Source: an optimization exercise on an open RTL-to-GDS flow (aim: small area). Production flows keep margins and buffers that such runs may drop. Only simulation tests tie the RTL to the original design; equivalence was not proved. Some runs may be left out. An edit can pass the tests and still lose a function that they never use. No activity file was given, so power comes from the tool's default toggle rates.

Fig. 1: run 1, met4 routing
Scale bar: 50 um. Supply wires on this layer in gray.
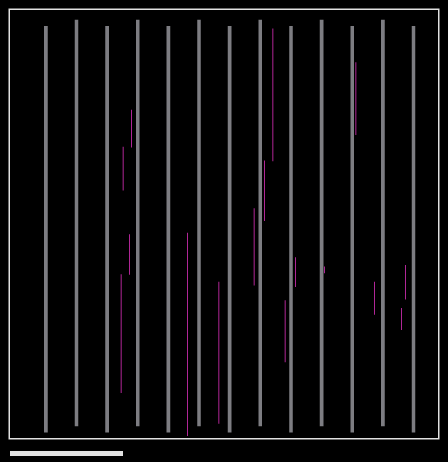
Fig. 2: run 1, port wiring
Scale bar: 50 um.
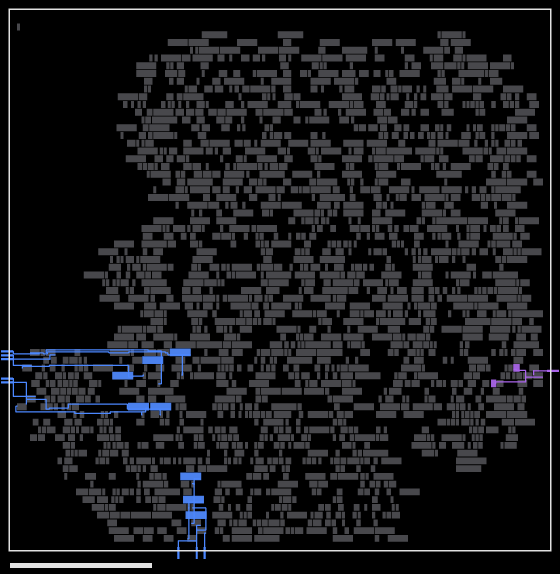
Fig. 3: run 1, ports around the boundary
Scale bar: 50 um. Pins as bars across the die edge, other pins in gray.
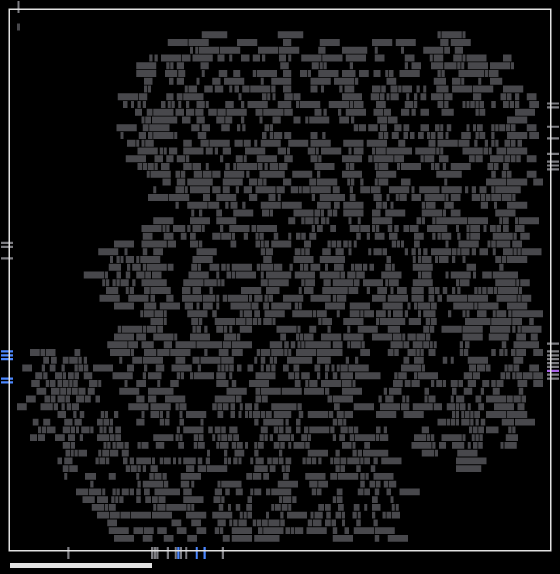
[flow/config.mk]
export PLATFORM = sky130hd
export DESIGN_NAME = GameManager
export DESIGN_NICKNAME = GameManager
export VERILOG_FILES = /design/flow/design.v
export SDC_FILE = /design/flow/constraint.sdc
export NUM_CORES = 4
export LEC_CHECK = 0
export CAP_MARGIN = 20
export CORE_MARGIN = 2
export CORE_UTILIZATION = 40
export SLEW_MARGIN = 20
[flow/constraint.sdc]
create_clock -name core_clock -period 10.0 [get_ports {clk_2}]
set_input_delay 2.0000 -clock core_clock [delete_from_list [all_inputs] [get_ports {clk_2}]]
set_output_delay 2.0000 -clock core_clock [all_outputs]
set_load 0.01 [all_outputs]
[flow/design.v]
module ClK_initialize(
    input wire clk_in,
    input wire rst,          
    input wire sys_rst,      
    output wire en_1kHz,     
    output reg clk_10Hz      
    );
    reg [5:0] count2;
    assign en_1kHz = ~rst;
    always @(posedge clk_in) begin
        if (rst | sys_rst) begin
            count2 <= 0;
            clk_10Hz <= 0;
        end
        else if (count2 < 49) begin
            count2 <= count2 + 1;
        end
        else begin
            count2 <= 0;
            clk_10Hz <= ~clk_10Hz;
        end
    end
endmodule
module clk_divider(
    input clk,           
    input sys_rst,       
    input clk_in,        
    input rst,           
    output Tx2, Tx4, Tx8, Tx16, Tx32
);
    reg [4:0] T;
    reg clk_in_q;
    always @(posedge clk) begin
        if (sys_rst) clk_in_q <= 1'b0;
        else clk_in_q <= clk_in;
        if (sys_rst | !rst) begin
            T <= 5'b00000;
        end else if (clk_in & ~clk_in_q) begin
            T <= T + 1;
        end
    end
    assign Tx2 = T[0];
    assign Tx4 = T[1];
    assign Tx8 = T[2];
    assign Tx16 = T[3];
    assign Tx32 = T[4];
endmodule
module level_select(
    input clk,
    input en,
    input keypad_1,
    input keypad_2,
    input keypad_3,
    input keypad_0,
    output reg [2:0] level,
    output reg rst,
    output reg end_signal
);
    reg k1, k2, k3;
    wire k_on;
    assign k_on = keypad_1 | keypad_2 | keypad_3;
    wire verify, not_multi_inp, inp_on_signal;
    assign inp_on_signal = (k1 | k2 | k3);
    assign not_multi_inp = (k1 + k2 + k3 < 2);
    assign verify = inp_on_signal & not_multi_inp & (~end_signal);
    reg hold_rst;
    always @(posedge clk) begin
        if (keypad_0) begin
            rst <= 1'b0;
            hold_rst <= 1'b1;
            end_signal <= 1'b0;
            level <= 3'b000;
            k1 <= 1'b0;
            k2 <= 1'b0;
            k3 <= 1'b0;
        end else if (!en) begin
        end else if (k_on) begin
            if (keypad_1) k1 <= 1'b1;
            if (keypad_2) k2 <= 1'b1;
            if (keypad_3) k3 <= 1'b1;
        end else if (hold_rst) begin
            rst <= 1'b0;
            hold_rst <= 1'b0;
        end else begin
            rst <= 1'b1;
            if (verify) begin
                level <= {k3, k2, k1};
                end_signal <= 1'b1;
            end
            k3 <= 1'b0;
            k2 <= 1'b0;
            k1 <= 1'b0;
        end
    end
endmodule
module counter(
    input clk,
    input keypad_0,
    output reg [19:0] count
);
    always @(posedge clk) begin
        if (keypad_0) count <= 0;
        else count <= count + 20'b11001001101001001111;
    end
endmodule
module random_number(
    input clk_2,
    input sys_rst,
    input keypad_0,
    input inp,   
    output reg [19:0] random_num
);
    wire [19:0] count;
    counter counter(
        .clk(clk_2),
        .keypad_0(keypad_0),
        .count(count)
    );
    reg inp_q;
    always @(posedge clk_2) begin
        if (sys_rst) begin
            inp_q <= 1'b0;
            random_num <= 20'd0;
        end else begin
            inp_q <= inp;
            if (inp & ~inp_q)
                random_num <= count ^ (count << 7) ^ (count >> 5);
        end
    end
endmodule
module pattern_generator (
    input clk,
    input sys_rst,
    input rst,
    input enable,
    input keypad_0,
    input lv_sel,
    output reg [2:0] pattern_1,
    output reg [2:0] pattern_2,
    output reg [2:0] pattern_3,
    output reg [2:0] pattern_4,
    output reg [2:0] pattern_5,
    output reg [2:0] pattern_6,
    output reg [2:0] pattern_7,
    output reg [2:0] pattern_8,
    output reg [2:0] pattern_9,
    output reg [2:0] pattern_10,
    output reg [2:0] pattern_11,
    output reg [2:0] pattern_12,
    output reg [2:0] pattern_13,
    output reg [2:0] pattern_14,
    output reg [2:0] pattern_15,
    output reg [2:0] pattern_16,
    output reg pattern_gen_end
);
    wire [19:0] random_num;
    random_number random_number(
        .clk_2(clk),
        .sys_rst(sys_rst),
        .keypad_0(keypad_0),
        .inp(lv_sel),
        .random_num(random_num)
    );
    reg enable_q;
    always @(posedge clk) begin
        if (sys_rst) enable_q <= 1'b0;
        else enable_q <= enable;
    end
    always @(posedge clk) begin
        if (sys_rst) begin
            {pattern_1, pattern_2, pattern_3, pattern_4, pattern_5, pattern_6, pattern_7, pattern_8} <= 24'd0;
            {pattern_9, pattern_10, pattern_11, pattern_12, pattern_13, pattern_14, pattern_15, pattern_16} <= 24'd0;
            pattern_gen_end <= 0;
        end
        else if (!rst) pattern_gen_end <= 0;
        else if (enable & ~enable_q) begin
            pattern_1 <= random_num[2:0] ^ random_num[6:4];
            pattern_2 <= random_num[3:1] ^ random_num[7:5];
            pattern_3 <= random_num[4:2] ^ random_num[8:6]; 
            pattern_4 <= random_num[5:3] ^ random_num[9:7];
            pattern_5 <= random_num[6:4] ^ random_num[10:8];
            pattern_6 <= random_num[7:5] ^ random_num[11:9];
            pattern_7 <= random_num[8:6] ^ random_num[12:10]; 
            pattern_8 <= random_num[9:7] ^ random_num[13:11];
            pattern_9 <= random_num[10:8] ^ random_num[14:12];
            pattern_10 <= random_num[11:9] ^ random_num[15:13];
            pattern_11 <= random_num[12:10] ^ random_num[16:14]; 
            pattern_12 <= random_num[13:11] ^ random_num[17:15];
            pattern_13 <= random_num[14:12] ^ random_num[18:16];
            pattern_14 <= random_num[15:13] ^ random_num[19:17];
            pattern_15 <= random_num[16:14] ^ {random_num[0], random_num[19:18]}; 
            pattern_16 <= random_num[17:15] ^ {random_num[1:0], random_num[19]};
            pattern_gen_end <= 1;
        end
    end
endmodule
module print_pattern(
    input clk_1,     
    input sys_rst,   
    input clk_3,     
    input rst,
    input enable,
    input [2:0] level,
    input [2:0] pattern_1,
    input [2:0] pattern_2,
    input [2:0] pattern_3,
    input [2:0] pattern_4,
    input [2:0] pattern_5,
    input [2:0] pattern_6,
    input [2:0] pattern_7,
    input [2:0] pattern_8,
    input [2:0] pattern_9,
    input [2:0] pattern_10,
    input [2:0] pattern_11,
    input [2:0] pattern_12,
    input [2:0] pattern_13,
    input [2:0] pattern_14,
    input [2:0] pattern_15,
    input [2:0] pattern_16,
    output reg led_1,
    output reg led_2,
    output reg led_3,
    output reg led_4,
    output reg led_5,
    output reg led_6,
    output reg led_7,
    output reg led_8,
    output reg print_pattern_end
);
    wire clk_x2, clk_x4, clk_x8, clk_x16, clk_x32;
    clk_divider clk_divider(
        .clk(clk_1),
        .sys_rst(sys_rst),
        .clk_in(clk_3),
        .rst(enable),
        .Tx2(clk_x2),
        .Tx4(clk_x4),
        .Tx8(clk_x8),
        .Tx16(clk_x16),
        .Tx32(clk_x32)
    );
    wire [3:0] max;
    assign max = 3 + 12 * level[2] + 8 * level[1]  + 4 * level[0];
    wire clk;
    assign clk = ((clk_x8 & level[2]) | (clk_x16 & level[1]) | (clk_x32 & level[0])) & enable;
    reg [2:0] pattern [15:0];
    reg pulse;
    reg [4:0] i;
    reg [1:0] delay_enable;
    reg clk_q;
    always @(posedge clk_1) begin
        if (sys_rst) clk_q <= 1'b0;
        else clk_q <= clk;
    end
    always @(posedge clk_1) begin
        if (sys_rst | !rst) begin
            pulse <= 0;
            i <= 4'b0000;
            pattern[0] <= 3'b000;
            pattern[1] <= 3'b000;
            pattern[2] <= 3'b000;
            pattern[3] <= 3'b000;
            pattern[4] <= 3'b000;
            pattern[5] <= 3'b000;
            pattern[6] <= 3'b000;
            pattern[7] <= 3'b000;
            pattern[8] <= 3'b000;
            pattern[9] <= 3'b000;
            pattern[10] <= 3'b000;
            pattern[11] <= 3'b000;
            pattern[12] <= 3'b000;
            pattern[13] <= 3'b000;
            pattern[14] <= 3'b000;
            pattern[15] <= 3'b000;
            led_1 <= 0;
            led_2 <= 0;
            led_3 <= 0;
            led_4 <= 0;
            led_5 <= 0;
            led_6 <= 0;
            led_7 <= 0;
            led_8 <= 0;
            delay_enable <= 2'b00;
            print_pattern_end <= 0;
        end else if (!(clk & ~clk_q)) begin
        end else if ((delay_enable == 2'b11) & pulse & (i <= max)) begin
            case (pattern[i])
                3'b000: led_1 <= 1;
                3'b001: led_2 <= 1;
                3'b010: led_3 <= 1;
                3'b011: led_4 <= 1;
                3'b100: led_5 <= 1;
                3'b101: led_6 <= 1;
                3'b110: led_7 <= 1;
                3'b111: led_8 <= 1;
            endcase
            pulse <= 0;
            i <= i + 1;
        end else if ((delay_enable == 2'b11) & (~pulse) & (i <= max)) begin
            led_1 <= 0;
            led_2 <= 0;
            led_3 <= 0;
            led_4 <= 0;
            led_5 <= 0;
            led_6 <= 0;
            led_7 <= 0;
            led_8 <= 0;
            pulse <= 1;
        end else if ((delay_enable == 2'b11))begin
            led_1 <= 0;
            led_2 <= 0;
            led_3 <= 0;
            led_4 <= 0;
            led_5 <= 0;
            led_6 <= 0;
            led_7 <= 0;
            led_8 <= 0;
            print_pattern_end <= 1;
        end else if ((delay_enable != 2'b11) & enable) begin
            delay_enable <= delay_enable + 1;
            pattern[0] <= pattern_1;
            pattern[1] <= pattern_2;
            pattern[2] <= pattern_3;
            pattern[3] <= pattern_4;
            pattern[4] <= pattern_5;
            pattern[5] <= pattern_6;
            pattern[6] <= pattern_7;
            pattern[7] <= pattern_8;
            pattern[8] <= pattern_9;
            pattern[9] <= pattern_10;
            pattern[10] <= pattern_11;
            pattern[11] <= pattern_12;
            pattern[12] <= pattern_13;
            pattern[13] <= pattern_14;
            pattern[14] <= pattern_15;
            pattern[15] <= pattern_16;
            led_1 <= led_1;
            led_2 <= led_2;
            led_3 <= led_3;
            led_4 <= led_4;
            led_5 <= led_5;
            led_6 <= led_6;
            led_7 <= led_7;
            led_8 <= led_8;
        end else begin
            led_1 <= led_1;
            led_2 <= led_2;
            led_3 <= led_3;
            led_4 <= led_4;
            led_5 <= led_5;
            led_6 <= led_6;
            led_7 <= led_7;
            led_8 <= led_8;
        end
    end
endmodule
module input_trim(
    input clk,
    input en,
    input sys_rst,
    input rst,
    input enable,
    input [2:0] level,
    input botton_1,
    input botton_2,
    input botton_3,
    input botton_4,
    input botton_5,
    input botton_6,
    input botton_7,
    input botton_8,
    output reg [2:0] trimmed_inp_1,
    output reg [2:0] trimmed_inp_2,
    output reg [2:0] trimmed_inp_3,
    output reg [2:0] trimmed_inp_4,
    output reg [2:0] trimmed_inp_5,
    output reg [2:0] trimmed_inp_6,
    output reg [2:0] trimmed_inp_7,
    output reg [2:0] trimmed_inp_8,
    output reg [2:0] trimmed_inp_9,
    output reg [2:0] trimmed_inp_10,
    output reg [2:0] trimmed_inp_11,
    output reg [2:0] trimmed_inp_12,
    output reg [2:0] trimmed_inp_13,
    output reg [2:0] trimmed_inp_14,
    output reg [2:0] trimmed_inp_15,
    output reg [2:0] trimmed_inp_16,
    output reg end_signal
);
    reg b1, b2, b3, b4, b5, b6, b7, b8;
    reg [4:0] i;
    wire [3:0] max;
    assign max = 3 + 12 * level[2] + 8 * level[1]  + 4 * level[0];
    wire verify, inp_on_signal, not_multi_inp;
    assign inp_on_signal = b1|b2|b3|b4|b5|b6|b7|b8;
    assign not_multi_inp = (b1+b2+b3+b4+b5+b6+b7+b8 < 2);
    assign verify = enable & inp_on_signal & not_multi_inp & (~end_signal);
    wire inp_bt ;
    assign inp_bt = botton_1 | botton_2 | botton_3 | botton_4 | botton_5 | botton_6 | botton_7 | botton_8;
    reg [2:0] tmp_trim;
    reg load;
    always @(posedge clk) begin
        if (sys_rst | !rst) begin
            tmp_trim <= 3'b000;
            load <= 1'b0;
            trimmed_inp_1  <= 3'b000;
            trimmed_inp_2  <= 3'b000;
            trimmed_inp_3  <= 3'b000;
            trimmed_inp_4  <= 3'b000;
            trimmed_inp_5  <= 3'b000;
            trimmed_inp_6  <= 3'b000;
            trimmed_inp_7  <= 3'b000;
            trimmed_inp_8  <= 3'b000;
            trimmed_inp_9  <= 3'b000;
            trimmed_inp_10 <= 3'b000;
            trimmed_inp_11 <= 3'b000;
            trimmed_inp_12 <= 3'b000;
            trimmed_inp_13 <= 3'b000;
            trimmed_inp_14 <= 3'b000;
            trimmed_inp_15 <= 3'b000;
            trimmed_inp_16 <= 3'b000;
            b1 <= 1'b0;
            b2 <= 1'b0;
            b3 <= 1'b0;
            b4 <= 1'b0;
            b5 <= 1'b0;
            b6 <= 1'b0;
            b7 <= 1'b0;
            b8 <= 1'b0;
            i <= 5'b00000;
            end_signal <= 1'b0;
        end else if (!en) begin
        end else if (inp_bt) begin
            if (botton_1) b1 <= 1'b1;
            if (botton_2) b2 <= 1'b1;
            if (botton_3) b3 <= 1'b1;
            if (botton_4) b4 <= 1'b1;
            if (botton_5) b5 <= 1'b1;
            if (botton_6) b6 <= 1'b1;
            if (botton_7) b7 <= 1'b1;
            if (botton_8) b8 <= 1'b1;
        end else begin
            if (verify) begin    
                case({b1, b2, b3, b4, b5, b6, b7, b8})
                    8'b00000001: begin 
                        tmp_trim <= 7; 
                        b8 <= 0; 
                    end
                    8'b00000010: begin 
                        tmp_trim <= 6; 
                        b7 <= 0; 
                    end
                    8'b00000100: begin 
                        tmp_trim <= 5; 
                        b6 <= 0; 
                    end
                    8'b00001000: begin 
                        tmp_trim <= 4; 
                        b5 <= 0; 
                    end
                    8'b00010000: begin 
                        tmp_trim <= 3; 
                        b4 <= 0; 
                    end
                    8'b00100000: begin 
                        tmp_trim <= 2; 
                        b3 <= 0; 
                    end
                    8'b01000000: begin 
                        tmp_trim <= 1; 
                        b2 <= 0; 
                    end
                    8'b10000000: begin 
                        tmp_trim <= 0; 
                        b1 <= 0; 
                    end
                endcase
                if (i <= max) begin
                    i <= i + 1;
                    load <= 1;
                end
            end else begin
                {b1, b2, b3, b4, b5, b6, b7, b8} <= 8'b00000000;
                load <= 0;
            end
            if (i > max) begin
                end_signal <= 1;
            end
            if (load) begin
                case (i-1)
                    4'b0000: trimmed_inp_1  <= tmp_trim;
                    4'b0001: trimmed_inp_2  <= tmp_trim;
                    4'b0010: trimmed_inp_3  <= tmp_trim;
                    4'b0011: trimmed_inp_4  <= tmp_trim;
                    4'b0100: trimmed_inp_5  <= tmp_trim;
                    4'b0101: trimmed_inp_6  <= tmp_trim;
                    4'b0110: trimmed_inp_7  <= tmp_trim;
                    4'b0111: trimmed_inp_8  <= tmp_trim;
                    4'b1000: trimmed_inp_9  <= tmp_trim;
                    4'b1001: trimmed_inp_10 <= tmp_trim;
                    4'b1010: trimmed_inp_11 <= tmp_trim;
                    4'b1011: trimmed_inp_12 <= tmp_trim;
                    4'b1100: trimmed_inp_13 <= tmp_trim;
                    4'b1101: trimmed_inp_14 <= tmp_trim;
                    4'b1110: trimmed_inp_15 <= tmp_trim;
                    4'b1111: trimmed_inp_16 <= tmp_trim;
                endcase
            end
        end
    end
endmodule
module print_score_7seg(
	CLK,
	EN,
	a,
	N_Reset,
	SEG_COM, SEG_DATA
);
input CLK,EN,N_Reset;
input [6:0] a;
output [7:0] SEG_COM, SEG_DATA;  
wire [3:0] T_hunds,T_tens,T_ones;
wire [6:0] H, T, O; 
binary_to_BCD_7bit u1(a, T_hunds, T_tens, T_ones);
BCD_to_7segment u_100(T_ones[3],T_ones[2],T_ones[1],T_ones[0],H[6],H[5],H[4],H[3],H[2],H[1],H[0]);
BCD_to_7segment u_10(T_tens[3],T_tens[2],T_tens[1],T_tens[0],T[6],T[5],T[4],T[3],T[2],T[1],T[0]);
BCD_to_7segment u_1(T_hunds[3],T_hunds[2],T_hunds[1],T_hunds[0],O[6],O[5],O[4],O[3],O[2],O[1],O[0]);
SevenSeg_CTRL u4(CLK, EN, N_Reset,8'b0,8'b0,8'b0,8'b0,8'b0,{H,1'b0},{T,1'b0},{O,1'b0}, SEG_COM, SEG_DATA);
endmodule
module SevenSeg_CTRL(
	iCLK,
	iEN,
	nRST,
	iSEG7,
	iSEG6,
	iSEG5,
	iSEG4,
	iSEG3,
	iSEG2,
	iSEG1,
	iSEG0,
	oS_COM,
	oS_ENS
);
input iCLK, iEN, nRST;
input [7:0] iSEG7, iSEG6, iSEG5, iSEG4, iSEG3, iSEG2, iSEG1, iSEG0;
output [7:0] oS_COM;
output [7:0] oS_ENS;  
reg [7:0] oS_COM;
reg [7:0] oS_ENS;
integer CNT_SCAN; 
always @(posedge iCLK)
begin
	if (nRST)
	  begin
		oS_COM <= 8'b00000000;
		oS_ENS <= 0;
	    CNT_SCAN = 0;
	  end
	else if (iEN)
	  begin
	  	if (CNT_SCAN >= 7)
	  	  CNT_SCAN = 0;
	  	else
	  	  CNT_SCAN = CNT_SCAN + 1;
	  	case (CNT_SCAN)
	  	  0 : 
	  	    begin
				oS_COM <= 8'b11111110;
				oS_ENS <= iSEG0;
	  	    end
	  	  1 : 
	  	    begin
				oS_COM <= 8'b11111101;
				oS_ENS <= iSEG1;
	  	    end
	  	  2 : 
	  	    begin
				oS_COM <= 8'b11111011;
				oS_ENS <= iSEG2;
	  	    end
	  	  3 : 
	  	    begin
				oS_COM <= 8'b11110111;
				oS_ENS <= iSEG3;
	  	    end
	  	  4 : 
	  	    begin
				oS_COM <= 8'b11101111;
				oS_ENS <= iSEG4;
	  	    end
	  	  5 : 
	  	    begin
				oS_COM <= 8'b11011111;
				oS_ENS <= iSEG5;
	  	    end
	  	  6 : 
	  	    begin
				oS_COM <= 8'b10111111;
				oS_ENS <= iSEG6;
	  	    end
	  	  7 : 
	  	    begin
				oS_COM <= 8'b01111111;
				oS_ENS <= iSEG7;
	  	    end			 
	  	  default : 
	  	    begin
	  	      oS_COM <= 8'b11111111;
				oS_ENS <= iSEG7;
	  	    end
	  	endcase
      end
end
endmodule 
module BCD_to_7segment (T3,T2,T1,T0, A1,B1,C1,D1,E1,F1,G1); 
input T3,T2,T1,T0;   
output A1,B1,C1,D1,E1,F1,G1;  
reg [6:0] out; 
always @(T3,T2,T1,T0) 
begin
case({T3,T2,T1,T0})
4'b0000 : out <= 7'b1111110;  
4'b0001 : out <= 7'b0110000;  
4'b0010 : out <= 7'b1101101;  
4'b0011 : out <= 7'b1111001;  
4'b0100 : out <= 7'b0110011;  
4'b0101 : out <= 7'b1011011;  
4'b0110 : out <= 7'b1011111;  
4'b0111 : out <= 7'b1110010;  
4'b1000 : out <= 7'b1111111;  
4'b1001 : out <= 7'b1111011;  
default : out <= 7'b0000000;  
endcase 
end
assign {A1,B1,C1,D1,E1,F1,G1} = out;
endmodule 
module linedecoder 
(
	A3,A2,A1,A0,
	S3,S2,S1,S0
);
input A3,A2,A1,A0;  
output S3,S2,S1,S0;  
reg [3:0] out; 
always @(A3,A2,A1,A0)
begin
case({A3,A2,A1,A0})  
4'b0000 : out <= 4'b0000; 
4'b0001 : out <= 4'b0001; 
4'b0010 : out <= 4'b0010; 
4'b0011 : out <= 4'b0011; 
4'b0100 : out <= 4'b0100; 
4'b0101 : out <= 4'b1000; 
4'b0110 : out <= 4'b1001; 
4'b0111 : out <= 4'b1010; 
4'b1000 : out <= 4'b1011; 
4'b1001 : out <= 4'b1100; 
default : out <= 4'b0000; 
endcase 
end
assign {S3,S2,S1,S0} = out; 
endmodule 
module binary_to_BCD_7bit (
    input  [6:0] score,
    output [3:0] hundreds,
    output [3:0] tens,
    output [3:0] units
);
    assign hundreds = (score >= 7'd100) ? 4'd1 : 4'd0;
    assign tens = (score >= 7'd100) ? ((score - 7'd100) / 7'd10) : (score / 7'd10);
    assign units = (score >= 7'd100) ? ((score - 7'd100) % 7'd10) : (score % 7'd10);
endmodule
module GameManager(
    input clk_2,
    input botton_1,
    input botton_2,
    input botton_3,
    input botton_4,
    input botton_5,
    input botton_6,
    input botton_7,
    input botton_8,
    input dip1,
    input dip2,
    input dip3,
    input dip_rst,
    input dip_clk,
    output led_1,
    output led_2,
    output led_3,
    output led_4,
    output led_5,
    output led_6,
    output led_7,
    output led_8,
    output [7:0] SEG_COM,
    output [7:0] SEG_DATA
);
    wire clk_1, en_1, clk_3;
    assign clk_1 = clk_2;
    ClK_initialize ClK_initialize(
        .clk_in(clk_2),
        .rst(dip_clk),
        .sys_rst(dip_rst),
        .en_1kHz(en_1),
        .clk_10Hz(clk_3)
        );
    wire keypad_1, keypad_2, keypad_3;
    assign keypad_1 = dip1;
    assign keypad_2 = dip2;
    assign keypad_3 = dip3;
    wire [2:0] level;
    wire rst, level_select_end;
    level_select level_select(
        .clk(clk_1),
        .en(en_1),
        .keypad_1(keypad_1),
        .keypad_2(keypad_2),
        .keypad_3(keypad_3),
        .keypad_0(dip_rst),
        .level(level),
        .rst(rst),
        .end_signal(level_select_end)
    );
    reg [15:0] pattern_lv_enable;
    wire pattern_gen_end;
    always @(posedge clk_1) begin
        if (dip_rst | (en_1 & !rst)) pattern_lv_enable <=16'b0000000000000000;
        else if (en_1 & pattern_gen_end)
            case (level)
                3'b001: pattern_lv_enable <= 16'b0000000011111111;
                3'b010: pattern_lv_enable <= 16'b0000111111111111;
                3'b100: pattern_lv_enable <= 16'b1111111111111111;
            endcase
    end
    reg [4:0] round_count;
    reg [3:0] answer_count;
    wire game_end;
    assign game_end = (round_count > 9);
    reg lpge;
    reg lrst;
    wire update_pattern;
    wire input_trim_end;
    assign update_pattern = input_trim_end;
    wire lv_sel;
    assign lv_sel = keypad_1 | keypad_2 | keypad_3;
    wire [2:0] pattern_1, pattern_2, pattern_3, pattern_4, pattern_5, pattern_6, pattern_7, pattern_8;
    wire [2:0] pattern_9, pattern_10, pattern_11, pattern_12, pattern_13, pattern_14, pattern_15, pattern_16;
    pattern_generator pattern_generator(
        .clk(clk_2),
        .sys_rst(dip_rst),
        .rst(rst & lrst),
        .enable(level_select_end & lpge), 
        .keypad_0(dip_rst),
        .lv_sel(lv_sel | update_pattern),
        .pattern_1(pattern_1),
        .pattern_2(pattern_2),
        .pattern_3(pattern_3),
        .pattern_4(pattern_4),
        .pattern_5(pattern_5),
        .pattern_6(pattern_6),
        .pattern_7(pattern_7),
        .pattern_8(pattern_8),
        .pattern_9(pattern_9),
        .pattern_10(pattern_10),
        .pattern_11(pattern_11),
        .pattern_12(pattern_12),
        .pattern_13(pattern_13),
        .pattern_14(pattern_14),
        .pattern_15(pattern_15),
        .pattern_16(pattern_16),
        .pattern_gen_end(pattern_gen_end)
    );
    wire print_pattern_end;
    print_pattern print_pattern(
        .clk_1(clk_1),
        .sys_rst(dip_rst),
        .clk_3(clk_3),
        .rst(rst & lrst),
        .enable(pattern_gen_end & (!game_end)),
        .level(level),
        .pattern_1(pattern_1),
        .pattern_2(pattern_2),
        .pattern_3(pattern_3),
        .pattern_4(pattern_4),
        .pattern_5(pattern_5),
        .pattern_6(pattern_6),
        .pattern_7(pattern_7),
        .pattern_8(pattern_8),
        .pattern_9(pattern_9),
        .pattern_10(pattern_10),
        .pattern_11(pattern_11),
        .pattern_12(pattern_12),
        .pattern_13(pattern_13),
        .pattern_14(pattern_14),
        .pattern_15(pattern_15),
        .pattern_16(pattern_16),
        .led_1(led_1),
        .led_2(led_2),
        .led_3(led_3),
        .led_4(led_4),
        .led_5(led_5),
        .led_6(led_6),
        .led_7(led_7),
        .led_8(led_8),
        .print_pattern_end(print_pattern_end)
    );
    wire [2:0] trimmed_inp_1, trimmed_inp_2, trimmed_inp_3, trimmed_inp_4, trimmed_inp_5;
    wire [2:0] trimmed_inp_6, trimmed_inp_7, trimmed_inp_8, trimmed_inp_9, trimmed_inp_10, trimmed_inp_11; 
    wire [2:0] trimmed_inp_12, trimmed_inp_13, trimmed_inp_14, trimmed_inp_15, trimmed_inp_16;
    input_trim input_trim(
        .clk(clk_1),
        .en(en_1),
        .sys_rst(dip_rst),
        .rst(rst & lrst),
        .enable(print_pattern_end),
        .level(level),
        .botton_1(botton_1),
        .botton_2(botton_2),
        .botton_3(botton_3),
        .botton_4(botton_4),
        .botton_5(botton_5),
        .botton_6(botton_6),
        .botton_7(botton_7),
        .botton_8(botton_8),
        .trimmed_inp_1(trimmed_inp_1),
        .trimmed_inp_2(trimmed_inp_2),
        .trimmed_inp_3(trimmed_inp_3),
        .trimmed_inp_4(trimmed_inp_4),
        .trimmed_inp_5(trimmed_inp_5),
        .trimmed_inp_6(trimmed_inp_6),
        .trimmed_inp_7(trimmed_inp_7),
        .trimmed_inp_8(trimmed_inp_8),
        .trimmed_inp_9(trimmed_inp_9),
        .trimmed_inp_10(trimmed_inp_10),
        .trimmed_inp_11(trimmed_inp_11),
        .trimmed_inp_12(trimmed_inp_12),
        .trimmed_inp_13(trimmed_inp_13),
        .trimmed_inp_14(trimmed_inp_14),
        .trimmed_inp_15(trimmed_inp_15),
        .trimmed_inp_16(trimmed_inp_16),
        .end_signal(input_trim_end)
    );
    wire round_win; 
    assign round_win =  ((pattern_1 & {3{pattern_lv_enable[0]}}) == trimmed_inp_1) &
                        ((pattern_2 & {3{pattern_lv_enable[1]}}) == trimmed_inp_2) &
                        ((pattern_3 & {3{pattern_lv_enable[2]}}) == trimmed_inp_3) &
                        ((pattern_4 & {3{pattern_lv_enable[3]}}) == trimmed_inp_4) &
                        ((pattern_5 & {3{pattern_lv_enable[4]}}) == trimmed_inp_5) &
                        ((pattern_6 & {3{pattern_lv_enable[5]}}) == trimmed_inp_6) &
                        ((pattern_7 & {3{pattern_lv_enable[6]}}) == trimmed_inp_7) &
                        ((pattern_8 & {3{pattern_lv_enable[7]}}) == trimmed_inp_8) &
                        ((pattern_9 & {3{pattern_lv_enable[8]}}) == trimmed_inp_9) &
                        ((pattern_10 & {3{pattern_lv_enable[9]}}) == trimmed_inp_10) &
                        ((pattern_11 & {3{pattern_lv_enable[10]}}) == trimmed_inp_11) &
                        ((pattern_12 & {3{pattern_lv_enable[11]}}) == trimmed_inp_12) &
                        ((pattern_13 & {3{pattern_lv_enable[12]}}) == trimmed_inp_13) &
                        ((pattern_14 & {3{pattern_lv_enable[13]}}) == trimmed_inp_14) &
                        ((pattern_15 & {3{pattern_lv_enable[14]}}) == trimmed_inp_15) &
                        ((pattern_16 & {3{pattern_lv_enable[15]}}) == trimmed_inp_16);
    reg [1:0] delay;
    always @(posedge clk_1) begin
        if (dip_rst | (en_1 & !rst)) begin
            round_count <= 5'b00000;
            answer_count <= 4'b0000;
            delay <= 2'b00;
        end else if (!en_1) begin
        end else if (!lrst) delay <= 2'b00;
        else if (input_trim_end) begin
            if (delay == 2'b10) begin
                round_count <= round_count + 1;
                answer_count <= answer_count + round_win;
                delay <= delay + 1;
            end
            else if (delay != 2'b11)
                delay <= delay + 1;
        end
    end
    reg [1:0] delay_pge;
    reg inp_trim_end_enable;
    reg [2:0] pre_delay;
    always @(posedge clk_1) begin
    if (dip_rst) begin
        lrst <= 1'b1;
        lpge <= 1'b1;
        delay_pge <= 2'b00;
        inp_trim_end_enable <= 1'b1;
        pre_delay <= 3'b000;
    end
    else if (!en_1) begin
    end
    else if (!rst) begin
        delay_pge <= 2'b11;
        inp_trim_end_enable <= 1'b1;
        pre_delay <= 3'b000;
    end
    else if (!lrst) begin
        delay_pge <= 2'b00;
        lrst <= 1'b1;
        inp_trim_end_enable <= 1'b1;
        pre_delay <= 3'b000;
    end
    else begin
        if (delay_pge == 2'b10) begin
            lpge <= 1'b0;
            delay_pge <= delay_pge + 1;
        end
        else if (delay_pge != 2'b11) begin
            delay_pge <= delay_pge + 1;
        end
        else if (delay_pge == 2'b11) begin
            lpge <= 1'b1;
        end
        if (input_trim_end & inp_trim_end_enable) begin
            if (pre_delay[2]) begin
                lrst <= 1'b0;
                inp_trim_end_enable <= 1'b0;
            end
            else begin
                pre_delay <= pre_delay + 1;
            end
        end
    end
end
    reg [6:0] score;
    always @(posedge clk_1) begin
        if (dip_rst) score <= 0;
        else if (en_1) score <= 10 * answer_count;
    end
    print_score_7seg print_score_7seg(
        .CLK(clk_1),
        .EN(en_1),
	    .a(score),
	    .N_Reset(dip_rst),
	    .SEG_COM(SEG_COM), 
        .SEG_DATA(SEG_DATA)
    );
endmodule
[flow/run.sh]
#!/bin/bash
# synth_recipe.tcl (not shown) runs the flow's synth.tcl, then flattens the netlist and writes it again
# the make line also repeats each setting of config.mk as NAME=value (left out here)
make -C /OpenROAD-flow-scripts/flow DESIGN_CONFIG=/design/flow/config.mk WORK_HOME=/design/flow/orfs CLKGATE_MAP_FILE= SYNTH_SCRIPT=/design/flow/synth_recipe.tcl finish
==> notes.md, run 1 <==
Outcome: timing/DRC/antenna clean
Sw Share: 23.42%
Largest net degree at the start of global routing: 96
Post-CTS Setup Bufs: 0
Design area: 15,350 um2
GP Congestion: 0.8460
TritonCTS clock tree: done
Comb pwr share: 7.6%
P&R area growth vs syn: 11.47%
Vias per cell: 5.456
Synth cell types: 72
Initial antenna violation count: 1
Worst Path Arrival: 5.31 ns
Multi-input logic area: 7938 um2
Die Area: 35,930 um2
Core area: 33,700 um2
Total CTS buffers: 30
Reg area: 5205 um2
Share of cells above drive strength 1: 5.279%
Skew final: 0.01943 ns
Slowest-stage cell, CP: dfxtp_1
Post-DP HPWL: 22,810 um
Initial Util: 40.87%
Clk pwr share: 46.5%
Clk slew on worst S/H paths: 0.06 ns
CP Max Fanout: 15
PD cells: 158.6 nW/um2
Global-route wire length before repair: 54,480 um
Worst path buffer plus inverter count: 2
Final Slew Violations: 0
EDFF count, synth: 0
Sequential share of power: 46.0%
Top post-synthesis cells by area: dfxtp_1 (38%), nor2_1 (7.8%), mux2i_1 (6.3%), xnor2_1 (4.5%), ha_1 (4.5%)
Top cells by instance count after synthesis: nor2_1 (285), dfxtp_1 (260), nand2_1 (142)
Max IR drop VDD: 0.1280 mV
Post-DR wirelength/cell: 15.35 um
Routed Antenna Nets: 0
Synthesized Nets: 1,768
Core Util, Final: 45.56%
# hold bufs at CTS: 0
Most common cell in the netlist: nor2_1
YS warnings: 12
Post-synthesis sequential area ratio: 37.79%
H-Tree Level Count: 1
Synthesized area: 13,770 um2
NumNets Final: 1,730
Cts repair resizes: 0
Min Tclk post-route: 4.880 ns
Critical Path Start Type: flip-flop
CP max stage delay: 0.65 ns
Maximum clock rate: 204.9 MHz
Hold_ws: 0.4511 ns
Async SR Flop Fraction: 0%
Pwr Total: 2.434 mW
DRT Pass-1 Iters: 6
Flops & latches, synth: 260
Global-route usage over all layers: 17.95%
Clock sinks: 260
Crit path max-delay family: compound AO/OA/AOI/OAI gates
Setup repair after global routing missed its margin: false
## Picture notes: Fig. 1
main direction: vertical
nets with wire on the layer: 8
longest straight run: 89.8 um
share of all routed wire: 1.5%
wire length on this layer: 490 um

## Picture notes: Fig. 2
[blue] SEG_COM | bits: 8 | direction: output | end cells: 8 | buffers: 8 | wire: 427 um
[purple] botton_7 | bits: 1 | direction: input | end cells: 2 | buffers: 1 | wire: 32.6 um

## Picture notes: Fig. 3
[blue] SEG_COM | pins: 8 | direction: output | edge: 5 west, 3 south
[purple] botton_7 | pins: 1 | direction: input | edge: east
all pins by edge: 17 east, 12 south, 8 west, 1 north
die width: 189.6 um
# port buffers: 36
DIE HEIGHT: 189.6 um

## run 1: cells by family (layout without fill, tap and decap cells)
group	Yosys count	count (layout)	share of synthesized area (%)
buffers and inverters	171	156	4.787
AND/OR/NAND/NOR	654	654	21.88
multiplexers	90	90	6.568
AO/OA/AOI/OAI	372	372	17.56
XOR/XNOR	100	100	6.359
adder cells (fa/ha/maj)	53	53	5.033
flip-flops	260	260	37.79
other	1	1	0.02723
## run 1: registers in the layout (all words and copies together), names as in the netlist, 4 cells and up
signal and flops:
print_pattern.clk_divider.T 5, print_pattern.pattern 18, print_pattern.i 5, print_score_7seg.u4.oS_ENS 7, ClK_initialize.count2 6, input_trim.i 5, answer_count 4, print_score_7seg.u4.oS_COM 8
round_count 5, score 6, pattern_generator.random_number.counter.count 20, print_score_7seg.u4.CNT_SCAN 32, pattern_generator.random_number.random_num 20
## run 1: placed cells by master, fill, tap and decap left out, types with 37 or more instances in the layout
cell type and instances:
nor3_1 37, o21ai_0 80, ha_1 49, mux2i_1 87, a21oi_1 99, xnor2_1 71, a211oi_1 48, nand2_1 142
nor2_1 284, inv_1 58, nand3_1 39, dfxtp_1 260
## run 1: per-layer routing
layer	routed length [um]	vias up	GRT usage, %
li1	-	5913	-
met1	16130	5438	24.91
met2	14640	254	29.87
met3	1504	38	2.380
met4	490	0	3.697
met5	0	-	0
## run 1: area by class of cell
type,instances,share of cell area [%]
multi-input combinational,1270,51.70
clock buffer,47,5.965
sequential,260,33.90
inverter,59,1.442
tap,448,3.651
timing repair buffer,42,2.591
clock inverter,8,0.7497
## run 1: metrics by stage
| step | cells | worst slack [ns] |
|---|---|---|
| 6_report | 2134 | 5.120 |
| 5_1_grt | 2134 | 4.462 |
| 4_1_cts | 2134 | 5.187 |
| 3_5_place_dp | 2079 | 5.229 |
| 3_3_place_gp | 2079 | 5.298 |
| 2_1_floorplan | 1701 | 6.032 |
## run 1: power groups by stage
stage	registers, mW	clock network [mW]	logic, mW
after floorplan	1.11	0	0.160
after global placement	1.14	0	0.182
after detailed placement	1.14	0	0.185
after CTS	1.12	1.16	0.186
after global routing	1.12	1.21	0.207
final	1.12	1.13	0.184
## run 1: path summary, 6_finish.rpt
kind | from | depth (start not counted) | endpoint
setup / recovery | score[2]$_SDFFE_PP0N_ | 21 | print_score_7seg.u4.oS_ENS[2]$_SDFFE_PP0N_
hold / removal | level_select.hold_rst$_SDFFE_PP1P_ | 1 | level_select.hold_rst$_SDFFE_PP1P_
setup reg to reg | score[2]$_SDFFE_PP0N_ | 21 | print_score_7seg.u4.oS_ENS[2]$_SDFFE_PP0N_
hold reg to reg | level_select.hold_rst$_SDFFE_PP1P_ | 1 | level_select.hold_rst$_SDFFE_PP1P_
Fig. 4: run 1, routing view
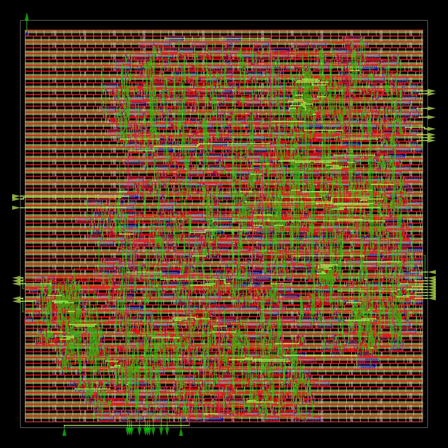

==> run 2: a larger rewrite; changed files in full <==
==> flow/design.v <==
module GameManager(
    input clk_2,
    input botton_1,
    input botton_2,
    input botton_3,
    input botton_4,
    input botton_5,
    input botton_6,
    input botton_7,
    input botton_8,
    input dip1,
    input dip2,
    input dip3,
    input dip_rst,
    input dip_clk,
    output led_1,
    output led_2,
    output led_3,
    output led_4,
    output led_5,
    output led_6,
    output led_7,
    output led_8,
    output [7:0] SEG_COM,
    output [7:0] SEG_DATA
);
    wire rs = dip_rst;
    wire en = ~dip_clk;
    wire [7:0] btn = {botton_8, botton_7, botton_6, botton_5,
                      botton_4, botton_3, botton_2, botton_1};
    reg [5:0] count2;
    reg clk10;
    always @(posedge clk_2) begin
        if (dip_clk | rs) begin
            count2 <= 6'd0;
            clk10 <= 1'b0;
        end else if (count2[5] & count2[4] & count2[0]) begin    
            count2 <= 6'd0;
            clk10 <= ~clk10;
        end else
            count2 <= count2 + 6'd1;
    end
    wire tick = clk10 & (count2 == 6'd0);
    reg [1:0] L;
    reg [2:0] k;
    reg grst, hold;
    wire dip_on = dip1 | dip2 | dip3;
    wire k_one = (k == 3'b001) | (k == 3'b010) | (k == 3'b100);
    always @(posedge clk_2) begin
        if (rs) begin
            grst <= 1'b0;
            hold <= 1'b1;
            L <= 2'd0;
            k <= 3'b000;
        end else if (en) begin
            if (dip_on)
                k <= k | {dip3, dip2, dip1};
            else if (hold) begin
                grst <= 1'b0;
                hold <= 1'b0;
            end else begin
                grst <= 1'b1;
                if (k_one & (L == 2'd0))
                    L <= {k[1] | k[2], k[0] | k[2]};
                k <= 3'b000;
            end
        end
    end
    wire [3:0] max = {L, 2'b11};
    reg [3:0] c;
    reg iend;
    wire lrst = (c != 4'd9);
    wire rr = grst & lrst;
    always @(posedge clk_2) begin
        if (rs)
            c <= 4'd4;
        else if (en) begin
            if (!grst)
                c <= 4'd4;
            else if (c == 4'd9)
                c <= 4'd0;
            else if (c < 4'd4)
                c <= c + 4'd1;
            else if (iend)
                c <= c + 4'd1;
        end
    end
    reg [3:0] rc;     
    reg [3:0] acd;    
    reg mm, cur;      
    wire win = ~mm & cur;
    wire game_end = rc[3] & rc[1];
    always @(posedge clk_2) begin
        if (rs) begin
            rc <= 4'd0;
            acd <= 4'd0;
        end else if (en & grst & iend & (c == 4'd8)) begin
            rc <= rc + 4'd1;
            acd <= acd + {3'd0, win};
        end
    end
    reg [19:0] count;
    always @(posedge clk_2) begin
        if (rs) count <= 20'd0;
        else count <= count + 20'b11001001101001001111;
    end
    wire lvs = dip_on | iend;
    reg inp_q;
    always @(posedge clk_2) begin
        if (rs) inp_q <= 1'b0;
        else inp_q <= lvs;
    end
    wire [15:0] P = count[15:0] ^ count[19:4];
    wire [17:0] rdn;
    assign rdn[0]  = P[0] ^ P[5];
    assign rdn[1]  = P[1] ^ P[6];
    assign rdn[2]  = P[2] ^ P[7];
    assign rdn[3]  = P[3] ^ P[8] ^ count[0];
    assign rdn[4]  = P[4] ^ P[9] ^ count[1];
    assign rdn[5]  = P[5] ^ P[10] ^ count[2];
    assign rdn[6]  = P[6] ^ P[11] ^ count[3];
    assign rdn[7]  = P[7] ^ P[12] ^ P[0];
    assign rdn[8]  = P[8] ^ P[13] ^ P[1];
    assign rdn[9]  = P[9] ^ P[14] ^ P[2];
    assign rdn[10] = P[10] ^ P[15] ^ P[3];
    assign rdn[11] = P[11] ^ P[4] ^ count[16];
    assign rdn[12] = P[12] ^ P[5] ^ count[17];
    assign rdn[13] = P[13] ^ P[6] ^ count[18];
    assign rdn[14] = P[14] ^ P[7] ^ count[19];
    assign rdn[15] = P[15] ^ P[8];
    assign rdn[16] = P[5] ^ count[0] ^ count[16];
    assign rdn[17] = P[6] ^ count[1] ^ count[17];
    reg [17:0] RD;
    always @(posedge clk_2) begin
        if (!rs & lvs & ~inp_q) RD <= rdn;
    end
    wire pen = (L != 2'd0) & (c != 4'd3);
    reg enq, pge;
    reg [17:0] D;
    wire cap = pen & ~enq;
    always @(posedge clk_2) begin
        if (rs) enq <= 1'b0;
        else enq <= pen;
        if (rs | ~rr) pge <= 1'b0;
        else if (cap) pge <= 1'b1;
        if (!rs & rr & cap) D <= RD;
    end
    wire ppen = pge & ~game_end;
    reg [4:0] T;
    always @(posedge clk_2) begin
        if (rs | ~ppen) T <= 5'd0;
        else if (tick) T <= T + 5'd1;
    end
    wire clkp = ppen & ((L == 2'd3) ? T[2] : (L == 2'd2) ? T[3] : (L == 2'd1) ? T[4] : 1'b0);
    reg clk_q;
    always @(posedge clk_2) begin
        if (rs) clk_q <= 1'b0;
        else clk_q <= clkp;
    end
    wire step = clkp & ~clk_q;
    reg [5:0] s;
    reg pend;
    wire s_last = (s == {1'b0, max, 1'b0});
    wire [2:0] w = D[s[4:1] +: 3];
    reg [7:0] b;
    reg [2:0] tmp;
    reg load;
    wire inp_bt = |btn;
    wire b_one = (b != 8'd0) & ((b & (b - 8'd1)) == 8'd0);
    wire verify = pend & b_one & ~iend;
    wire [2:0] benc = {b[4] | b[5] | b[6] | b[7], b[2] | b[3] | b[6] | b[7], b[1] | b[3] | b[5] | b[7]};
    wire match = (tmp == w);
    wire freeze = (c > 4'd5);
    always @(posedge clk_2) begin
        if (rs | ~rr) begin
            s <= 6'd59;
            pend <= 1'b0;
            b <= 8'd0;
            load <= 1'b0;
            iend <= 1'b0;
            mm <= 1'b0;
            cur <= 1'b1;
        end else begin
            if (step & ~pend) begin
                if (s_last) begin
                    pend <= 1'b1;
                    s <= 6'd62;
                end else
                    s <= s + 6'd1;
            end
            if (en) begin
                if (inp_bt)
                    b <= b | btn;
                else begin
                    b <= 8'd0;
                    if (verify) begin
                        tmp <= benc;
                        if (!s_last) begin
                            s <= s + 6'd2;
                            load <= 1'b1;
                            mm <= mm | ~(load ? match : cur);
                        end
                    end else
                        load <= 1'b0;
                    if (pend & s_last)
                        iend <= 1'b1;
                    if (load & ~freeze)
                        cur <= match;
                end
            end
        end
    end
    wire on = ~pend & ~s[5] & ~s[0];
    assign {led_8, led_7, led_6, led_5, led_4, led_3, led_2, led_1} = on ? (8'd1 << w) : 8'd0;
    reg [2:0] cnt;
    reg started;
    always @(posedge clk_2) begin
        if (rs) begin
            cnt <= 3'd0;
            started <= 1'b0;
        end else if (en) begin
            cnt <= cnt + 3'd1;
            started <= 1'b1;
        end
    end
    function [6:0] seg;
        input [3:0] v;
        case (v)
            4'd0: seg = 7'b1111110;
            4'd1: seg = 7'b0110000;
            4'd2: seg = 7'b1101101;
            4'd3: seg = 7'b1111001;
            4'd4: seg = 7'b0110011;
            4'd5: seg = 7'b1011011;
            4'd6: seg = 7'b1011111;
            4'd7: seg = 7'b1110010;
            4'd8: seg = 7'b1111111;
            4'd9: seg = 7'b1111011;
            default: seg = 7'b1111110;
        endcase
    endfunction
    wire hund = acd[3] & acd[1];
    reg [6:0] dig;
    always @(*) begin
        case (cnt)
            3'd0: dig = hund ? 7'b0110000 : 7'b1111110;
            3'd1: dig = seg(acd);
            3'd2: dig = 7'b1111110;
            default: dig = 7'b0000000;
        endcase
    end
    assign SEG_COM = started ? ~(8'd1 << cnt) : 8'd0;
    assign SEG_DATA = started ? {dig, 1'b0} : 8'd0;
endmodule
Fig. 5: run 2, routing view
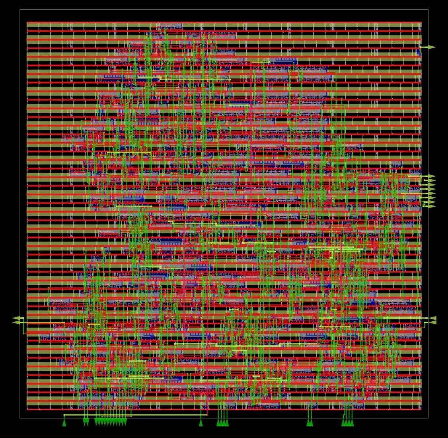
global-route usage over all layers: 15.52%
top routing layer in use: met4
met3 WL: 404 um
post-DR wirelength/cell: 13.78 um
met2 wire len: 5692 um

Fig. 6: run 2, placement by cell class
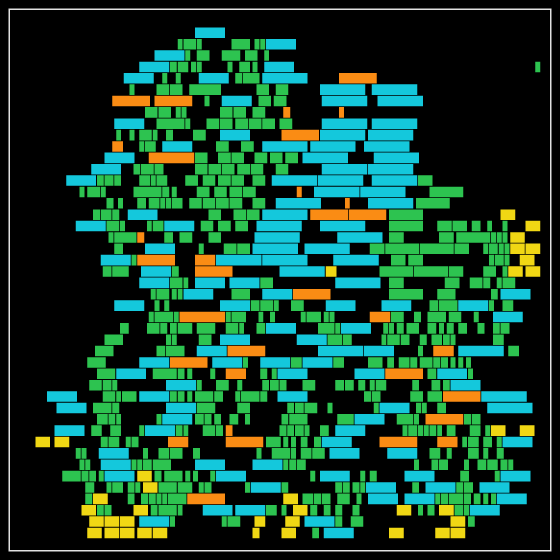
[orange] clock drivers and dummy loads | cells: 32 | share of their area: 8.5%
[green] all other logic | cells: 473 | share of their area: 46%
[cyan] flops | cells: 124 | share of their area: 41%
[yellow] other buffers and delay cells | cells: 38 | share of their area: 5.2%

==> notes.md, run 2 <==
Outcome: timing/DRC/antenna clean
Skew final: 0.009579 ns (-0.009847 ns)
Setup-failing EPs final: 0
Vias in the first global route: 4,316
GP Congestion: 0.8888 (+5.1%)
DIE HEIGHT: 129.2 um (-32%)
Total CTS buffers: 17 (-43%)
Vias per cell: 4.962 (-9.0%)
# port buffers: 36 (unchanged)
EDFF count, synth: 39 (+39)
Initial DRC count: 253
Hold crit path type: reg -> reg
Clk slew on worst S/H paths: 0.05 ns (about the same)
Largest net degree at the start of global routing: 62 (-35%)
Cts repair resizes: 0 (unchanged)
H-Tree Level Count: 4 (+3)
Leading cell type in the layout, fill and taps excluded: dfxtp_1
Flops & latches, synth: 124 (-52%)
Critical Path Start Type: flip-flop
Setup TNS Final: 0 ns
GR peak layer: met2
CP Max Fanout: 19 (+4)
Synth cell types: 68 (-5.6%)
DR vias: 4,357
Min Tclk post-route: 5.298 ns (+0.4174 ns)
Post-CTS Setup Bufs: 0 (unchanged)
Area post-placement: 6739 um2
NumNets Final: 689 (-60%)
Largest register FFs: 20 (-38%)
Initial antenna violation count: 0 (-1)
YS warnings: 1 (-11)
Synthesized area: 6272 um2 (-54%)
Clock sinks: 124 (-52%)
Clock latency on the worst-skew pair: 0.41 ns
Share of cells above drive strength 1: 9.145% (+3.9 points)
Final Slew Violations: 0 (unchanged)
Max-slew headroom: 38.78%
GRT overflow: 0
Synthesized Nets: 668 (-62%)
Root Buffer: clkbuf_16
Tightest Pin Transition: 0.9170 ns
Initial Util: 41.11% (+0.24 points)
Maximum clock rate: 188.8 MHz (-7.9%)
Setup repair after global routing missed its margin: false
DRC: 0
Top post-synthesis cells by area: dfxtp_1 (27%), edfxtp_1 (19%), xnor2_1 (8.4%), nor2_1 (5.0%), ha_1 (4.2%)
TritonCTS clock tree: done
DRT Pass-1 Iters: 4 (-2)
Post-synth top area share: 27.13%
Max Buffers Root-to-Sink: 2
Global-route wire length before repair: 20,510 um (-62%)
Leading area contributor after synthesis: dfxtp_1
Die width: 129.2 um (-32%)
PD cells: 193.7 nW/um2 (+22%)
Syn Inst Count: 633
Met3 usage: 4.459% (+2.1 points)
Leakage power total: 2.677 nW
Max IR drop VDD: 0.1204 mV (-6.0%)
Max cap viols: 0
Post-synthesis average cell area: 9.909 um2
GRT met1 Usage: 19.95% (-5.0 points)
Most frequent cells in the layout: dfxtp_1 (85), nor2_1 (84), xnor2_1 (60), a21oi_1 (46), nand2_1 (44)
Post-DP HPWL: 8743 um (-62%)
Core area: 15,260 um2 (-55%)
Met2 GRT Util: 25.11% (-4.8 points)
Main flop type after synthesis: dfxtp_1
Worst Path Arrival: 3.30 ns (-2.01 ns)
Crit path kind: reg -> out
FP Rows: 45
Top cells by instance count after synthesis: dfxtp_1 (85), nor2_1 (84), xnor2_1 (60)
Design area: 7341 um2 (-52%)
Setup WS post-layout: 4.702 ns (-0.4174 ns)
Post-synthesis sequential area ratio: 45.80% (+8.0 points)
Ant. Diodes: 0
Die Area: 16,700 um2 (-54%)
# hold bufs at CTS: 0 (unchanged)
Final Cycle Share: 52.98%
Pre-CTS setup slack: 5.085 ns (-0.1440 ns)
P&R area growth vs syn: 17.04%
Routed Antenna Nets: 0 (unchanged)
Worst endpoint required time: 8.00 ns
Most common cell in the netlist: dfxtp_1
I/O Pins: 38
Async SR Flop Fraction: 0% (unchanged)
[run 2: path summary, 6_finish.rpt]
| kind | startpoint | end | slack [ns] | depth (start not counted) |
|---|---|---|---|---|
| max reg2reg | s[1]$_SDFF_PP1_ | mm$_SDFFE_PP0P_ | 7.32 | 6 |
| min | RD[14]$_DFFE_PP_ | D[14]$_DFFE_PP_ | 0.41 | 0 |
| max | s[1]$_SDFF_PP1_ | led_2 | 4.70 | 6 |
| min reg2reg | RD[14]$_DFFE_PP_ | D[14]$_DFFE_PP_ | 0.41 | 0 |
[run 2: metal layers]
layer	wire (um)	vias to the layer above
met5	0	-
met2	5692	78
met3	404	14
met4	178	0
met1	5821	2021
li1	-	2244
[run 2: layout make-up]
| cell class | count | area, um2 |
|---|---|---|
| tap | 211 | 264.0 |
| fill | 1414 | 7918 |
| clock inverter | 6 | 82.58 |
| timing repair buffer | 38 | 370.4 |
| multi-input combinational | 454 | 3161 |
| clock buffer | 26 | 519.2 |
| sequential | 124 | 2873 |
| inverter | 19 | 71.32 |
[run 2: logic make-up after synthesis]
family / share of synthesized area [%]
simple gates: 16.92
flops: 45.80
compound gates: 10.77
xor+xnor: 11.31
buf+inv: 3.890
mux: 6.902
fa+ha+maj: 4.349
other cells: 0.05979
[run 2: critical path, cell delays in order, from the launching register on]
cell and delay [ns]:
dfxtp_1 0.92, mux4_2 0.62, mux2i_1 0.23, mux2i_4 0.13, or2_2 0.33, nor2_1 0.11
clkdlybuf4s50_1 0.54
[run 2: per-stage QoR]
step / hold slack [ns] / power [mW] / cells / utilization (%)
final: 0.4138 / 1.422 / 878 / 48.11
after global routing: 0.4241 / 1.488 / 878 / 48.11
after CTS: 0.4154 / 1.438 / 878 / 48.11
after detailed placement: 0.4063 / 0.8220 / 846 / 44.17
after global placement: 0.4097 / 0.8180 / 846 / 44.17
after floorplan: 0.4003 / 0.7773 / 633 / -
[run 2: power by group]
part	switching, mW	leakage (nW)	internal [mW]	total, mW
registers	0.0375	1.06	0.572	0.609
logic	0.0938	1.32	0.106	0.200
clock network	0.207	0.296	0.405	0.613
total	0.339	2.68	1.08	1.42
Fig. 7: run 2, ports around the boundary
Scale bar: 50 um. Pins as bars across the die edge, other pins in gray.
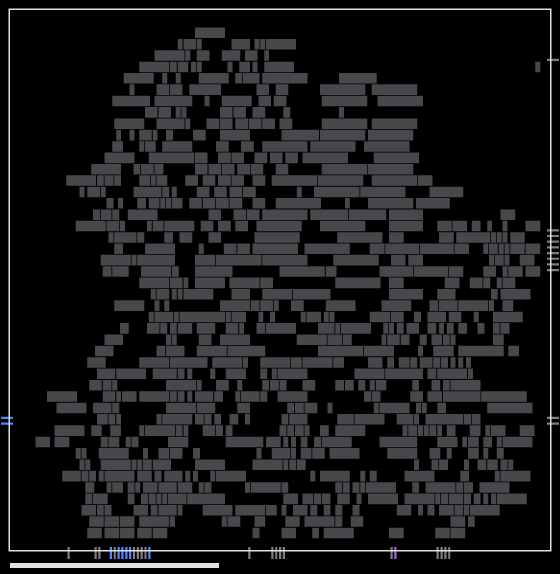

## Run 3: what changed since run 2
--- a/flow/design.v
+++ b/flow/design.v
@@ -137,3 +137,3 @@
     wire pen = (L != 2'd0) & (c != 4'd3);
-    reg enq, pge;
+    reg enq;
     reg [17:0] D;
@@ -143,6 +143,5 @@
         else enq <= pen;
-        if (rs | ~rr) pge <= 1'b0;
-        else if (cap) pge <= 1'b1;
         if (!rs & rr & cap) D <= RD;
     end
+    wire pge = enq & (c >= 4'd4) & (c <= 4'd8);
     wire ppen = pge & ~game_end;
@@ -225,28 +224,12 @@
     end
-    function [6:0] seg;
-        input [3:0] v;
-        case (v)
-            4'd0: seg = 7'b1111110;
-            4'd1: seg = 7'b0110000;
-            4'd2: seg = 7'b1101101;
-            4'd3: seg = 7'b1111001;
-            4'd4: seg = 7'b0110011;
-            4'd5: seg = 7'b1011011;
-            4'd6: seg = 7'b1011111;
-            4'd7: seg = 7'b1110010;
-            4'd8: seg = 7'b1111111;
-            4'd9: seg = 7'b1111011;
-            default: seg = 7'b1111110;
-        endcase
-    endfunction
+    wire [3:0] v = acd;
+    wire v1 = (v == 4'd1), v2 = (v == 4'd2), v4 = (v == 4'd4), v5 = (v == 4'd5);
+    wire v6 = (v == 4'd6), v7 = (v == 4'd7), v3 = (v == 4'd3);
+    wire v0 = (v == 4'd0) | (v == 4'd10), v8 = (v == 4'd8);
+    wire [6:0] seg_t = {~(v1 | v4), ~(v5 | v6), ~v2, ~(v1 | v4 | v7),
+                        v0 | v2 | v6 | v8, ~(v1 | v2 | v3), ~(v0 | v1 | v7)};
     wire hund = acd[3] & acd[1];
-    reg [6:0] dig;
-    always @(*) begin
-        case (cnt)
-            3'd0: dig = hund ? 7'b0110000 : 7'b1111110;
-            3'd1: dig = seg(acd);
-            3'd2: dig = 7'b1111110;
-            default: dig = 7'b0000000;
-        endcase
-    end
+    wire [6:0] dig = (cnt == 3'd0) ? (hund ? 7'b0110000 : 7'b1111110) :
+                     (cnt == 3'd1) ? seg_t :
+                     (cnt == 3'd2) ? 7'b1111110 : 7'b0000000;
     assign SEG_COM = started ? ~(8'd1 << cnt) : 8'd0;
--- a/flow/config.mk
+++ b/flow/config.mk
@@ -10,2 +10,3 @@
 export CORE_UTILIZATION = 40
+export CTS_BUF_LIST = sky130_fd_sc_hd__clkbuf_4
 export SLEW_MARGIN = 20
Fig. 8: run 3, ports around the boundary
Scale bar: 50 um. Pins as bars across the die edge, other pins in gray.
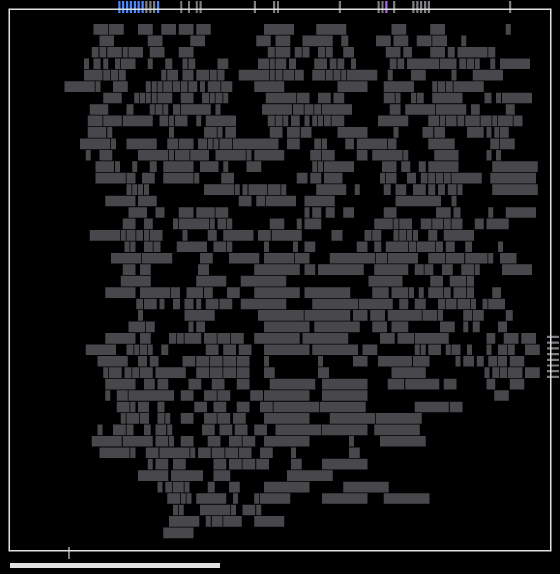
die width: 128.4 um
DIE HEIGHT: 128.4 um

Fig. 9: run 3, routing view
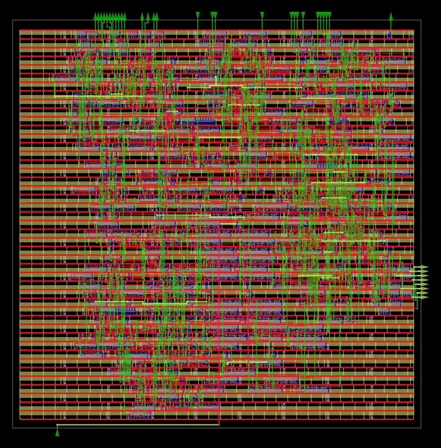
Detailed Route WL: 11,700 um
global-route usage over all layers: 15.08%
met3 WL: 366 um
post-DR wirelength/cell: 13.73 um
Post-Route M1 WL: 5495 um

==> notes.md, run 3 <==
Outcome: timing/DRC/antenna clean
Crit path kind: reg -> out
Leakage power total: 2.462 nW (-8.1%)
Min Tclk post-route: 5.541 ns (+0.2430 ns)
H-Tree Level Count: 4 (unchanged)
GRT overflow: 0 (unchanged)
Main flop type after synthesis: dfxtp_1
Initial DRC count: 246 (-2.8%)
Post-synthesis sequential area ratio: 43.84% (-2.0 points)
FP Rows: 45 (unchanged)
Clock sinks: 116 (-6.5%)
Final Slew Violations: 0 (unchanged)
Setup TNS Final: 0 ns (unchanged)
Syn Inst Count: 631 (-0.32%)
Most frequent cells in the layout: nor2_1 (80), dfxtp_1 (77), xnor2_1 (59), edfxtp_1 (39), a21oi_1 (38)
Core Util, Final: 45.71% (-2.4 points)
Hold crit path type: reg -> reg
Share of cells above drive strength 1: 10.86% (+1.7 points)
NumNets Final: 680 (-1.3%)
Skew final: 0.01422 ns (+0.004641 ns)
Multiplexer share of the synthesized area: 7.968% (+1.1 points)
Synth cell types: 71 (+4.4%)
Max IR drop VDD: 0.07886 mV (-34%)
GP Congestion: 0.8389 (-5.6%)
Total CTS buffers: 17 (unchanged)
Worst Path Arrival: 3.54 ns (+0.24 ns)
Max Buffers Root-to-Sink: 2 (unchanged)
Tightest Pin Transition: 0.9870 ns (+0.07001 ns)
Vias per cell: 5.144 (+3.7%)
Clk slew on worst S/H paths: 0.10 ns (+0.05 ns)
Worst endpoint required time: 8.00 ns (about the same)
Cts repair resizes: 0 (unchanged)
Leading area contributor after synthesis: dfxtp_1
Synthesized area: 6187 um2 (-1.4%)
DRT Pass-1 Iters: 4 (unchanged)
I/O Pins: 38 (unchanged)
Core area: 15,150 um2 (-0.74%)
Largest net degree at the start of global routing: 57 (-8.1%)
Post-Synth XOR/XNOR Area: 12.32% (+1.0 points)
Root Buffer: clkbuf_4
Maximum clock rate: 180.5 MHz (-4.4%)
Async SR Flop Fraction: 0% (unchanged)
DRC: 0 (unchanged)
Post-CTS Setup Bufs: 0 (unchanged)
Flops & latches, synth: 116 (-6.5%)
TritonCTS clock tree: done
Synthesized Nets: 661 (-1.0%)
Top post-synthesis cells by area: dfxtp_1 (25%), edfxtp_1 (19%), xnor2_1 (8.4%), nor2_1 (4.9%), xor2_1 (4.0%)
Post-DP HPWL: 8450 um (-3.4%)
Setup repair after global routing missed its margin: false
Vias in the first global route: 4,259 (-1.3%)
PD cells: 160.8 nW/um2 (-17%)
# port buffers: 36 (unchanged)
Post-Synth Simple-Gate Area: 17.29% (+0.37 points)
Final Cycle Share: 55.41% (+2.4 points)
DR vias: 4,383 (+0.60%)
Top cells by instance count after synthesis: nor2_1 (80), dfxtp_1 (77), xnor2_1 (59)
Largest family of logic cells by synthesized area: simple AND/OR/NAND/NOR gates
Die Area: 16,480 um2 (-1.3%)
Most common cell in the netlist: nor2_1
Max-slew headroom: 34.11% (-4.7 points)
Initial Util: 40.85% (-0.26 points)
Initial antenna violation count: 1 (+1)
P&R area growth vs syn: 11.89%
Leading cell type in the layout, fill and taps excluded: nor2_1
Setup-failing EPs final: 0 (unchanged)
Post-synthesis average cell area: 9.805 um2 (-1.0%)
EDFF count, synth: 39 (unchanged)
YS warnings: 1 (unchanged)
CP Capture Type: output pin
Final Hold Violating Endpoints: 0
Post-synth top area share: 24.91% (-2.2 points)
# hold bufs at CTS: 0 (unchanged)
CP Max Fanout: 22 (+3)
Clock latency on the worst-skew pair: 0.52 ns (+0.11 ns)
Max cap viols: 0 (unchanged)
Global-route wire length before repair: 19,810 um (-3.4%)
Critical Path Start Type: flip-flop
Largest register FFs: 20 (unchanged)
Adder-cell share of the synthesized area: 3.397% (-0.95 points)
Routed Antenna Nets: 0 (unchanged)
Synth Area in Compound Gates: 11.16% (+0.39 points)
==> run 3: changes by cell type in the layout (fill, tap and decap cells not counted), moves of 5 or more <==
cell	previous run	this run
dfxtp_1	85	77
xor2_1	21	28
nor3_1	16	21
nand2_1	44	35
clkinv_1	1	6
clkbuf_4	0	17
o31ai_1	6	1
and2_1	0	7
a21oi_1	46	38
clkbuf_16	17	0
clkbuf_8	6	0
ha_1	21	16
nand3_1	15	9
mux2_2	2	11
==> run 3: final timing paths <==
check	from	endpoint	slack [ns]	depth (start not counted)
setup / recovery	s[1]$_SDFF_PP1_	led_4	4.46	7
hold / removal	RD[8]$_DFFE_PP_	D[8]$_DFFE_PP_	0.43	0
setup reg to reg	s[1]$_SDFF_PP1_	s[5]$_SDFF_PP1_	7.12	6
hold reg to reg	RD[8]$_DFFE_PP_	D[8]$_DFFE_PP_	0.43	0
==> run 3: report_power, final <==
group          leakage (nW)  total (mW)  switching [mW]  internal [mW]
Sequential            0.988       0.576          0.0354          0.541
Combinational          1.32       0.206          0.0976          0.108
Clock                 0.150       0.332           0.166          0.166
==> run 3: kinds of logic (layout without fill, tap and decap cells) <==
family	count (synthesis)	count (layout)
buffers and inverters	60	92
other	1	2
multiplexers	36	36
adder cells (fa/ha/maj)	17	17
XOR/XNOR	87	87
flip-flops	116	116
AND/OR/NAND/NOR	210	210
AO/OA/AOI/OAI	104	104
==> run 3: area by class of cell <==
class	count	area, um2
diodes	1	2.502
clock buffers	17	127.6
clock inverters	15	145.1
fillers	1386	8223
inverters	20	75.07
multi-input cells	455	3239
flip-flops and latches	116	2713
well taps	188	235.2
repair buffers	40	385.4
==> run 3: layer usage <==
layer	up-vias	wire length [um]	share of wire (%)	track usage, %
li1	2257	-	-	-
met1	2058	5495	47	18.80
met2	57	5690	49	24.56
met3	11	366	3.1	4.782
met4	0	146	1.2	5.688
met5	-	0	0	0
==> run 3: critical path, stage by stage (launching register included) <==
cell	delay (ns)
dfxtp_1	0.98
mux2_2	0.44
mux4_2	0.51
nor2_1	0.14
a21o_1	0.12
and2_1	0.13
and3_1	0.16
clkdlybuf4s50_1	0.53
==> run 3: metrics by stage <==
stage	cells	instance area, um2	worst slack, ns	hold WS [ns]	power, mW
floorplan	631	6187	5.768	0.4003	0.7475
global placement	819	6648	5.091	0.4046	0.7918
detailed placement	819	6648	4.985	0.4045	0.7942
CTS	851	6920	4.376	0.4311	1.131
global route	852	6923	4.112	0.4388	1.181
finish	852	6923	4.459	0.4272	1.113
Fig. 10: run 3, placement by cell class
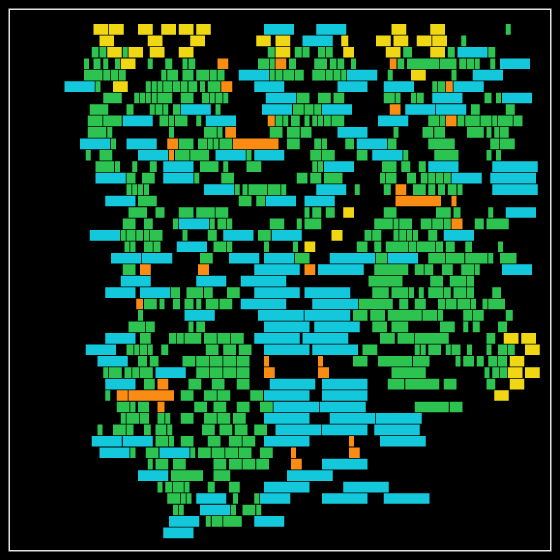

## Run 4: what changed since run 3
==> flow/flow/run.sh (new file) <==
#!/bin/bash
# Own layout flow: the standard flow (standard.sh) with three changes:
#  * synthesis maps the logic with an area-oriented ABC script (flow/my_synth.tcl,
#    flow/abc_area.script); everything else in synthesis is the standard flow's
#  * the port buffers are sky130_fd_sc_hd__buf_1 (every port still gets one)
#  * clock tree synthesis uses clkbuf_4 buffers and inserts no dummy loads
# Each tool's full output goes to the ORFS logs (orfs/logs/...) and to
# flow_make.log / flow_def.log in this folder.
set -euo pipefail
W=$(pwd)
export MY_ABC_SCRIPT="$W/flow/abc_area.script"
export BUFFER_PORTS_ARGS="-buffer_cell sky130_fd_sc_hd__buf_1"
export CTS_ARGS="-sink_clustering_enable -repair_clock_nets -dont_use_dummy_load -buf_list sky130_fd_sc_hd__clkbuf_4"
# standard.sh with the synthesis script swapped for flow/my_synth.tcl
sed "s#SYNTH_SCRIPT=[^ ]*#SYNTH_SCRIPT=$W/flow/my_synth.tcl#" standard.sh > my_standard.sh
grep -q "SYNTH_SCRIPT=$W/flow/my_synth.tcl" my_standard.sh
bash my_standard.sh finish > flow_make.log 2>&1 || { tail -50 flow_make.log; exit 1; }
test -s out/final.def
==> flow/flow/abc_area.script (new file) <==
strash
&get -n
&fraig -x
&put
scorr
dc2
strash
&get -n
&dch -f
&nf
&put
==> flow/flow/my_synth.tcl (new file) <==
# The standard synthesis (synth_recipe.tcl), with one change: ABC maps the
# logic with flow/abc_area.script (an area-oriented script) in place of ORFS's
# abc_speed.script. Registers are mapped before ABC runs, so they are the
# standard synthesis's registers, with the same names and cells.
proc synth {args} { yosys synth -nofsm -noshare {*}$args }
proc abc {args} {
  set i [lsearch -exact $args -script]
  if {$i >= 0} { lset args [expr {$i + 1}] $::env(MY_ABC_SCRIPT) }
  yosys abc {*}$args
}
source $::env(SCRIPTS_DIR)/synth.tcl
# left out here: clear keep_hierarchy, flatten, clean up, hide names made inside functions, write 1_2_yosys.v
==> flow/standard.sh (new file) <==
#!/bin/bash
# synth_recipe.tcl (not shown) runs the flow's synth.tcl, then flattens the netlist and writes it again
# the make line also repeats each setting of config.mk as NAME=value (left out here)
make -C /OpenROAD-flow-scripts/flow DESIGN_CONFIG=/design/flow/config.mk WORK_HOME=/design/flow/orfs CLKGATE_MAP_FILE= SYNTH_SCRIPT=/design/flow/synth_recipe.tcl "${@:-finish}"
--- a/flow/config.mk
+++ b/flow/config.mk
@@ -10,3 +10,2 @@
 export CORE_UTILIZATION = 40
-export CTS_BUF_LIST = sky130_fd_sc_hd__clkbuf_4
 export SLEW_MARGIN = 20
removed: flow/run.sh
Fig. 11: run 4, placement by cell class
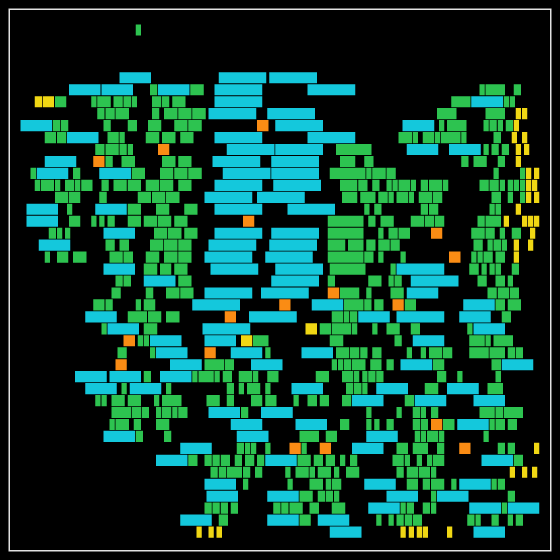
[orange] cells driving clock nets | cells: 17 | share of their area: 2.1%
[green] all other logic | cells: 455 | share of their area: 50%
[cyan] flops | cells: 116 | share of their area: 46%
[yellow] other buffers and delay cells | cells: 39 | share of their area: 2.7%

==> notes.md, run 4 <==
Outcome: timing/DRC/antenna clean
Setup repair after global routing missed its margin: false
Clk slew on worst S/H paths: 0.10 ns (about the same)
Flops & latches, synth: 116 (unchanged)
Setup WS post-layout: 4.832 ns (+0.3728 ns)
Max IR drop VDD: 0.09668 mV (+23%)
Design area: 6166 um2 (-11%)
Core area: 13,830 um2 (-8.7%)
Clk pwr share: 23.2% (-6.6 points)
Setup TNS Final: 0 ns (unchanged)
Clock sinks: 116 (unchanged)
Global-route wire length before repair: 18,570 um (-6.3%)
Max cap viols: 0 (unchanged)
Maximum clock rate: 193.5 MHz (+7.2%)
Vias per cell: 5.269 (+2.4%)
Largest register FFs: 20 (unchanged)
I/O Pins: 38 (unchanged)
Post-CTS Setup Bufs: 0 (unchanged)
Die width: 122.9 um (-4.3%)
Final Slew Violations: 0 (unchanged)
Synth cell types: 52 (-27%)
PD cells: 150.0 nW/um2 (-6.7%)
# hold bufs at CTS: 0 (unchanged)
Post-synthesis average cell area: 9.881 um2 (+0.77%)
Async SR Flop Fraction: 0% (unchanged)
Max-slew headroom: 33.98% (-0.13 points)
Setup-failing EPs final: 0 (unchanged)
Critical Path Start Type: flip-flop
Die Area: 15,100 um2 (-8.4%)
Initial DRC count: 206 (-16%)
CP Capture Type: output pin
Routed Antenna Nets: 0 (unchanged)
NumNets Final: 659 (-3.1%)
# port buffers: 36 (unchanged)
Post-route insts no fill: 807 (-5.3%)
Initial antenna violation count: 0 (-1)
Vias in the first global route: 4,064 (-4.6%)
Crit path kind: reg -> out
GP Congestion: 0.8350 (-0.46%)
CP Max Fanout: 20 (-9.1%)
Initial Util: 40.87% (about the same)
Worst Path Arrival: 3.17 ns (-0.37 ns)
Main flop type after synthesis: dfxtp_1
Worst endpoint required time: 8.00 ns (about the same)
DRC: 0 (unchanged)
DR vias: 4,252 (-3.0%)
EDFF count, synth: 39 (unchanged)
DIE HEIGHT: 122.9 um (-4.3%)
Max Buffers Root-to-Sink: 2 (unchanged)
Leading cell type in the layout, fill and taps excluded: nor2_1
Synthesized area: 5652 um2 (-8.7%)
Top cells by instance count after synthesis: nor2_1 (80), dfxtp_1 (77), xnor2_1 (51)
Most common cell in the netlist: nor2_1
Synthesized Nets: 602 (-8.9%)
YS warnings: 1 (unchanged)
DRT Pass-1 Iters: 4 (unchanged)
TritonCTS clock tree: done
Top post-synthesis cells by area: dfxtp_1 (27%), edfxtp_1 (21%), xnor2_1 (7.9%), nor2_1 (5.3%), a21oi_1 (4.3%)
Post-DP HPWL: 8078 um (-4.4%)
DP Cell Count: 790 (-3.5%)
GRT overflow: 0 (unchanged)
Ant. Diodes: 0 (-1)
Pwr Total: 0.9251 mW (-17%)
H-Tree Level Count: 4 (unchanged)
Cts repair resizes: 0 (unchanged)
Post-synth top area share: 27.27% (+2.4 points)
Total CTS buffers: 17 (unchanged)
Clock latency on the worst-skew pair: 0.50 ns (-0.02 ns)
Net switching power: 0.2437 mW (-18%)
Tightest Pin Transition: 0.9813 ns (-0.005769 ns)
Skew final: 0.04870 ns (+0.03448 ns)
P&R area growth vs syn: 9.099%
Largest net degree at the start of global routing: 52 (-8.8%)
Leading area contributor after synthesis: dfxtp_1
Final Cycle Share: 51.68% (-3.7 points)
Core Util, Final: 44.59% (-1.1 points)
Root Buffer: clkbuf_4
Leakage power total: 2.136 nW (-13%)
Syn Inst Count: 572 (-9.4%)
Sequential share of power: 60.5% (+8.8 points)
Comb pwr share: 16.2% (-2.3 points)
Hold crit path type: reg -> reg
Internal power: 0.6814 mW (-16%)
Pre-CTS setup slack: 5.281 ns (+0.2955 ns)
Min Tclk post-route: 5.168 ns (-0.3728 ns)
Post-synthesis sequential area ratio: 48.00% (+4.2 points)
Final Hold Violating Endpoints: 0 (unchanged)
Sw Share: 26.34% (-0.49 points)
Share of cells above drive strength 1: 4.625% (-6.2 points)
Area post-placement: 6038 um2 (-9.2%)
Hold_ws: 0.3902 ns (-0.03700 ns)
Most frequent cells in the layout: nor2_1 (80), dfxtp_1 (77), xnor2_1 (51), a21oi_1 (49), edfxtp_1 (39)
FP Rows: 43 (-4.4%)
Fig. 12: run 4, routing view
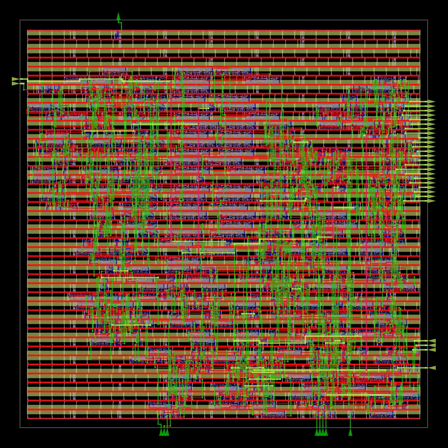
global-route usage over all layers: 15.64%
post-DR wirelength/cell: 13.57 um
Detailed Route WL: 10,950 um
Post-Route M1 WL: 4938 um
met2 wire len: 5353 um

## run 4: worst max-delay path, cell delays in order, from the launching register on
cell,delay (ns)
dfxtp_1,0.89
mux4_2,0.59
nor2b_1,0.14
o31ai_1,0.36
nand3_1,0.20
or2_0,0.27
nor2_1,0.11
buf_1,0.16
## run 4: cell type report
type	count	area, um2
repair buffers	39	158.9
clock buffers	17	127.6
multi-input cells	437	2874
inverters	18	67.56
well taps	180	225.2
fillers	1329	7661
flip-flops and latches	116	2713
## run 4: worst paths after layout
| check | from | end | slack (ns) | depth (start not counted) |
|---|---|---|---|---|
| min reg2reg | RD[17]$_DFFE_PP_ | D[17]$_DFFE_PP_ | 0.39 | 0 |
| max | s[1]$_SDFF_PP1_ | led_1 | 4.83 | 7 |
| min | RD[17]$_DFFE_PP_ | D[17]$_DFFE_PP_ | 0.39 | 0 |
| max reg2reg | s[1]$_SDFF_PP1_ | cur$_SDFFE_PP1P_ | 6.82 | 7 |
## run 4: logic make-up (layout without fill, tap and decap cells)
group / after synthesis / in the layout / synth area share, %
AO/OA/AOI/OAI: 116 / 116 / 12.82
XOR/XNOR: 71 / 71 / 11.00
adder cells (fa/ha/maj): 17 / 17 / 3.719
buffers and inverters: 19 / 74 / 1.328
flip-flops: 116 / 116 / 48.00
multiplexers: 16 / 16 / 4.206
other: 1 / 1 / 0.06635
AND/OR/NAND/NOR: 216 / 216 / 18.86
## run 4: layer usage
metal / global-route usage (%) / up-vias / share of wire (%) / wire length [um]
li1: - / 2173 / - / -
met2: 27.04 / 80 / 49 / 5353
met5: 0 / - / 0 / 0
met4: 5.747 / 0 / 1.6 / 177
met1: 18.32 / 1988 / 45 / 4938
met3: 4.554 / 11 / 4.4 / 483
## run 4: power groups by stage
stage,registers [mW],logic [mW],clock network [mW]
2_1_floorplan,0.563,0.121,0
3_3_place_gp,0.570,0.150,0
3_5_place_dp,0.571,0.153,0
4_1_cts,0.560,0.153,0.228
5_1_grt,0.565,0.169,0.248
6_report,0.560,0.150,0.215
Fig. 13: run 4, ports around the boundary
Scale bar: 20 um. Pins as bars across the die edge, other pins in gray.
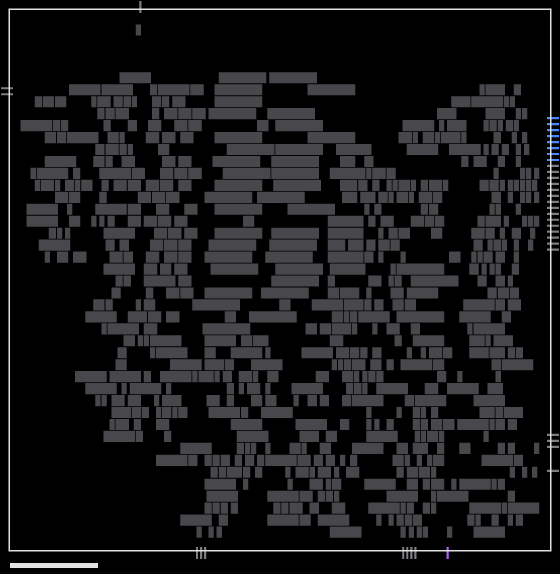

## Run 5: what changed since run 4
--- a/flow/design.v
+++ b/flow/design.v
@@ -140,2 +140,3 @@
     wire cap = pen & ~enq;
+    wire rot;    
     always @(posedge clk_2) begin
@@ -144,2 +145,3 @@
         if (!rs & rr & cap) D <= RD;
+        else if (!rs & rr & rot) D <= {D[0], D[17:1]};
     end
@@ -161,5 +163,7 @@
     reg pend;
-    wire s_last = (s == {1'b0, max, 1'b0});
-    wire [2:0] w = D[s[4:1] +: 3];
-    reg [7:0] b;
+    wire s_last = (s == {1'b0, max, 1'b1});
+    wire [2:0] w = ~pend ? {D[1], D[0], D[17]} :
+                   (L == 2'd1) ? D[11:9] : (L == 2'd2) ? D[7:5] : D[3:1];
+    reg bv, bm;
+    reg [2:0] bi;
     reg [2:0] tmp;
@@ -167,5 +171,8 @@
     wire inp_bt = |btn;
-    wire b_one = (b != 8'd0) & ((b & (b - 8'd1)) == 8'd0);
-    wire verify = pend & b_one & ~iend;
-    wire [2:0] benc = {b[4] | b[5] | b[6] | b[7], b[2] | b[3] | b[6] | b[7], b[1] | b[3] | b[5] | b[7]};
+    wire bl_any = |btn[3:0], bh_any = |btn[7:4];
+    wire bl_le1 = ~((btn[0] | btn[1]) & (btn[2] | btn[3])) & ~(btn[0] & btn[1]) & ~(btn[2] & btn[3]);
+    wire bh_le1 = ~((btn[4] | btn[5]) & (btn[6] | btn[7])) & ~(btn[4] & btn[5]) & ~(btn[6] & btn[7]);
+    wire btn_one = ~(bl_any & bh_any) & bl_le1 & bh_le1;
+    wire [2:0] btn_enc = {bh_any, btn[2] | btn[3] | btn[6] | btn[7], btn[1] | btn[3] | btn[5] | btn[7]};
+    wire verify = pend & bv & ~bm & ~iend;
     wire match = (tmp == w);
@@ -174,5 +181,6 @@
         if (rs | ~rr) begin
-            s <= 6'd59;
+            s <= 6'd60;
             pend <= 1'b0;
-            b <= 8'd0;
+            bv <= 1'b0;
+            bm <= 1'b0;
             load <= 1'b0;
@@ -185,3 +193,3 @@
                     pend <= 1'b1;
-                    s <= 6'd62;
+                    s <= 6'd63;
                 end else
@@ -190,8 +198,11 @@
             if (en) begin
-                if (inp_bt)
-                    b <= b | btn;
-                else begin
-                    b <= 8'd0;
+                if (inp_bt) begin
+                    bv <= 1'b1;
+                    if (!bv) bi <= btn_enc;
+                    if (~btn_one | (bv & (btn_enc != bi))) bm <= 1'b1;
+                end else begin
+                    bv <= 1'b0;
+                    bm <= 1'b0;
                     if (verify) begin
-                        tmp <= benc;
+                        tmp <= bi;
                         if (!s_last) begin
@@ -211,3 +222,5 @@
     end
-    wire on = ~pend & ~s[5] & ~s[0];
+    assign rot = (step & ~pend & ~s[5] & ~s[0]) |
+                 (en & ~inp_bt & verify & ~s_last);
+    wire on = ~pend & ~s[5] & s[0];
     assign {led_8, led_7, led_6, led_5, led_4, led_3, led_2, led_1} = on ? (8'd1 << w) : 8'd0;
==> flow/flow/abc_area.script (replaced) <==
strash
&get -n
&fraig -x
&put
scorr
dc2
dc2
strash
&get -n
&dch -f
&nf -a -R 1000
&put
Fig. 14: run 5, ports around the boundary
Scale bar: 20 um. Pins as bars across the die edge, other pins in gray.
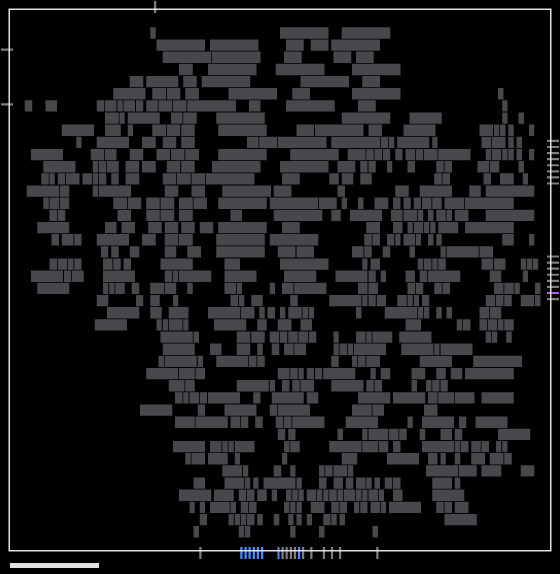
DIE HEIGHT: 120.7 um
die width: 120.7 um

==> notes.md, run 5 <==
Outcome: timing/DRC/antenna clean
Max cap viols: 0 (unchanged)
Max Buffers Root-to-Sink: 2 (unchanged)
Skew final: 0.03913 ns (-0.009569 ns)
Post-synthesis sequential area ratio: 49.22% (+1.2 points)
Min Tclk post-route: 4.521 ns (-0.6466 ns)
GRT overflow: 0 (unchanged)
Largest net degree at the start of global routing: 53 (+1.9%)
Cts repair resizes: 0 (unchanged)
Synth cell types: 45 (-13%)
Initial Util: 40.99% (+0.12 points)
CP Max Fanout: 6 (-70%)
Maximum clock rate: 221.2 MHz (+14%)
H-Tree Level Count: 4 (unchanged)
Post-synth top area share: 26.08% (-1.2 points)
Final Hold Violating Endpoints: 0 (unchanged)
DR vias: 4,125 (-3.0%)
PD cells: 151.3 nW/um2 (+0.83%)
Core area: 13,300 um2 (-3.8%)
Post-DR wirelength/cell: 13.64 um (+0.48%)
Sw Share: 26.61% (+0.27 points)
TritonCTS clock tree: done
Worst path buffer plus inverter count: 2 (+1)
CP Capture Type: output pin
# port buffers: 36 (unchanged)
Clock sinks: 113 (-2.6%)
Crit path kind: reg -> out
Post-synthesis average cell area: 9.785 um2 (-0.97%)
Initial DRC count: 210 (+1.9%)
Pre-CTS setup slack: 5.385 ns (+0.1047 ns)
Global-route usage over all layers: 15.68% (+0.045 points)
Setup repair after global routing missed its margin: false
Flops & latches, synth: 113 (-2.6%)
Routed Antenna Nets: 0 (unchanged)
Async SR Flop Fraction: 0% (unchanged)
Clock latency on the worst-skew pair: 0.51 ns (about the same)
Worst Path Arrival: 2.52 ns (-0.65 ns)
Internal power: 0.6640 mW (-2.6%)
Comb pwr share: 16.4% (+0.2 points)
Tightest Pin Transition: 0.8312 ns (-0.1501 ns)
Vias in the first global route: 3,871 (-4.7%)
Final Slew Violations: 0 (unchanged)
CP max stage delay: 0.46 ns (-0.43 ns)
Area post-placement: 5842 um2 (-3.3%)
YS warnings: 1 (unchanged)
Die Area: 14,580 um2 (-3.4%)
Leading area contributor after synthesis: dfxtp_1
Total CTS buffers: 17 (unchanged)
Slowest-stage cell, CP: dfxtp_1
Max-slew headroom: 44.00% (+10 points)
Synthesized area: 5450 um2 (-3.6%)
Top post-synthesis cells by area: dfxtp_1 (26%), edfxtp_1 (23%), xnor2_1 (6.9%), nor2_1 (4.9%), xor2_1 (4.5%)
CP cell instances: clkinv_1 > nor2_1 > nor3_1 > o21ai_0 > o21ai_0 > or2_0 > nor2_1 > buf_1
Number of fill cells: 1,313 (-1.2%)
Clk slew on worst S/H paths: 0.09 ns (about the same)
Most frequent cells in the layout: dfxtp_1 (71), nor2_1 (71), xnor2_1 (43), edfxtp_1 (42), a21oi_1 (42)
Top cells by instance count after synthesis: dfxtp_1 (71), nor2_1 (71), xnor2_1 (43)
Critical Path Start Type: flip-flop
Clk pwr share: 23.5% (+0.3 points)
Syn Inst Count: 557 (-2.6%)
Hold_ws: 0.4729 ns (+0.08271 ns)
Largest register FFs: 20 (unchanged)
Main flop type after synthesis: dfxtp_1
Fig. 15: run 5, cell sizes after repair
Scale bar: 20 um.
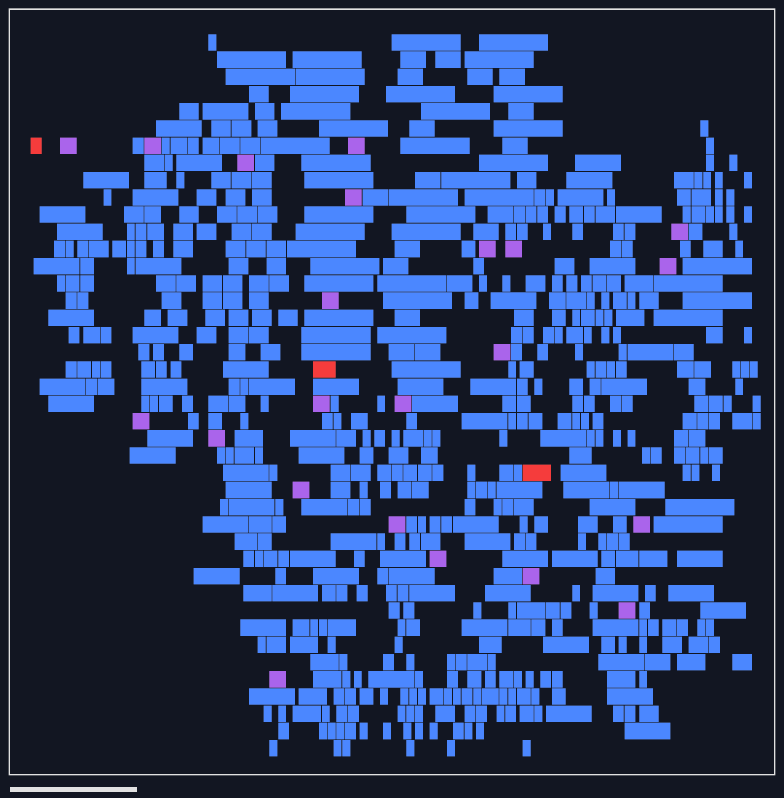
[blue] drive 1 or less | cells: 589
[purple] drive 3 to 4 | cells: 22
[red] drive 2 | cells: 3
P&R area growth vs syn: 9.734%
Setup WS post-layout: 5.479 ns
Buffers, non-clock: 41
design area: 5981 um2

[run 5: cell types whose count changed after synthesis, sizes merged, moves of 8 or more]
cell   delta
xor2      +8
mux2     +16
o21ai    +14
xnor2     -8
nor2      -9
nor3     +11
[run 5: layout make-up]
type / instances / area, um2 / area share, %
antenna: 2 / 5.005 / 0.08368
clock buffer: 17 / 127.6 / 2.134
multi-input combinational: 421 / 2689 / 44.96
sequential: 113 / 2683 / 44.85
timing repair buffer: 41 / 173.9 / 2.908
inverter: 22 / 82.58 / 1.381
tap: 176 / 220.2 / 3.682
[run 5: kinds of logic after synthesis]
kind of cell,synth area share [%]
AND/OR/NAND/NOR,17.77
adder cells (fa/ha/maj),3.444
XOR/XNOR,11.41
flip-flops,49.22
AO/OA/AOI/OAI,11.98
buffers and inverters,1.653
multiplexers,4.454
other,0.06880
[run 5: power groups by stage]
| stage | Sequential [mW] | Clock [mW] | Combinational (mW) |
|---|---|---|---|
| floorplan | 0.547 | 0 | 0.118 |
| global placement | 0.555 | 0 | 0.148 |
| detailed placement | 0.556 | 0 | 0.150 |
| CTS | 0.545 | 0.224 | 0.150 |
| global route | 0.550 | 0.245 | 0.168 |
| finish | 0.545 | 0.212 | 0.148 |
[run 5: through the flow]
| step | total power, mW | cells | utilization [%] |
|---|---|---|---|
| floorplan | 0.6645 | 557 | - |
| global placement | 0.7026 | 773 | 43.94 |
| detailed placement | 0.7053 | 773 | 43.94 |
| CTS | 0.9191 | 790 | 44.90 |
| global route | 0.9625 | 792 | 44.98 |
| finish | 0.9047 | 792 | 44.98 |
[run 5: worst paths after layout]
| kind | from | to | slack [ns] | cells past startpoint |
|---|---|---|---|---|
| max | L[1]$_SDFFE_PP0P_ | led_4 | 5.48 | 8 |
| min | hold$_SDFFE_PP1P_ | hold$_SDFFE_PP1P_ | 0.47 | 2 |
| max reg2reg | count[2]$_SDFF_PP0_ | count[19]$_SDFF_PP0_ | 7.15 | 11 |
| min reg2reg | hold$_SDFFE_PP1P_ | hold$_SDFFE_PP1P_ | 0.47 | 2 |
[run 5: worst register-to-register path: stages (launching register included)]
cell and delay, ns:
dfxtp_1 0.40, or4_1 0.61, and3_1 0.24, o21a_1 0.20, a21o_1 0.20, a21oi_1 0.17, nor2b_1 0.22, nor2_1 0.12
o211a_1 0.23, nor2_1 0.13, a21oi_1 0.09, o21a_1 0.13
[run 5: layer usage]
| metal | GRT usage [%] | up-vias | routed length, um |
|---|---|---|---|
| met1 | 19.04 | 1924 | 5094 |
| met2 | 25.92 | 76 | 5168 |
| met3 | 4.953 | 11 | 404 |
| met5 | 0 | - | 0 |
| li1 | - | 2114 | - |
| met4 | 6.105 | 0 | 134 |

## port drivers added, routing unchanged
The flow's constraints put no driver on any port. The routed layouts listed below were extracted and timed again, unchanged, in two steps. Step 1 assumes that a clkbuf_16 drives the clock port and a buf_2 every other input. Step 2 moves the port delays by t, midway between the first and last clock arrival at a register: inputs arrive t later, outputs are due t later. That takes back most of the time a late clock gives input paths. Slacks: ideal ports / drivers / drivers and shift; pairs: ideal ports / drivers.
run	t (ns)	slack for setup (ns)	hold slack, ns	worst data-port slew with drivers (ns)	pins driven straight from the clock port
run 1	0.593	5.120 / 5.120 / 5.120	0.451 / 0.451 / 0.451	0.07	1
run 2	0.446	4.702 / 4.663 / 5.049	0.414 / 0.414 / 0.414	0.03	1
run 3	0.544	4.459 / 4.427 / 4.971	0.427 / 0.427 / 0.427	0.03	1
run 4	0.510	4.832 / 4.798 / 5.308	0.390 / 0.390 / 0.390	0.03	1
run 5	0.524	5.479 / 5.444 / 5.376	0.473 / 0.473 / 0.473	0.04	1
After both steps every run listed still meets setup and hold. For run 5, which loses most, drivers alone change the setup slack by -0.035 ns; drivers and shift together by -0.103 ns.
